This design comes from an exercise in tuning for small area and a short achievable clock period on the open sky130 flow, not from production work.
Only simulation tests tie the RTL to the original design; equivalence was not proved.
Not every run is shown, and edits may drop behaviour that the tests do not exercise.

--- flow/design.v: outline only ---
// module iir_filter: 1054 lines
// module iir_fa: 4 lines
module iir_filter(
    input clk,
    input rst,
    input signed [11:0] signal_i,
    output signed [11:0] signal_o
    );
  // ...
==> flow/run.sh <==
#!/bin/bash
# synth_recipe.tcl (not shown) runs the flow's synth.tcl, then flattens the netlist and writes it again
# the make line also repeats each setting of config.mk as NAME=value (left out here)
make -C /OpenROAD-flow-scripts/flow DESIGN_CONFIG=/design/flow/config.mk WORK_HOME=/design/flow/orfs CLKGATE_MAP_FILE= SYNTH_SCRIPT=/design/flow/synth_recipe.tcl finish
==> flow/config.mk <==
export PLATFORM = sky130hd
export DESIGN_NAME = iir_filter
export DESIGN_NICKNAME = iir_filter
export VERILOG_FILES = /design/flow/design.v
export SDC_FILE = /design/flow/constraint.sdc
export NUM_CORES = 4
export LEC_CHECK = 0
export ABC_AREA = 1
export CAP_MARGIN = 20
export CORE_MARGIN = 2
export CORE_UTILIZATION = 50
export CTS_BUF_LIST = sky130_fd_sc_hd__clkbuf_4 sky130_fd_sc_hd__clkbuf_8
export PLACE_DENSITY = 0.75
export SLEW_MARGIN = 20
export SYNTH_HIERARCHICAL = 1
==> flow/constraint.sdc <==
create_clock -name core_clock -period 14.5 [get_ports {clk}]
set_input_delay 2.9000 -clock core_clock [delete_from_list [all_inputs] [get_ports {clk}]]
set_output_delay 2.9000 -clock core_clock [all_outputs]
set_load 0.01 [all_outputs]
Figure 1. Sizing map (run 1).
The bar under the picture is 50 um long.
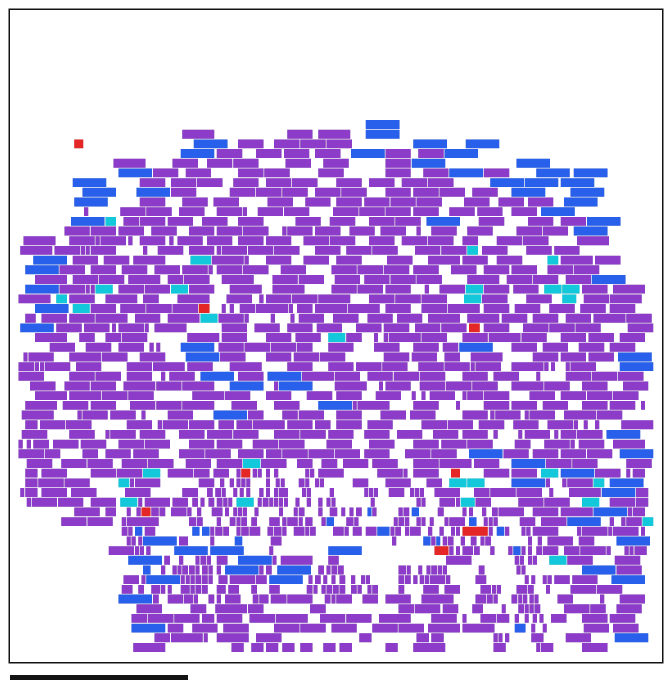
legend:
  _2 cells:
    color: blue
    cells: 87
    share: 7.5%
  _0 and _1 cells:
    color: purple
    cells: 1032
    share: 89%
  _3 and _4 cells:
    color: red
    cells: 8
    share: 0.69%
  _6 and larger:
    color: cyan
    cells: 28
    share: 2.4%
worst setup margin: 8.74 ns
area delta synth->final: 7.09%

Figure 2. Register map, names as in the netlist (run 1).
The bar under the picture is 50 um long. Other sequential cells in the stronger gray, the rest of the logic in the fainter gray.
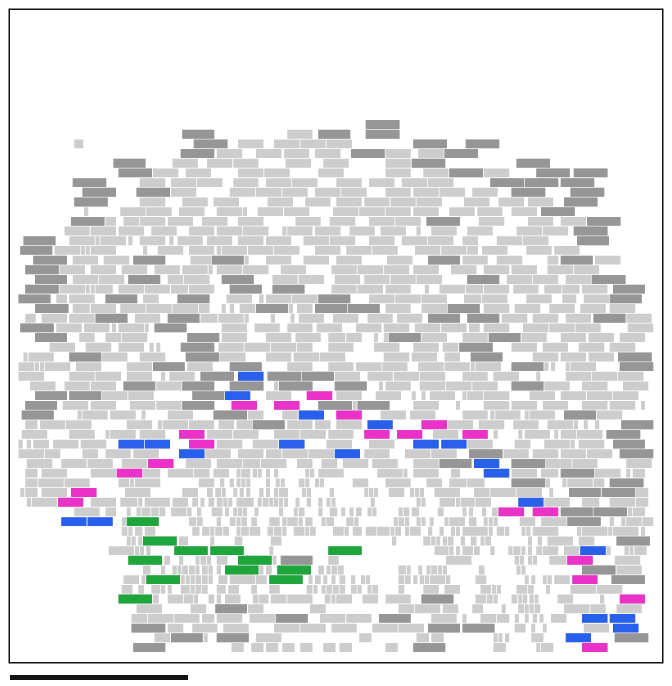
legend:
  `qa`:
    color: blue
    flops: 21
  `qb`:
    color: magenta
    flops: 20
  `y0`:
    color: green
    flops: 12
not colored: 132
storage element area: 4510 um2
final design utilization: 54.4%
sequential share of cell area: 26.3%

Figure 3. Signal routing as the flow saved it (run 1).
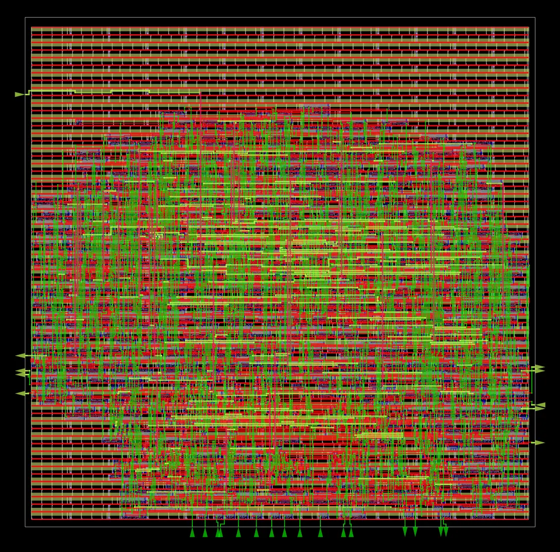
final wirelength: 39100 um
DR vias: 8552
DR WL/cell: 25.1 um
M1 WL: 16000 um
metal2 WL: 18800 um

Figure 4. Signal wires by layer (run 1).
The bar under the picture is 50 um long.
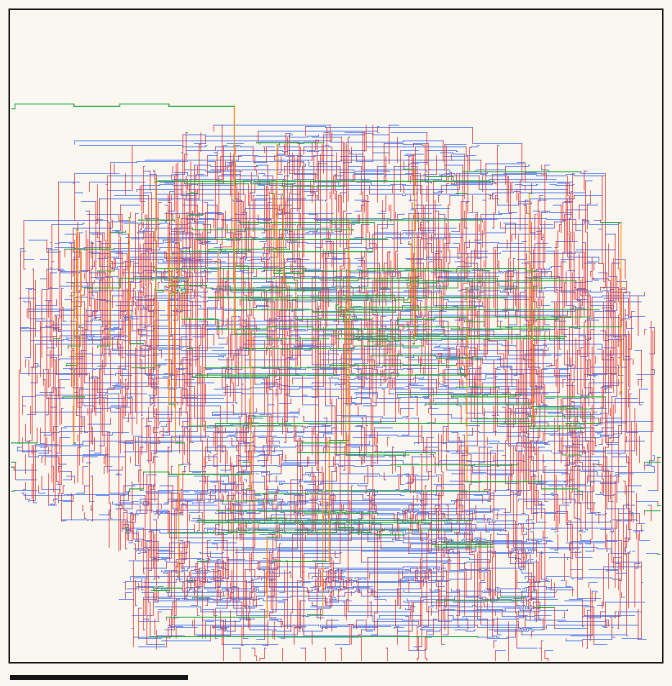
legend:
  metal 2:
    color: red
    wire_length: 18800 um
  metal 4:
    color: orange
    wire_length: 1050 um
  metal 3:
    color: green
    wire_length: 3270 um
  metal 1:
    color: blue
    wire_length: 16000 um
total track usage: 26.0%

==> out/metrics.csv, run 1 <==
metric,value,unit
fraction of area in multi-input gates,64.0,%
Compound-Gate Fraction of Synth Area,2.04,%
highest-count cells in the layout ignoring fill and taps,"442 x fa_1, 137 x inv_1, 119 x nand2_1, 72 x dfrtp_1, 72 x dfstp_2",
met1 Track Usage GR,36.1,%
Num CTS Buffers,17,
top cell type's share of synthesized area,55.2,%
post-synthesis register bit count,185,
Tmin final,5.76,ns
root buf cell,clkbuf_8,
Skew-Pair Late Insertion Delay,0.49,ns
layout cell share with drive strength beyond 1,10.6,%
Synth Warn #,7,
Syn Area/Cell,14.6,um2
clk slew on worst S/H paths,0.12,ns
clock buffers,18,
count of multi-input gates,772,
number of global-route vias before repair,9906,
Final Non-Filler Cells,1557,
Top class by area,multi-input combinational cells,
Post-synth ARST share,77.8,%
post-DP HPWL,33000,um
n_taps,402,
n_diodes,0,
Sum Neg Setup Slack,0,ns
# hold bufs at CTS,0,
WL met3,3270,um
pin count of the biggest net entering global routing,87,
die width,183,um
Min-Delay Path Depth,0,
total gr overflow,0,
main combinational cell family by area after synthesis,adder cells,
GRT busiest layer,met2,
synth top area cells,"fa_1 55%, dfstp_2 12%, dfrtp_1 11%, ha_1 5.2%, dfxtp_1 5.1%",
CTS tree,done,
DRT iter0 DRCs,615,
"commonest non-fill, non-tap cell in the layout",fa_1,
Plain + repair buffers,26,
DP Worst Slack,8.47,ns
DRC Markers,0,
placed cell area,16800,um2
WP data arrival,6.20,ns
Worst EP required,14.93,ns
Top Metal Used,met4,
nonclk inv count,140,
"Buf+Inv Stages, Crit Path",2,
nets@finish,1665,
Slew @ Worst Pin,0.832,ns
depth of the CTS H-tree,4,
CP Launch Type,register,
row cnt,65,
largest stage delay on the critical path,0.85,ns
Levels on crit path,21,
Crit Path Class,register to register,
status,timing/DRC/antenna clean,
Synth area leader,fa_1,
simple-gate area share of the yosys netlist,4.80,%
FMAX,173,MHz
Via density,5.49,
Most common cell on crit path,nand2_1,
CP max stage cell,dfstp_2,
post-synth cell types,31,
CTS sink count,185,
CORE AREA,31600,um2
grt met3 use,8.18,%
Critical Path End Type,register,
"Non-clock buffers, area share",1.50,%
xor/xnor share of the synthesized area,1.31,%
Pre-Repair DR Iteration Count,5,
crit path cell chain,fa_1 > fa_1 > fa_1 > ha_1 > nand2_1 > nor2_1 > inv_1 > o21ai_1 > a21oi_1 > xnor2_1 > fa_1 > ha_1 > nand2_1 > inv_1 > a21boi_0 > o21ai_0 > a21oi_1 > nor2_2 > nand2_1 > nand2_1 > nand2_1,
crit-path max FO,8,
Buffers on Ports,25,
"Seq/Total Area, Yosys",28.1,%
Placer Congestion,0.975,
post-route ant nets,0,
"Setup violations, final",0,
mux share of post-synthesis cell area,0,%
R2R setup slack,8.74,ns
Finished Cell Area,17200,um2
placed cell count,1525,
fillcell total,2539,
Fin. Hold Viols,0,
Seq Cell Count,185,
number of enable flip-flop cells after synthesis,0,
Post-Syn Instances,1098,
normalized max-slew margin,44.5,%
skew final,0.0209,ns
max reg flops,21,
Hold Path Class,register to register,
Post-CTS Resized,0,
first-pass GRT wire length,61300,um
adder-cell share of the synthesized area,60.4,%
"Top FF cell, synth",dfstp_2,
setup bufs post-CTS,0,
Die Y-Extent,183,um
Post-synth top cells,"442 x fa_1, 138 x inv_1, 119 x nand2_1",
multi-input logic area,11000,um2
final period utilization,39.8,%
max-slew violation count,0,
unrepaired setup endpoints after global routing,no,
cell area after synthesis,16000,um2
GRT met2 Usage,40.2,%
Ports,26,
full die area,33500,um2
kind of cell adding the most delay to the critical path,adder cells,
"count leader, synth",fa_1,
Max-Cap Viols,0,
worst r2r path cells,21,
initial antenna violation count,0,
clock tree cell share of total cell area,2.21,%
CTS Buffer Depth,2,
worst hold margin,0.415,ns
Initial Utilization,50.8,%
Figure 5. Placement by cell class (run 1).
Fill, decap, tap and diode cells in gray.
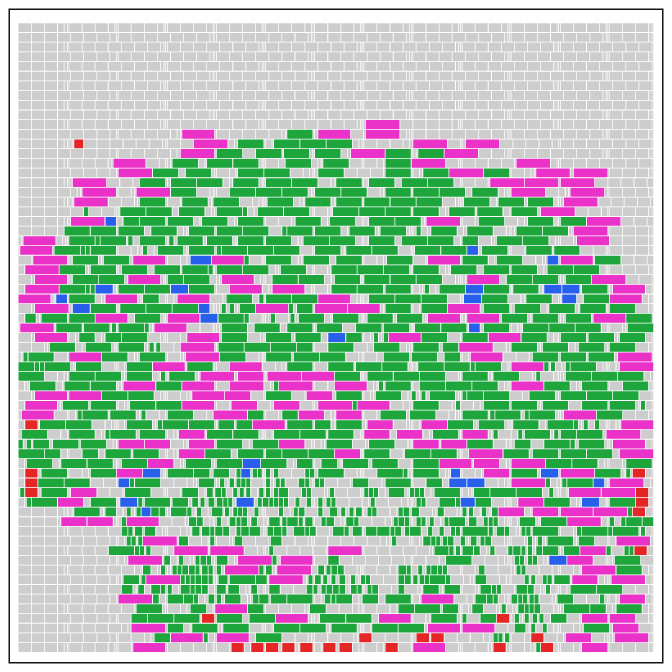

## Run 2: what changed since run 1
--- a/flow/config.mk
+++ b/flow/config.mk
@@ -10,5 +10,5 @@
 export CORE_MARGIN = 2
-export CORE_UTILIZATION = 50
+export CORE_UTILIZATION = 40
 export CTS_BUF_LIST = sky130_fd_sc_hd__clkbuf_4 sky130_fd_sc_hd__clkbuf_8
-export PLACE_DENSITY = 0.75
+export PLACE_DENSITY = 0.6
 export SLEW_MARGIN = 20
Figure 6. Placement by cell class (run 2).
Fill, decap, tap and diode cells in gray.
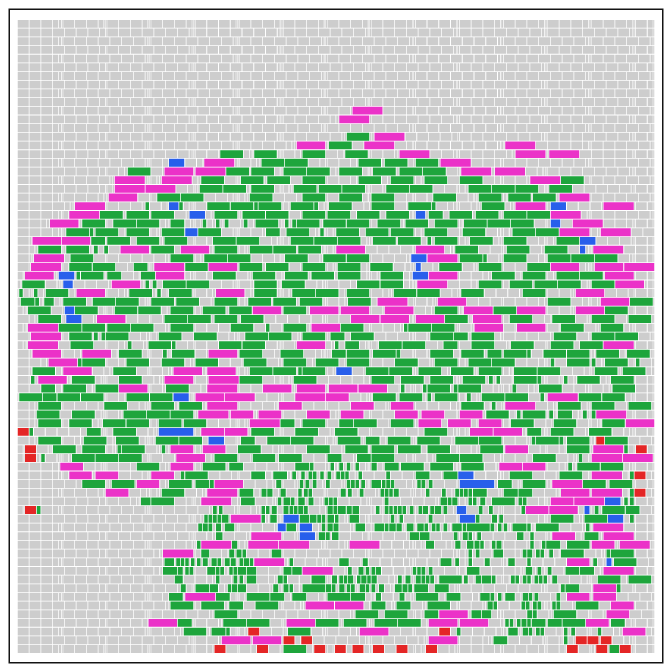
legend:
  sequential cells:
    color: magenta
    cells: 185
    share_of_their_area: 27%
  clock drivers and dummy loads:
    color: blue
    cells: 32
    share_of_their_area: 2.4%
  combinational and other logic:
    color: green
    cells: 912
    share_of_their_area: 69%
  remaining buffers and delay cells:
    color: red
    cells: 26
    share_of_their_area: 1.5%
sequential share of cell area: 26.0%
Finished Cell Area: 17400 um2
final design utilization: 43.8%
row cnt: 73
CORE AREA: 39600 um2

Figure 7. Register map, names as in the netlist (run 2).
The bar under the picture is 50 um long. Other sequential cells in the stronger gray, the rest of the logic in the fainter gray.
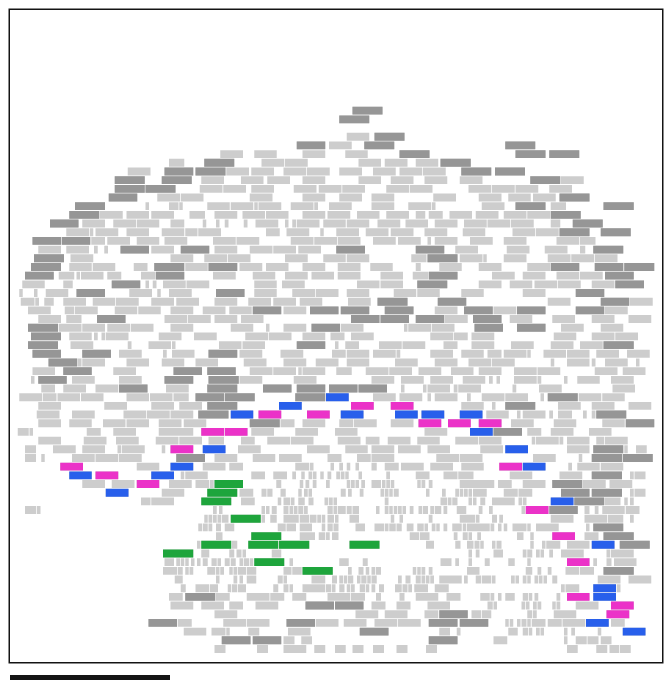
legend:
  `y0`:
    color: green
    flops: 12
  `qb`:
    color: magenta
    flops: 20
  `qa`:
    color: blue
    flops: 21

==> out/metrics.csv, run 2 <==
metric,value,unit
nonclk inv count,140,
number of global-route vias before repair,9576,
"count leader, synth",fa_1,
total gr overflow,0,
post-DP HPWL,34300,um
Initial Utilization,40.5,%
synth top area cells,"fa_1 55%, dfstp_2 12%, dfrtp_1 11%, ha_1 5.2%, dfxtp_1 5.1%",
highest-count cells in the layout ignoring fill and taps,"442 x fa_1, 137 x inv_1, 119 x nand2_1, 72 x dfrtp_1, 72 x dfstp_2",
unrepaired setup endpoints after global routing,no,
Most common cell on crit path,fa_1,
final wirelength,39800,um
first-pass GRT wire length,62000,um
status,timing/DRC/antenna clean,
"commonest non-fill, non-tap cell in the layout",fa_1,
placed cell count,1648,
Compound-Gate Fraction of Synth Area,2.04,%
initial antenna violation count,1,
clk slew on worst S/H paths,0.11,ns
Fin. Hold Viols,0,
adder-cell share of the synthesized area,60.4,%
Crit Path Class,register to register,
GRT busiest layer,met2,
DRC Markers,0,
Min-Delay Path Depth,0,
Tmin final,5.75,ns
Slew @ Worst Pin,0.904,ns
Top class by area,multi-input combinational cells,
placed cell area,17000,um2
Max-Cap Viols,0,
Synth Warn #,7,
DR WL/cell,23.7,um
kind of cell adding the most delay to the critical path,adder cells,
M1 WL,17400,um
DP Worst Slack,8.51,ns
post-synth cell types,31,
worst setup margin,8.75,ns
Post-Syn Instances,1098,
Seq Cell Count,185,
area delta synth->final,8.17,%
clock buffers,17,
crit-path max FO,8,
Skew-Pair Late Insertion Delay,0.53,ns
GRT met2 Usage,33.4,%
Die Y-Extent,204,um
n_taps,525,
main combinational cell family by area after synthesis,adder cells,
worst r2r path cells,21,
Plain + repair buffers,26,
grt met3 use,5.40,%
# hold bufs at CTS,0,
setup bufs post-CTS,0,
cell area after synthesis,16000,um2
worst hold margin,0.417,ns
Levels on crit path,21,
clock tree cell share of total cell area,2.29,%
nets@finish,1665,
die width,204,um
WL met3,2340,um
Post-synth top cells,"442 x fa_1, 138 x inv_1, 119 x nand2_1",
Ports,26,
post-route ant nets,0,
Post-synth ARST share,77.8,%
met1 Track Usage GR,30.1,%
count of multi-input gates,772,
CTS Buffer Depth,2,
metal2 WL,19400,um
"Seq/Total Area, Yosys",28.1,%
Final Non-Filler Cells,1681,
fraction of area in multi-input gates,63.4,%
R2R setup slack,8.75,ns
skew final,0.0158,ns
Top Metal Used,met4,
largest stage delay on the critical path,0.81,ns
mux share of post-synthesis cell area,0,%
Figure 8. Sizing map (run 2).
The bar under the picture is 50 um long.
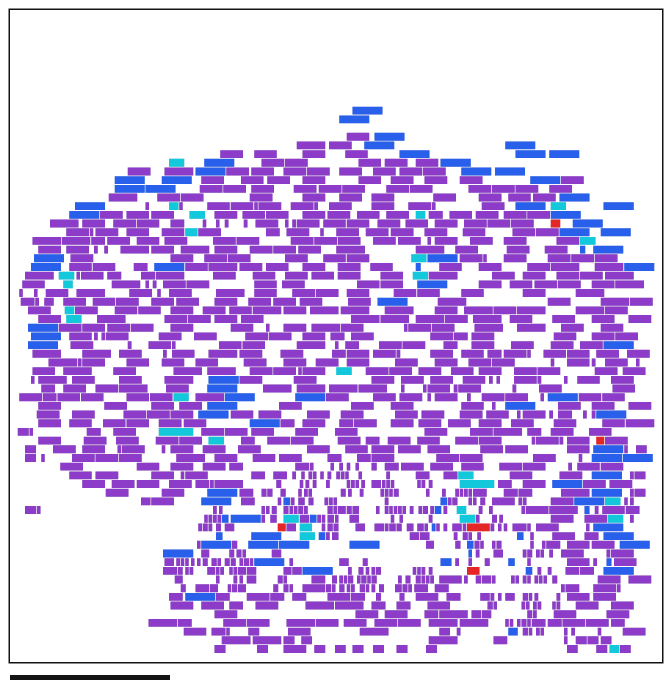

## Run 3: what changed since run 2
--- a/flow/design.v
+++ b/flow/design.v
@@ -826,176 +826,218 @@
 iir_fa u_qs_793 (.a(qs_708), .b(qs_751), .c(qs_750), .s(qs_793), .co(qs_794));
-wire ws_1, ws_2;
-iir_fa u_ws_1 (.a(x1[0]), .b(x1[7]), .c(y0[3]), .s(ws_1), .co(ws_2));
-wire ws_3, ws_4;
-iir_fa u_ws_3 (.a(x1[1]), .b(x1[8]), .c(y0[0]), .s(ws_3), .co(ws_4));
-wire ws_5, ws_6;
-iir_fa u_ws_5 (.a(y0[4]), .b(qa[8]), .c(qb[8]), .s(ws_5), .co(ws_6));
-wire ws_7, ws_8;
-iir_fa u_ws_7 (.a(x1[2]), .b(x1[9]), .c(y0[1]), .s(ws_7), .co(ws_8));
-wire ws_9, ws_10;
-iir_fa u_ws_9 (.a(y0[5]), .b(qa[9]), .c(qb[9]), .s(ws_9), .co(ws_10));
-wire ws_11, ws_12;
-iir_fa u_ws_11 (.a(x1[3]), .b(x1[10]), .c(y0[2]), .s(ws_11), .co(ws_12));
-wire ws_13, ws_14;
-iir_fa u_ws_13 (.a(y0[6]), .b(qa[10]), .c(qb[10]), .s(ws_13), .co(ws_14));
-wire ws_15, ws_16;
-iir_fa u_ws_15 (.a(x1[4]), .b(x1[11]), .c(y0[3]), .s(ws_15), .co(ws_16));
-wire ws_17, ws_18;
-iir_fa u_ws_17 (.a(y0[7]), .b(qa[11]), .c(qb[11]), .s(ws_17), .co(ws_18));
-wire ws_19, ws_20;
-iir_fa u_ws_19 (.a(x1[5]), .b(y0[4]), .c(y0[8]), .s(ws_19), .co(ws_20));
-wire ws_21, ws_22;
-assign ws_21 = qa[12] ^ qb[12];
-assign ws_22 = qa[12] & qb[12];
-wire ws_23, ws_24;
-iir_fa u_ws_23 (.a(x1[6]), .b(y0[5]), .c(y0[9]), .s(ws_23), .co(ws_24));
-wire ws_25, ws_26;
-assign ws_25 = qa[13] ^ qb[13];
-assign ws_26 = qa[13] & qb[13];
-wire ws_27, ws_28;
-iir_fa u_ws_27 (.a(x1[7]), .b(y0[6]), .c(y0[10]), .s(ws_27), .co(ws_28));
-wire ws_29, ws_30;
-assign ws_29 = qa[14] ^ qb[14];
-assign ws_30 = qa[14] & qb[14];
-wire ws_31, ws_32;
-iir_fa u_ws_31 (.a(x1[8]), .b(y0[7]), .c(y0[11]), .s(ws_31), .co(ws_32));
-wire ws_33, ws_34;
-assign ws_33 = qa[15] ^ qb[15];
-assign ws_34 = qa[15] & qb[15];
-wire ws_35, ws_36;
-iir_fa u_ws_35 (.a(x1[9]), .b(y0[8]), .c(qa[16]), .s(ws_35), .co(ws_36));
-wire ws_37, ws_38;
-iir_fa u_ws_37 (.a(x1[10]), .b(y0[9]), .c(qa[17]), .s(ws_37), .co(ws_38));
-wire ws_39, ws_40;
-iir_fa u_ws_39 (.a(x1[11]), .b(y0[10]), .c(qa[18]), .s(ws_39), .co(ws_40));
-wire ws_41, ws_42;
-iir_fa u_ws_41 (.a(x1[4]), .b(y0[0]), .c(qa[4]), .s(ws_41), .co(ws_42));
-wire ws_43, ws_44;
-iir_fa u_ws_43 (.a(x1[5]), .b(y0[1]), .c(qa[5]), .s(ws_43), .co(ws_44));
-wire ws_45, ws_46;
-iir_fa u_ws_45 (.a(x1[6]), .b(y0[2]), .c(qa[6]), .s(ws_45), .co(ws_46));
-wire ws_47, ws_48;
-iir_fa u_ws_47 (.a(qa[7]), .b(qb[7]), .c(ws_1), .s(ws_47), .co(ws_48));
-wire ws_49, ws_50;
-iir_fa u_ws_49 (.a(ws_2), .b(ws_3), .c(ws_5), .s(ws_49), .co(ws_50));
-wire ws_51, ws_52;
-iir_fa u_ws_51 (.a(ws_4), .b(ws_6), .c(ws_7), .s(ws_51), .co(ws_52));
-wire ws_53, ws_54;
-iir_fa u_ws_53 (.a(ws_8), .b(ws_10), .c(ws_11), .s(ws_53), .co(ws_54));
-wire ws_55, ws_56;
-iir_fa u_ws_55 (.a(ws_12), .b(ws_14), .c(ws_15), .s(ws_55), .co(ws_56));
-wire ws_57, ws_58;
-iir_fa u_ws_57 (.a(ws_21), .b(ws_16), .c(ws_18), .s(ws_57), .co(ws_58));
-wire ws_59, ws_60;
-iir_fa u_ws_59 (.a(ws_22), .b(ws_25), .c(ws_20), .s(ws_59), .co(ws_60));
-wire ws_61, ws_62;
-iir_fa u_ws_61 (.a(ws_26), .b(ws_29), .c(ws_24), .s(ws_61), .co(ws_62));
-wire ws_63, ws_64;
-iir_fa u_ws_63 (.a(ws_30), .b(ws_33), .c(ws_28), .s(ws_63), .co(ws_64));
-wire ws_65, ws_66;
-iir_fa u_ws_65 (.a(qb[16]), .b(ws_34), .c(ws_32), .s(ws_65), .co(ws_66));
-wire ws_67, ws_68;
-iir_fa u_ws_67 (.a(qb[17]), .b(ws_36), .c(ws_37), .s(ws_67), .co(ws_68));
-wire ws_69, ws_70;
-iir_fa u_ws_69 (.a(qb[18]), .b(ws_38), .c(ws_39), .s(ws_69), .co(ws_70));
-wire ws_71, ws_72;
-iir_fa u_ws_71 (.a(y0[11]), .b(qa[19]), .c(qb[19]), .s(ws_71), .co(ws_72));
-wire ws_73, ws_74;
-iir_fa u_ws_73 (.a(x1[1]), .b(qa[1]), .c(qb[1]), .s(ws_73), .co(ws_74));
-wire ws_75, ws_76;
-iir_fa u_ws_75 (.a(x1[2]), .b(qa[2]), .c(qb[2]), .s(ws_75), .co(ws_76));
-wire ws_77, ws_78;
-iir_fa u_ws_77 (.a(x1[3]), .b(qa[3]), .c(qb[3]), .s(ws_77), .co(ws_78));
-wire ws_79, ws_80;
-assign ws_79 = qb[4] ^ ws_41;
-assign ws_80 = qb[4] & ws_41;
-wire ws_81, ws_82;
-iir_fa u_ws_81 (.a(qb[5]), .b(ws_42), .c(ws_43), .s(ws_81), .co(ws_82));
-wire ws_83, ws_84;
-iir_fa u_ws_83 (.a(qb[6]), .b(ws_44), .c(ws_45), .s(ws_83), .co(ws_84));
-wire ws_85, ws_86;
-assign ws_85 = ws_46 ^ ws_47;
-assign ws_86 = ws_46 & ws_47;
-wire ws_87, ws_88;
-assign ws_87 = ws_48 ^ ws_49;
-assign ws_88 = ws_48 & ws_49;
-wire ws_89, ws_90;
-iir_fa u_ws_89 (.a(ws_9), .b(ws_50), .c(ws_51), .s(ws_89), .co(ws_90));
-wire ws_91, ws_92;
-iir_fa u_ws_91 (.a(ws_13), .b(ws_52), .c(ws_53), .s(ws_91), .co(ws_92));
-wire ws_93, ws_94;
-iir_fa u_ws_93 (.a(ws_17), .b(ws_54), .c(ws_55), .s(ws_93), .co(ws_94));
-wire ws_95, ws_96;
-iir_fa u_ws_95 (.a(ws_19), .b(ws_56), .c(ws_57), .s(ws_95), .co(ws_96));
-wire ws_97, ws_98;
-iir_fa u_ws_97 (.a(ws_23), .b(ws_59), .c(ws_58), .s(ws_97), .co(ws_98));
-wire ws_99, ws_100;
-iir_fa u_ws_99 (.a(ws_27), .b(ws_60), .c(ws_61), .s(ws_99), .co(ws_100));
-wire ws_101, ws_102;
-iir_fa u_ws_101 (.a(ws_31), .b(ws_62), .c(ws_63), .s(ws_101), .co(ws_102));
-wire ws_103, ws_104;
-iir_fa u_ws_103 (.a(ws_35), .b(ws_64), .c(ws_65), .s(ws_103), .co(ws_104));
-wire ws_105, ws_106;
-assign ws_105 = ws_66 ^ ws_67;
-assign ws_106 = ws_66 & ws_67;
-wire ws_107, ws_108;
-assign ws_107 = ws_68 ^ ws_69;
-assign ws_108 = ws_68 & ws_69;
-wire ws_109, ws_110;
-iir_fa u_ws_109 (.a(ws_40), .b(ws_71), .c(ws_70), .s(ws_109), .co(ws_110));
-wire ws_111, ws_112;
-iir_fa u_ws_111 (.a(qa[20]), .b(qb[20]), .c(ws_72), .s(ws_111), .co(ws_112));
-wire [20:0] w = {ws_110, ws_108, ws_106, ws_104, ws_102, ws_100, ws_98, ws_96, ws_94, ws_92, ws_90, ws_88, ws_86, ws_84, ws_82, ws_80, ws_78, ws_76, ws_74, ws_73, x1[0]} + {ws_111, ws_109, ws_107, ws_105, ws_103, ws_101, ws_99, ws_97, ws_95, ws_93, ws_91, ws_89, ws_87, ws_85, ws_83, ws_81, ws_79, ws_77, ws_75, 1'b0, qa[0]};
 wire ys_1, ys_2;
-iir_fa u_ys_1 (.a(signal_i[0]), .b(signal_i[1]), .c(signal_i[3]), .s(ys_1), .co(ys_2));
+iir_fa u_ys_1 (.a(x1[0]), .b(x1[7]), .c(y0[3]), .s(ys_1), .co(ys_2));
 wire ys_3, ys_4;
-iir_fa u_ys_3 (.a(signal_i[1]), .b(signal_i[2]), .c(signal_i[4]), .s(ys_3), .co(ys_4));
+iir_fa u_ys_3 (.a(x1[1]), .b(x1[8]), .c(y0[0]), .s(ys_3), .co(ys_4));
 wire ys_5, ys_6;
-iir_fa u_ys_5 (.a(signal_i[2]), .b(signal_i[3]), .c(signal_i[5]), .s(ys_5), .co(ys_6));
+iir_fa u_ys_5 (.a(y0[4]), .b(qa[8]), .c(qb[8]), .s(ys_5), .co(ys_6));
 wire ys_7, ys_8;
-iir_fa u_ys_7 (.a(signal_i[3]), .b(signal_i[4]), .c(signal_i[6]), .s(ys_7), .co(ys_8));
+iir_fa u_ys_7 (.a(x1[2]), .b(x1[9]), .c(y0[1]), .s(ys_7), .co(ys_8));
 wire ys_9, ys_10;
-iir_fa u_ys_9 (.a(signal_i[4]), .b(signal_i[5]), .c(signal_i[7]), .s(ys_9), .co(ys_10));
+iir_fa u_ys_9 (.a(y0[5]), .b(qa[9]), .c(qb[9]), .s(ys_9), .co(ys_10));
 wire ys_11, ys_12;
-iir_fa u_ys_11 (.a(signal_i[5]), .b(signal_i[6]), .c(signal_i[8]), .s(ys_11), .co(ys_12));
+iir_fa u_ys_11 (.a(x1[3]), .b(x1[10]), .c(y0[2]), .s(ys_11), .co(ys_12));
 wire ys_13, ys_14;
-iir_fa u_ys_13 (.a(signal_i[6]), .b(signal_i[7]), .c(signal_i[9]), .s(ys_13), .co(ys_14));
+iir_fa u_ys_13 (.a(y0[6]), .b(qa[10]), .c(qb[10]), .s(ys_13), .co(ys_14));
 wire ys_15, ys_16;
-iir_fa u_ys_15 (.a(signal_i[7]), .b(signal_i[8]), .c(signal_i[10]), .s(ys_15), .co(ys_16));
+iir_fa u_ys_15 (.a(x1[4]), .b(x1[11]), .c(y0[3]), .s(ys_15), .co(ys_16));
 wire ys_17, ys_18;
-iir_fa u_ys_17 (.a(signal_i[8]), .b(signal_i[9]), .c(~signal_i[11]), .s(ys_17), .co(ys_18));
+iir_fa u_ys_17 (.a(y0[7]), .b(qa[11]), .c(qb[11]), .s(ys_17), .co(ys_18));
 wire ys_19, ys_20;
-assign ys_19 = signal_i[9] ^ signal_i[10];
-assign ys_20 = signal_i[9] & signal_i[10];
+iir_fa u_ys_19 (.a(x1[5]), .b(y0[4]), .c(y0[8]), .s(ys_19), .co(ys_20));
 wire ys_21, ys_22;
-assign ys_21 = signal_i[10] ^ ~signal_i[11];
-assign ys_22 = signal_i[10] & ~signal_i[11];
+assign ys_21 = qa[12] ^ qb[12];
+assign ys_22 = qa[12] & qb[12];
 wire ys_23, ys_24;
-iir_fa u_ys_23 (.a(signal_i[0]), .b(signal_i[2]), .c(w[3]), .s(ys_23), .co(ys_24));
+iir_fa u_ys_23 (.a(x1[6]), .b(y0[5]), .c(y0[9]), .s(ys_23), .co(ys_24));
 wire ys_25, ys_26;
-assign ys_25 = w[4] ^ ys_1;
-assign ys_26 = w[4] & ys_1;
+assign ys_25 = qa[13] ^ qb[13];
+assign ys_26 = qa[13] & qb[13];
 wire ys_27, ys_28;
-iir_fa u_ys_27 (.a(w[5]), .b(ys_2), .c(ys_3), .s(ys_27), .co(ys_28));
+iir_fa u_ys_27 (.a(x1[7]), .b(y0[6]), .c(y0[10]), .s(ys_27), .co(ys_28));
 wire ys_29, ys_30;
-iir_fa u_ys_29 (.a(w[6]), .b(ys_4), .c(ys_5), .s(ys_29), .co(ys_30));
+assign ys_29 = qa[14] ^ qb[14];
+assign ys_30 = qa[14] & qb[14];
 wire ys_31, ys_32;
-iir_fa u_ys_31 (.a(w[7]), .b(ys_6), .c(ys_7), .s(ys_31), .co(ys_32));
+iir_fa u_ys_31 (.a(x1[8]), .b(y0[7]), .c(y0[11]), .s(ys_31), .co(ys_32));
 wire ys_33, ys_34;
-iir_fa u_ys_33 (.a(w[8]), .b(ys_8), .c(ys_9), .s(ys_33), .co(ys_34));
+assign ys_33 = qa[15] ^ qb[15];
+assign ys_34 = qa[15] & qb[15];
 wire ys_35, ys_36;
-iir_fa u_ys_35 (.a(w[9]), .b(ys_10), .c(ys_11), .s(ys_35), .co(ys_36));
+iir_fa u_ys_35 (.a(x1[9]), .b(y0[8]), .c(qa[16]), .s(ys_35), .co(ys_36));
 wire ys_37, ys_38;
-iir_fa u_ys_37 (.a(w[10]), .b(ys_12), .c(ys_13), .s(ys_37), .co(ys_38));
+iir_fa u_ys_37 (.a(x1[10]), .b(y0[9]), .c(qa[17]), .s(ys_37), .co(ys_38));
 wire ys_39, ys_40;
-iir_fa u_ys_39 (.a(w[11]), .b(ys_14), .c(ys_15), .s(ys_39), .co(ys_40));
+iir_fa u_ys_39 (.a(x1[11]), .b(y0[10]), .c(qa[18]), .s(ys_39), .co(ys_40));
 wire ys_41, ys_42;
-iir_fa u_ys_41 (.a(w[12]), .b(ys_16), .c(ys_17), .s(ys_41), .co(ys_42));
+iir_fa u_ys_41 (.a(x1[4]), .b(y0[0]), .c(qa[4]), .s(ys_41), .co(ys_42));
 wire ys_43, ys_44;
-iir_fa u_ys_43 (.a(ys_19), .b(w[13]), .c(ys_18), .s(ys_43), .co(ys_44));
+iir_fa u_ys_43 (.a(x1[5]), .b(y0[1]), .c(qa[5]), .s(ys_43), .co(ys_44));
 wire ys_45, ys_46;
-iir_fa u_ys_45 (.a(ys_20), .b(ys_21), .c(w[14]), .s(ys_45), .co(ys_46));
+iir_fa u_ys_45 (.a(x1[6]), .b(y0[2]), .c(qa[6]), .s(ys_45), .co(ys_46));
 wire ys_47, ys_48;
-iir_fa u_ys_47 (.a(ys_22), .b(~signal_i[11]), .c(w[15]), .s(ys_47), .co(ys_48));
-wire [20:0] ysum = {w[20], w[19], w[18], w[17], ys_48, ys_46, ys_44, ys_42, ys_40, ys_38, ys_36, ys_34, ys_32, ys_30, ys_28, ys_26, ys_24, ys_23, signal_i[1], signal_i[0], w[0]} + {1'b0, 1'b0, 1'b0, 1'b0, w[16], ys_47, ys_45, ys_43, ys_41, ys_39, ys_37, ys_35, ys_33, ys_31, ys_29, ys_27, ys_25, 1'b0, w[2], w[1], 1'b0};
+iir_fa u_ys_47 (.a(qa[7]), .b(qb[7]), .c(ys_1), .s(ys_47), .co(ys_48));
+wire ys_49, ys_50;
+iir_fa u_ys_49 (.a(ys_2), .b(ys_3), .c(ys_5), .s(ys_49), .co(ys_50));
+wire ys_51, ys_52;
+iir_fa u_ys_51 (.a(ys_4), .b(ys_6), .c(ys_7), .s(ys_51), .co(ys_52));
+wire ys_53, ys_54;
+iir_fa u_ys_53 (.a(ys_8), .b(ys_10), .c(ys_11), .s(ys_53), .co(ys_54));
+wire ys_55, ys_56;
+iir_fa u_ys_55 (.a(ys_12), .b(ys_14), .c(ys_15), .s(ys_55), .co(ys_56));
+wire ys_57, ys_58;
+iir_fa u_ys_57 (.a(ys_21), .b(ys_16), .c(ys_18), .s(ys_57), .co(ys_58));
+wire ys_59, ys_60;
+iir_fa u_ys_59 (.a(ys_22), .b(ys_25), .c(ys_20), .s(ys_59), .co(ys_60));
+wire ys_61, ys_62;
+iir_fa u_ys_61 (.a(ys_26), .b(ys_29), .c(ys_24), .s(ys_61), .co(ys_62));
+wire ys_63, ys_64;
+iir_fa u_ys_63 (.a(ys_30), .b(ys_33), .c(ys_28), .s(ys_63), .co(ys_64));
+wire ys_65, ys_66;
+iir_fa u_ys_65 (.a(qb[16]), .b(ys_34), .c(ys_32), .s(ys_65), .co(ys_66));
+wire ys_67, ys_68;
+iir_fa u_ys_67 (.a(qb[17]), .b(ys_36), .c(ys_37), .s(ys_67), .co(ys_68));
+wire ys_69, ys_70;
+iir_fa u_ys_69 (.a(qb[18]), .b(ys_38), .c(ys_39), .s(ys_69), .co(ys_70));
+wire ys_71, ys_72;
+iir_fa u_ys_71 (.a(y0[11]), .b(qa[19]), .c(qb[19]), .s(ys_71), .co(ys_72));
+wire ys_73, ys_74;
+iir_fa u_ys_73 (.a(x1[1]), .b(qa[1]), .c(qb[1]), .s(ys_73), .co(ys_74));
+wire ys_75, ys_76;
+iir_fa u_ys_75 (.a(x1[2]), .b(qa[2]), .c(qb[2]), .s(ys_75), .co(ys_76));
+wire ys_77, ys_78;
+iir_fa u_ys_77 (.a(x1[3]), .b(qa[3]), .c(qb[3]), .s(ys_77), .co(ys_78));
+wire ys_79, ys_80;
+assign ys_79 = qb[4] ^ ys_41;
+assign ys_80 = qb[4] & ys_41;
+wire ys_81, ys_82;
+iir_fa u_ys_81 (.a(qb[5]), .b(ys_42), .c(ys_43), .s(ys_81), .co(ys_82));
+wire ys_83, ys_84;
+iir_fa u_ys_83 (.a(qb[6]), .b(ys_44), .c(ys_45), .s(ys_83), .co(ys_84));
+wire ys_85, ys_86;
+assign ys_85 = ys_46 ^ ys_47;
+assign ys_86 = ys_46 & ys_47;
+wire ys_87, ys_88;
+assign ys_87 = ys_48 ^ ys_49;
+assign ys_88 = ys_48 & ys_49;
+wire ys_89, ys_90;
+iir_fa u_ys_89 (.a(ys_9), .b(ys_50), .c(ys_51), .s(ys_89), .co(ys_90));
+wire ys_91, ys_92;
+iir_fa u_ys_91 (.a(ys_13), .b(ys_52), .c(ys_53), .s(ys_91), .co(ys_92));
+wire ys_93, ys_94;
+iir_fa u_ys_93 (.a(ys_17), .b(ys_54), .c(ys_55), .s(ys_93), .co(ys_94));
+wire ys_95, ys_96;
+iir_fa u_ys_95 (.a(ys_19), .b(ys_56), .c(ys_57), .s(ys_95), .co(ys_96));
+wire ys_97, ys_98;
+iir_fa u_ys_97 (.a(ys_23), .b(ys_59), .c(ys_58), .s(ys_97), .co(ys_98));
+wire ys_99, ys_100;
+iir_fa u_ys_99 (.a(ys_27), .b(ys_60), .c(ys_61), .s(ys_99), .co(ys_100));
+wire ys_101, ys_102;
+iir_fa u_ys_101 (.a(ys_31), .b(ys_62), .c(ys_63), .s(ys_101), .co(ys_102));
+wire ys_103, ys_104;
+iir_fa u_ys_103 (.a(ys_35), .b(ys_64), .c(ys_65), .s(ys_103), .co(ys_104));
+wire ys_105, ys_106;
+assign ys_105 = ys_66 ^ ys_67;
+assign ys_106 = ys_66 & ys_67;
+wire ys_107, ys_108;
+assign ys_107 = ys_68 ^ ys_69;
+assign ys_108 = ys_68 & ys_69;
+wire ys_109, ys_110;
+iir_fa u_ys_109 (.a(ys_40), .b(ys_71), .c(ys_70), .s(ys_109), .co(ys_110));
+wire ys_111, ys_112;
+iir_fa u_ys_111 (.a(qa[20]), .b(qb[20]), .c(ys_72), .s(ys_111), .co(ys_112));
+wire ys_113, ys_114;
+iir_fa u_ys_113 (.a(ys_79), .b(ys_78), .c(signal_i[0]), .s(ys_113), .co(ys_114));
+wire ys_115, ys_116;
+iir_fa u_ys_115 (.a(ys_80), .b(ys_81), .c(signal_i[1]), .s(ys_115), .co(ys_116));
+wire ys_117, ys_118;
+iir_fa u_ys_117 (.a(ys_82), .b(ys_83), .c(signal_i[2]), .s(ys_117), .co(ys_118));
+wire ys_119, ys_120;
+iir_fa u_ys_119 (.a(ys_85), .b(ys_84), .c(signal_i[3]), .s(ys_119), .co(ys_120));
+wire ys_121, ys_122;
+iir_fa u_ys_121 (.a(ys_86), .b(ys_87), .c(signal_i[4]), .s(ys_121), .co(ys_122));
+wire ys_123, ys_124;
+iir_fa u_ys_123 (.a(ys_88), .b(ys_89), .c(signal_i[5]), .s(ys_123), .co(ys_124));
+wire ys_125, ys_126;
+iir_fa u_ys_125 (.a(ys_90), .b(ys_91), .c(signal_i[6]), .s(ys_125), .co(ys_126));
+wire ys_127, ys_128;
+iir_fa u_ys_127 (.a(ys_92), .b(ys_93), .c(signal_i[7]), .s(ys_127), .co(ys_128));
+wire ys_129, ys_130;
+iir_fa u_ys_129 (.a(ys_94), .b(ys_95), .c(signal_i[8]), .s(ys_129), .co(ys_130));
+wire ys_131, ys_132;
+iir_fa u_ys_131 (.a(ys_96), .b(ys_97), .c(signal_i[9]), .s(ys_131), .co(ys_132));
+wire ys_133, ys_134;
+iir_fa u_ys_133 (.a(ys_98), .b(ys_99), .c(signal_i[10]), .s(ys_133), .co(ys_134));
+wire ys_135, ys_136;
+iir_fa u_ys_135 (.a(ys_76), .b(ys_77), .c(signal_i[0]), .s(ys_135), .co(ys_136));
+wire ys_137, ys_138;
+iir_fa u_ys_137 (.a(signal_i[1]), .b(signal_i[3]), .c(ys_113), .s(ys_137), .co(ys_138));
+wire ys_139, ys_140;
+iir_fa u_ys_139 (.a(signal_i[2]), .b(signal_i[4]), .c(ys_114), .s(ys_139), .co(ys_140));
+wire ys_141, ys_142;
+iir_fa u_ys_141 (.a(signal_i[3]), .b(signal_i[5]), .c(ys_116), .s(ys_141), .co(ys_142));
+wire ys_143, ys_144;
+iir_fa u_ys_143 (.a(signal_i[4]), .b(signal_i[6]), .c(ys_118), .s(ys_143), .co(ys_144));
+wire ys_145, ys_146;
+iir_fa u_ys_145 (.a(signal_i[5]), .b(signal_i[7]), .c(ys_120), .s(ys_145), .co(ys_146));
+wire ys_147, ys_148;
+iir_fa u_ys_147 (.a(signal_i[6]), .b(signal_i[8]), .c(ys_122), .s(ys_147), .co(ys_148));
+wire ys_149, ys_150;
+iir_fa u_ys_149 (.a(signal_i[7]), .b(signal_i[9]), .c(ys_124), .s(ys_149), .co(ys_150));
+wire ys_151, ys_152;
+iir_fa u_ys_151 (.a(signal_i[8]), .b(signal_i[10]), .c(ys_126), .s(ys_151), .co(ys_152));
+wire ys_153, ys_154;
+iir_fa u_ys_153 (.a(signal_i[9]), .b(ys_128), .c(ys_129), .s(ys_153), .co(ys_154));
+wire ys_155, ys_156;
+iir_fa u_ys_155 (.a(signal_i[10]), .b(ys_130), .c(ys_131), .s(ys_155), .co(ys_156));
+wire ys_157, ys_158;
+iir_fa u_ys_157 (.a(~signal_i[11]), .b(ys_132), .c(ys_133), .s(ys_157), .co(ys_158));
+wire ys_159, ys_160;
+iir_fa u_ys_159 (.a(ys_100), .b(ys_101), .c(ys_134), .s(ys_159), .co(ys_160));
+wire ys_161, ys_162;
+iir_fa u_ys_161 (.a(ys_74), .b(ys_75), .c(signal_i[1]), .s(ys_161), .co(ys_162));
+wire ys_163, ys_164;
+assign ys_163 = signal_i[2] ^ ys_135;
+assign ys_164 = signal_i[2] & ys_135;
+wire ys_165, ys_166;
+assign ys_165 = ys_136 ^ ys_137;
+assign ys_166 = ys_136 & ys_137;
+wire ys_167, ys_168;
+iir_fa u_ys_167 (.a(ys_115), .b(ys_138), .c(ys_139), .s(ys_167), .co(ys_168));
+wire ys_169, ys_170;
+iir_fa u_ys_169 (.a(ys_117), .b(ys_140), .c(ys_141), .s(ys_169), .co(ys_170));
+wire ys_171, ys_172;
+iir_fa u_ys_171 (.a(ys_119), .b(ys_142), .c(ys_143), .s(ys_171), .co(ys_172));
+wire ys_173, ys_174;
+iir_fa u_ys_173 (.a(ys_121), .b(ys_144), .c(ys_145), .s(ys_173), .co(ys_174));
+wire ys_175, ys_176;
+iir_fa u_ys_175 (.a(ys_123), .b(ys_146), .c(ys_147), .s(ys_175), .co(ys_176));
+wire ys_177, ys_178;
+iir_fa u_ys_177 (.a(ys_125), .b(ys_148), .c(ys_149), .s(ys_177), .co(ys_178));
+wire ys_179, ys_180;
+iir_fa u_ys_179 (.a(ys_127), .b(ys_150), .c(ys_151), .s(ys_179), .co(ys_180));
+wire ys_181, ys_182;
+iir_fa u_ys_181 (.a(~signal_i[11]), .b(ys_152), .c(ys_153), .s(ys_181), .co(ys_182));
+wire ys_183, ys_184;
+assign ys_183 = ys_154 ^ ys_155;
+assign ys_184 = ys_154 & ys_155;
+wire ys_185, ys_186;
+assign ys_185 = ys_156 ^ ys_157;
+assign ys_186 = ys_156 & ys_157;
+wire ys_187, ys_188;
+iir_fa u_ys_187 (.a(~signal_i[11]), .b(ys_159), .c(ys_158), .s(ys_187), .co(ys_188));
+wire ys_189, ys_190;
+iir_fa u_ys_189 (.a(ys_102), .b(ys_103), .c(ys_160), .s(ys_189), .co(ys_190));
+wire ys_191, ys_192;
+assign ys_191 = ys_105 ^ ys_104;
+assign ys_192 = ys_105 & ys_104;
+wire ys_193, ys_194;
+assign ys_193 = ys_106 ^ ys_107;
+assign ys_194 = ys_106 & ys_107;
+wire ys_195, ys_196;
+assign ys_195 = ys_108 ^ ys_109;
+assign ys_196 = ys_108 & ys_109;
+wire ys_197, ys_198;
+assign ys_197 = ys_111 ^ ys_110;
+assign ys_198 = ys_111 & ys_110;
+wire [20:0] ysum = {ys_196, ys_194, ys_192, ys_190, ys_188, ys_186, ys_184, ys_182, ys_180, ys_178, ys_176, ys_174, ys_172, ys_170, ys_168, ys_166, ys_164, ys_162, ys_161, ys_73, x1[0]} + {ys_197, ys_195, ys_193, ys_191, ys_189, ys_187, ys_185, ys_183, ys_181, ys_179, ys_177, ys_175, ys_173, ys_171, ys_169, ys_167, ys_165, ys_163, 1'b0, signal_i[0], qa[0]};
 always @(posedge clk or posedge rst) begin
Figure 9. Sizing map (run 3).
The bar under the picture is 50 um long.
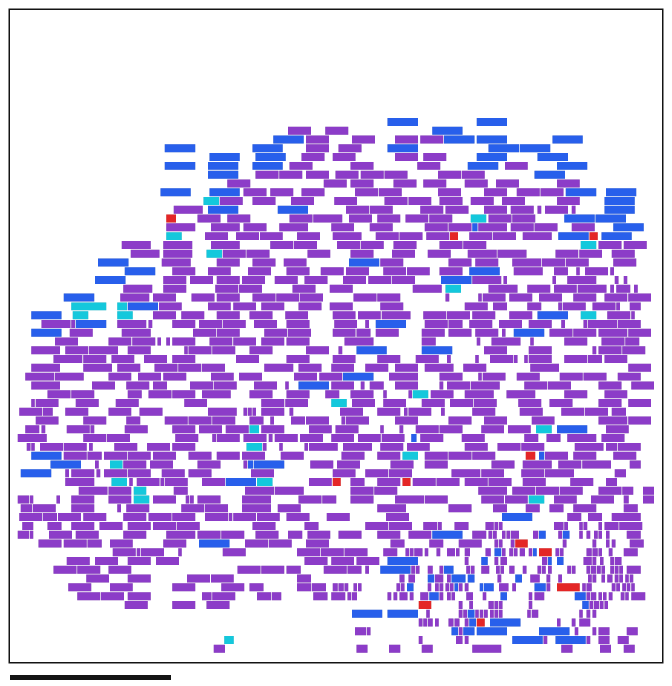
legend:
  _0 and _1 cells:
    color: purple
    cells: 912
    share: 87%
  _6 and larger:
    color: cyan
    cells: 24
    share: 2.3%
  _2 cells:
    color: blue
    cells: 101
    share: 9.6%
  _3 and _4 cells:
    color: red
    cells: 11
    share: 1.0%
area delta synth->final: 8.22%
Finished Cell Area: 17000 um2
worst setup margin: 8.82 ns
Plain + repair buffers: 27

Figure 10. Signal wires by layer (run 3).
The bar under the picture is 50 um long.
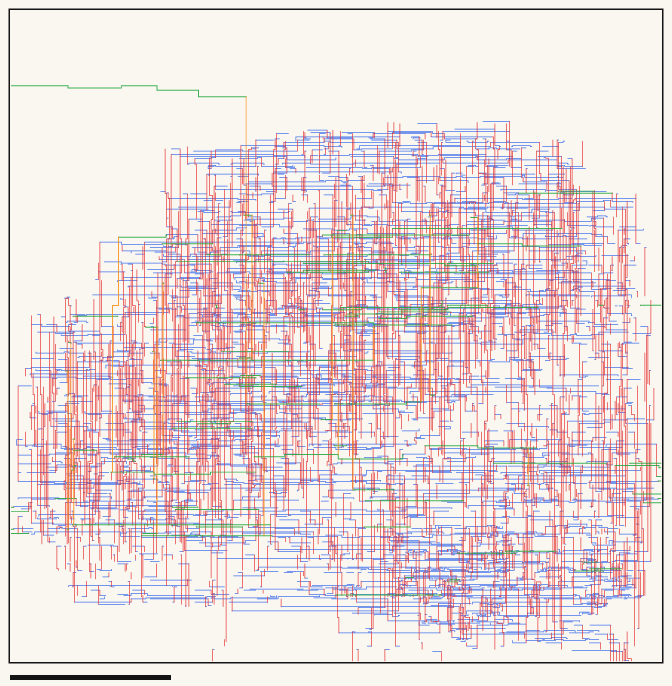
legend:
  metal 1:
    color: blue
    wire_length: 15400 um
  metal 3:
    color: green
    wire_length: 1740 um
  metal 4:
    color: orange
    wire_length: 864 um
  metal 2:
    color: red
    wire_length: 19200 um
total track usage: 20.2%
final wirelength: 37200 um
DR WL/cell: 23.8 um
DR vias: 7635

==> out/metrics.csv, run 3 <==
metric,value,unit
status,timing/DRC/antenna clean,
worst r2r path cells,15,
Synth Warn #,7,
"Seq/Total Area, Yosys",28.8,%
R2R setup slack,9.58,ns
Fin. Hold Viols,0,
depth of the CTS H-tree,4,
fillcell total,3445,
Top class by area,multi-input combinational cells,
Crit Path Class,input pin to register,
clock buffers,20,
Placer Congestion,0.912,
Max-Cap Viols,0,
final design utilization,43.9,%
Ports,26,
"Top FF cell, synth",dfstp_2,
largest stage delay on the critical path,0.66,ns
Top Metal Used,met4,
Initial Utilization,40.6,%
die width,202,um
storage element area,4510,um2
layout cell share with drive strength beyond 1,13.0,%
CTS Buffer Depth,2,
metal2 WL,19200,um
adder-cell share of the synthesized area,62.7,%
worst hold margin,0.401,ns
full die area,40800,um2
max reg flops,21,
Skew-Pair Late Insertion Delay,0.51,ns
Sum Neg Setup Slack,0,ns
total gr overflow,0,
multi-input logic area,10700,um2
Slew @ Worst Pin,0.844,ns
post-synthesis register bit count,185,
Compound-Gate Fraction of Synth Area,0.758,%
CTS tree,done,
Via density,4.88,
placed cell area,16600,um2
CORE AREA,38600,um2
crit-path max FO,6,
# hold bufs at CTS,0,
post-route ant nets,0,
Post-Syn Instances,990,
kind of cell adding the most delay to the critical path,adder cells,
root buf cell,clkbuf_8,
WL met3,1740,um
clk slew on worst S/H paths,0.10,ns
unrepaired setup endpoints after global routing,no,
Hold Path Class,register to register,
max-slew violation count,0,
clock tree cell share of total cell area,2.23,%
Die Y-Extent,202,um
Post-synth ARST share,77.8,%
"count leader, synth",fa_1,
mux share of post-synthesis cell area,0,%
DP Worst Slack,8.30,ns
Tmin final,5.68,ns
highest-count cells in the layout ignoring fill and taps,"456 x fa_1, 117 x inv_1, 89 x nand2_1, 72 x dfrtp_1, 72 x dfstp_2",
Syn Area/Cell,15.8,um2
Min-Delay Path Depth,0,
Num CTS Buffers,17,
Post-synth top cells,"456 x fa_1, 118 x inv_1, 89 x nand2_1",
xor/xnor share of the synthesized area,0.391,%
row cnt,72,
post-DP HPWL,31700,um
DRC Markers,0,
WP data arrival,6.09,ns
setup bufs post-CTS,0,
normalized max-slew margin,43.7,%
Figure 11. Placement by cell class (run 3).
Fill, decap, tap and diode cells in gray.
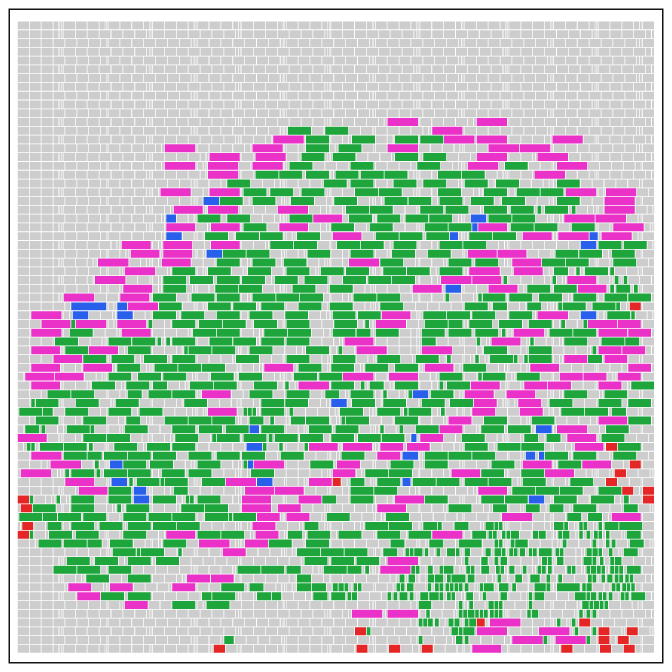

## Run 4: what changed since run 3
--- a/flow/design.v
+++ b/flow/design.v
@@ -1044,7 +1044,49 @@
     if (rst) begin
-        y0 <= 12'h7ff; y1 <= 12'h7ff; y2 <= 12'h7ff; y3 <= 12'h7ff; y4 <= 12'h7ff; y5 <= 12'h7ff;
-        x1 <= 12'h800; x2 <= 12'h800; x3 <= 12'h800; x4 <= 12'h800; x5 <= 12'h800; x6 <= 12'h800;
+        y0 <= 12'h7ff; y2 <= 12'h7ff; y4 <= 12'h7ff;
+        x1 <= 12'h800; x3 <= 12'h800; x5 <= 12'h800;
+        qa <= 21'h15529a; qb <= 21'h1d5676;
     end else begin
-        y0 <= {ysum[20], ~ysum[19:9]}; y1 <= y0; y2 <= y1; y3 <= y2; y4 <= y3; y5 <= y4;
-        x1 <= {~signal_i[11], signal_i[10:0]}; x2 <= x1; x3 <= x2; x4 <= x3; x5 <= x4; x6 <= x5;
+        y0 <= {ysum[20], ~ysum[19:9]}; y2 <= y1; y4 <= y3;
+        x1 <= {~signal_i[11], signal_i[10:0]}; x3 <= x2; x5 <= x4;
+        qa[0] <= qs_753;
+        qa[1] <= qs_754;
+        qb[1] <= qs_755;
+        qa[2] <= qs_756;
+        qb[2] <= qs_757;
+        qa[3] <= qs_758;
+        qb[3] <= qs_759;
+        qa[4] <= qs_760;
+        qb[4] <= qs_761;
+        qa[5] <= qs_762;
+        qb[5] <= qs_763;
+        qa[6] <= qs_764;
+        qb[6] <= qs_765;
+        qa[7] <= qs_766;
+        qb[7] <= qs_767;
+        qa[8] <= qs_768;
+        qb[8] <= qs_769;
+        qa[9] <= qs_770;
+        qb[9] <= qs_771;
+        qa[10] <= qs_772;
+        qb[10] <= qs_773;
+        qa[11] <= qs_774;
+        qb[11] <= qs_775;
+        qa[12] <= qs_776;
+        qb[12] <= qs_777;
+        qa[13] <= qs_778;
+        qb[13] <= qs_779;
+        qa[14] <= qs_780;
+        qb[14] <= qs_781;
+        qa[15] <= qs_782;
+        qb[15] <= qs_783;
+        qa[16] <= qs_784;
+        qb[16] <= qs_785;
+        qa[17] <= qs_786;
+        qb[17] <= qs_787;
+        qa[18] <= qs_788;
+        qb[18] <= qs_789;
+        qa[19] <= qs_790;
+        qb[19] <= qs_791;
+        qa[20] <= qs_792;
+        qb[20] <= qs_793;
     end
@@ -1052,43 +1094,4 @@
 always @(posedge clk) begin
-    qa[0] <= qs_753;
-    qa[1] <= qs_754;
-    qb[1] <= qs_755;
-    qa[2] <= qs_756;
-    qb[2] <= qs_757;
-    qa[3] <= qs_758;
-    qb[3] <= qs_759;
-    qa[4] <= qs_760;
-    qb[4] <= qs_761;
-    qa[5] <= qs_762;
-    qb[5] <= qs_763;
-    qa[6] <= qs_764;
-    qb[6] <= qs_765;
-    qa[7] <= qs_766;
-    qb[7] <= qs_767;
-    qa[8] <= qs_768;
-    qb[8] <= qs_769;
-    qa[9] <= qs_770;
-    qb[9] <= qs_771;
-    qa[10] <= qs_772;
-    qb[10] <= qs_773;
-    qa[11] <= qs_774;
-    qb[11] <= qs_775;
-    qa[12] <= qs_776;
-    qb[12] <= qs_777;
-    qa[13] <= qs_778;
-    qb[13] <= qs_779;
-    qa[14] <= qs_780;
-    qb[14] <= qs_781;
-    qa[15] <= qs_782;
-    qb[15] <= qs_783;
-    qa[16] <= qs_784;
-    qb[16] <= qs_785;
-    qa[17] <= qs_786;
-    qb[17] <= qs_787;
-    qa[18] <= qs_788;
-    qb[18] <= qs_789;
-    qa[19] <= qs_790;
-    qb[19] <= qs_791;
-    qa[20] <= qs_792;
-    qb[20] <= qs_793;
+    y1 <= y0; y3 <= y2; y5 <= y4;
+    x2 <= x1; x4 <= x3; x6 <= x5;
 end
Figure 12. Placement by cell class (run 4).
Fill, decap, tap and diode cells in gray.
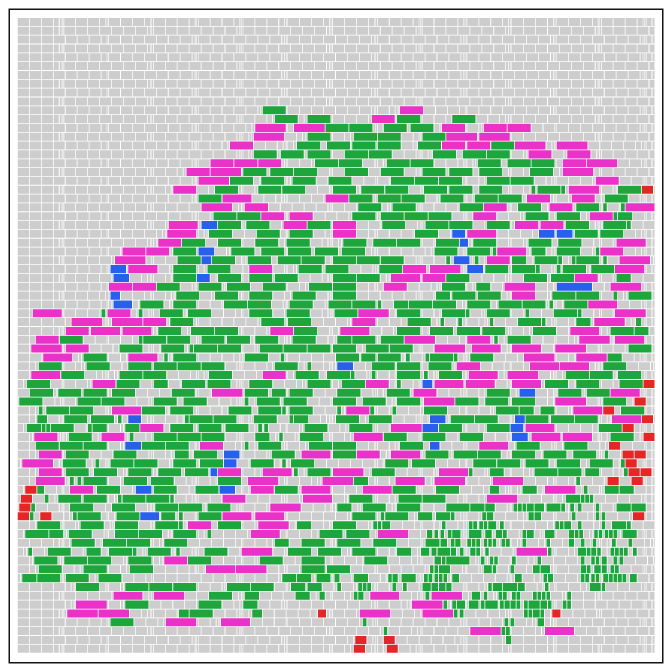
legend:
  remaining buffers and delay cells:
    color: red
    cells: 27
    share_of_their_area: 1.6%
  clock drivers and dummy loads:
    color: blue
    cells: 32
    share_of_their_area: 2.5%
  sequential cells:
    color: magenta
    cells: 185
    share_of_their_area: 27%
  combinational and other logic:
    color: green
    cells: 804
    share_of_their_area: 69%
final design utilization: 43.7%
sequential share of cell area: 25.8%
Finished Cell Area: 16800 um2
row cnt: 72

Figure 13. Signal wires by layer (run 4).
The bar under the picture is 50 um long.
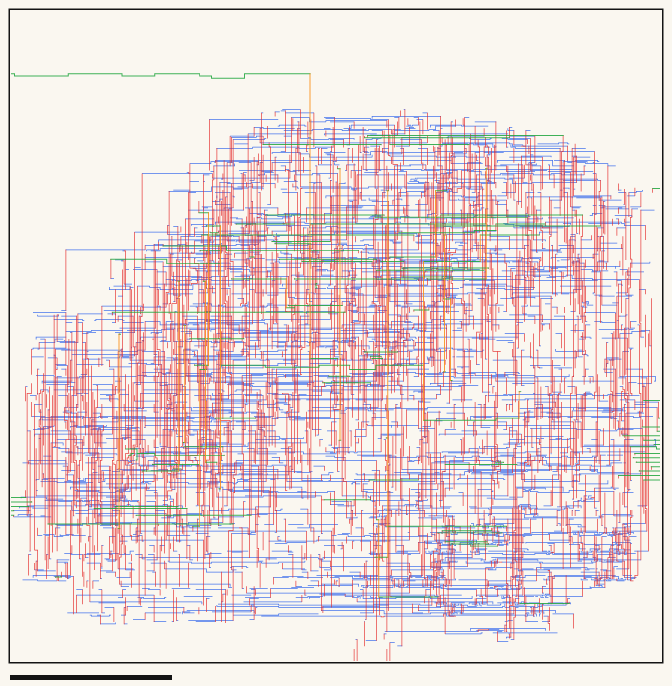
legend:
  metal 4:
    color: orange
    wire_length: 890 um
  metal 3:
    color: green
    wire_length: 1840 um
  metal 2:
    color: red
    wire_length: 18800 um
  metal 1:
    color: blue
    wire_length: 15300 um
final wirelength: 36800 um
total track usage: 20.0%
DR WL/cell: 23.5 um

==> out/metrics.csv, run 4 <==
metric,value,unit
status,timing/DRC/antenna clean,
Pre-Repair DR Iteration Count,4,
setup bufs post-CTS,0,
number of global-route vias before repair,9167,
WP data arrival,6.12,ns
fraction of area in multi-input gates,63.6,%
post-synth cell types,25,
Worst EP required,14.93,ns
pin count of the biggest net entering global routing,71,
n_taps,518,
FMAX,176,MHz
full die area,40400,um2
"Non-clock buffers, area share",1.58,%
Min-Delay Path Depth,0,
adder-cell share of the synthesized area,63.4,%
Hold Path Class,register to register,
simple-gate area share of the yosys netlist,4.43,%
Via density,4.81,
max reg flops,21,
first-pass GRT wire length,57200,um
M1 WL,15300,um
max-slew violation count,0,
Fin. Hold Viols,0,
area delta synth->final,8.51,%
Slew @ Worst Pin,0.979,ns
CP Launch Type,input pin,
root buf cell,clkbuf_8,
Synth area leader,fa_1,
final period utilization,39.2,%
die width,201,um
"count leader, synth",fa_1,
kind of cell adding the most delay to the critical path,adder cells,
placed cell count,1534,
highest-count cells in the layout ignoring fill and taps,"456 x fa_1, 117 x inv_1, 89 x nand2_1, 72 x dfxtp_1, 59 x dfstp_2",
top cell type's share of synthesized area,58.9,%
fillcell total,3461,
Post-Syn Instances,990,
Levels on crit path,13,
nets@finish,1561,
n_diodes,0,
Post-CTS Resized,0,
Initial Utilization,40.3,%
R2R setup slack,9.57,ns
Crit Path Class,input pin to register,
crit path cell chain,clkdlybuf4s50_1 > fa_1 > fa_1 > fa_1 > ha_1 > nand2_2 > inv_2 > a21oi_2 > inv_1 > a21oi_2 > nand2_1 > nand2_1 > nand2_1,
Syn Area/Cell,15.7,um2
post-DP HPWL,31500,um
"Buf+Inv Stages, Crit Path",3,
CTS Buffer Depth,2,
CORE AREA,38500,um2
metal2 WL,18800,um
Top class by area,multi-input combinational cells,
Compound-Gate Fraction of Synth Area,0.767,%
WL met3,1840,um
DR vias,7530,
main combinational cell family by area after synthesis,adder cells,
"commonest non-fill, non-tap cell in the layout",fa_1,
Skew-Pair Late Insertion Delay,0.49,ns
worst hold margin,0.406,ns
Die Y-Extent,201,um
Tmin final,5.68,ns
Placer Congestion,0.895,
Mapped Nets,1516,
DP Worst Slack,8.33,ns
Final Non-Filler Cells,1566,
total gr overflow,0,
DRC Markers,0,
initial antenna violation count,2,
CTS tree,done,
depth of the CTS H-tree,4,
synth top area cells,"fa_1 59%, dfstp_2 10%, dfxtp_1 9.3%, dfrtp_1 8.7%, ha_1 4.5%",
nonclk inv count,122,
DRT iter0 DRCs,331,
Num CTS Buffers,17,
grt met3 use,3.60,%
layout cell share with drive strength beyond 1,11.7,%
Buffers on Ports,25,
worst setup margin,8.82,ns
xor/xnor share of the synthesized area,0.395,%
largest stage delay on the critical path,0.66,ns
met1 Track Usage GR,27.1,%
unrepaired setup endpoints after global routing,no,
Plain + repair buffers,27,
CP max stage cell,clkdlybuf4s50_1,
Top Metal Used,met4,
number of enable flip-flop cells after synthesis,0,
mux share of post-synthesis cell area,0,%
Sum Neg Setup Slack,0,ns
crit-path max FO,5,
cell area after synthesis,15500,um2
Post-synth ARST share,61.1,%
skew final,0.0277,ns
Ports,26,
normalized max-slew margin,34.8,%
post-route ant nets,0,
clk slew on worst S/H paths,0.11,ns
Max-Cap Viols,0,
"Setup violations, final",0,
Synth Warn #,7,
# hold bufs at CTS,0,
CTS sink count,185,
post-synthesis register bit count,185,
GRT busiest layer,met2,
GRT met2 Usage,33.3,%
count of multi-input gates,682,
Seq Cell Count,185,
"Top FF cell, synth",dfxtp_1,
multi-input logic area,10700,um2
clock buffers,17,
clock tree cell share of total cell area,2.44,%
storage element area,4340,um2
placed cell area,16400,um2
"Seq/Total Area, Yosys",28.0,%
Post-synth top cells,"456 x fa_1, 118 x inv_1, 89 x nand2_1",
Critical Path End Type,register,
worst r2r path cells,10,
Figure 14. Signal routing as the flow saved it (run 4).
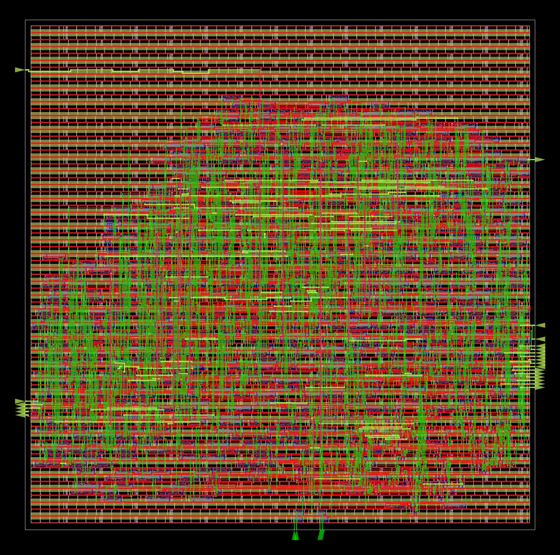

## Run 5: large edit since run 4, in outline
flow/design.v: 1103 -> 1071 lines; modules unchanged: 1
  iir_filter: edited, 1099 -> 1067 lines
Figure 15. Signal routing as the flow saved it (run 5).
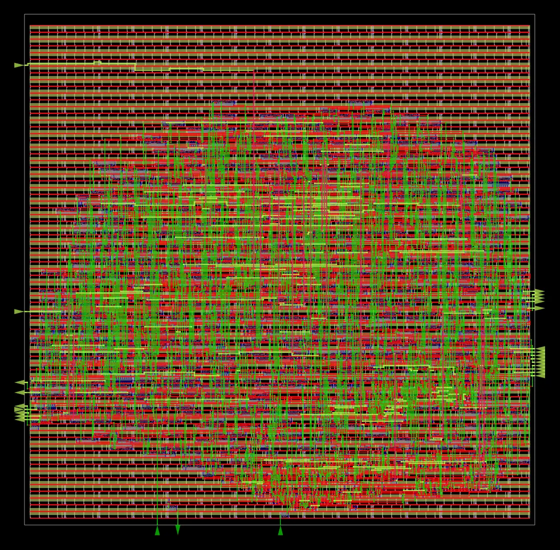
total track usage: 21.2%
Top Metal Used: met4
M1 WL: 17100 um

Figure 16. Signal wires by layer (run 5).
The bar under the picture is 50 um long.
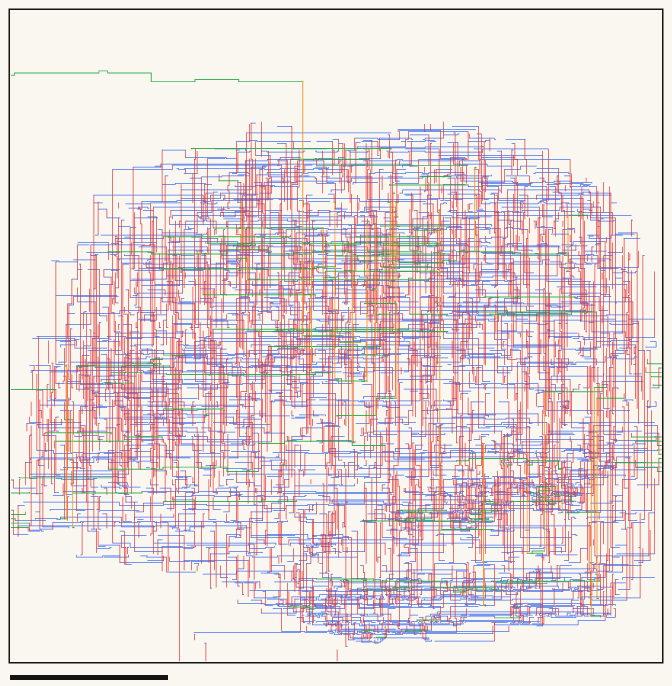
legend:
  metal 4:
    color: orange
    wire_length: 1020 um
  metal 2:
    color: red
    wire_length: 19900 um
  metal 3:
    color: green
    wire_length: 2200 um
  metal 1:
    color: blue
    wire_length: 17100 um
DR WL/cell: 24.1 um
DR vias: 8465
final wirelength: 40200 um

==> out/metrics.csv, run 5 <==
metric,value,unit
Skew-Pair Late Insertion Delay,0.52,ns
post-route ant nets,0,
simple-gate area share of the yosys netlist,4.99,%
normalized max-slew margin,36.6,%
worst setup margin,8.78,ns
"Top FF cell, synth",dfrtp_1,
CTS Buffer Depth,2,
CP Launch Type,input pin,
"Seq/Total Area, Yosys",29.1,%
count of multi-input gates,777,
R2R setup slack,9.11,ns
xor/xnor share of the synthesized area,1.40,%
CP max stage cell,clkdlybuf4s50_1,
WP data arrival,6.14,ns
met1 Track Usage GR,29.2,%
number of global-route vias before repair,10008,
metal2 WL,19900,um
Post-Syn Instances,1090,
Min-Delay Path Depth,0,
crit path cell chain,clkdlybuf4s50_1 > fa_1 > fa_1 > ha_1 > nand2_1 > inv_1 > nand2_1 > nand2_1 > nor2_1 > nand2_1 > nand2_1 > nand2_1 > a21oi_2 > nor2_4 > nand3_1 > nand2_1,
Ports,26,
"Non-clock buffers, area share",1.46,%
unrepaired setup endpoints after global routing,no,
initial antenna violation count,0,
row cnt,73,
Syn Area/Cell,15.0,um2
Plain + repair buffers,26,
Compound-Gate Fraction of Synth Area,1.93,%
Post-synth ARST share,100,%
die width,206,um
Final Non-Filler Cells,1670,
"Buf+Inv Stages, Crit Path",2,
Via density,5.07,
status,timing/DRC/antenna clean,
max-slew violation count,0,
Fin. Hold Viols,0,
worst r2r path cells,9,
DRC Markers,0,
Num CTS Buffers,17,
Crit Path Class,input pin to register,
"count leader, synth",fa_1,
grt met3 use,4.49,%
cell area after synthesis,16300,um2
first-pass GRT wire length,62600,um
fillcell total,3589,
Post-CTS Resized,0,
"commonest non-fill, non-tap cell in the layout",fa_1,
Max-Cap Viols,0,
clock tree cell share of total cell area,2.25,%
kind of cell adding the most delay to the critical path,adder cells,
synth top area cells,"fa_1 54%, dfstp_2 15%, dfrtp_1 14%, ha_1 5.2%, inv_1 2.7%",
Sum Neg Setup Slack,0,ns
Worst EP required,14.91,ns
sequential share of cell area,26.9,%
final period utilization,39.5,%
setup bufs post-CTS,0,
# hold bufs at CTS,0,
Most common cell on crit path,nand2_1,
worst hold margin,0.412,ns
Synth Warn #,7,
CORE AREA,40000,um2
main combinational cell family by area after synthesis,adder cells,
FMAX,175,MHz
Synth area leader,fa_1,
CTS tree,done,
Post-synth top cells,"443 x fa_1, 117 x inv_1, 113 x nand2_1",
max reg flops,21,
adder-cell share of the synthesized area,59.6,%
Initial Utilization,40.8,%
post-synthesis register bit count,185,
Tmin final,5.72,ns
post-DP HPWL,34000,um
clock buffers,20,
multi-input logic area,11100,um2
n_diodes,0,
total gr overflow,0,
DRT iter0 DRCs,624,
final design utilization,44.0,%
nonclk inv count,125,
Critical Path End Type,register,
nets@finish,1657,
GRT met2 Usage,34.0,%
full die area,42400,um2
Mapped Nets,1615,
"Setup violations, final",0,
Placer Congestion,0.932,
Finished Cell Area,17600,um2
top cell type's share of synthesized area,54.4,%
number of enable flip-flop cells after synthesis,0,
depth of the CTS H-tree,4,
fraction of area in multi-input gates,62.9,%
Buffers on Ports,25,
crit-path max FO,6,
placed cell area,17200,um2
Die Y-Extent,206,um
largest stage delay on the critical path,0.78,ns
Hold Path Class,register to register,
n_taps,525,
layout cell share with drive strength beyond 1,13.7,%
Seq Cell Count,185,
mux share of post-synthesis cell area,0,%
area delta synth->final,8.00,%
Slew @ Worst Pin,0.952,ns
clk slew on worst S/H paths,0.10,ns
WL met3,2200,um
post-synth cell types,31,
Levels on crit path,16,
storage element area,4740,um2
skew final,0.0218,ns
DP Worst Slack,8.31,ns
Top class by area,multi-input combinational cells,
placed cell count,1638,
GRT busiest layer,met2,
highest-count cells in the layout ignoring fill and taps,"443 x fa_1, 116 x inv_1, 113 x nand2_1, 94 x dfrtp_1, 91 x dfstp_2",
pin count of the biggest net entering global routing,112,
Pre-Repair DR Iteration Count,5,
CTS sink count,185,
root buf cell,clkbuf_8,

==> port drivers added, routing unchanged <==
The results above use ideal ports. As a check the final layouts listed here were re-extracted and re-timed, cells and wires unchanged. Step 1 sets driving cells, clkbuf_16 on the clock port and buf_2 on the other inputs (assumed; they add their load-dependent delay and slew). Step 2 adds t to the input delays and takes it off the output delays; t is the mean of the earliest and latest rising clock arrival at the registers after step 1. Input paths then give back, and output paths get back, about the clock's delay inside the block. Slacks: ideal ports / drivers / drivers and shift; pairs: ideal ports / drivers.
run	t (ns)	setup WS [ns]	hold slack, ns	worst setup path after step 2	worst register clock-pin slew, ns
run 1	0.528	8.736 / 8.736 / 8.448	0.415 / 0.415 / 0.415	input to register	0.12 / 0.12
run 2	0.569	8.750 / 8.750 / 8.532	0.417 / 0.417 / 0.417	input to register	0.11 / 0.11
run 3	0.547	8.822 / 8.847 / 8.300	0.401 / 0.401 / 0.401	input to register	0.12 / 0.12
run 4	0.530	8.816 / 8.838 / 8.307	0.406 / 0.406 / 0.406	input to register	0.12 / 0.12
run 5	0.555	8.775 / 8.787 / 8.232	0.412 / 0.412 / 0.412	input to register	0.11 / 0.11
After both steps every run listed still meets setup and hold. The setup slack of run 5, which loses most, moves by +0.012 ns with the drivers and by -0.543 ns with both steps.
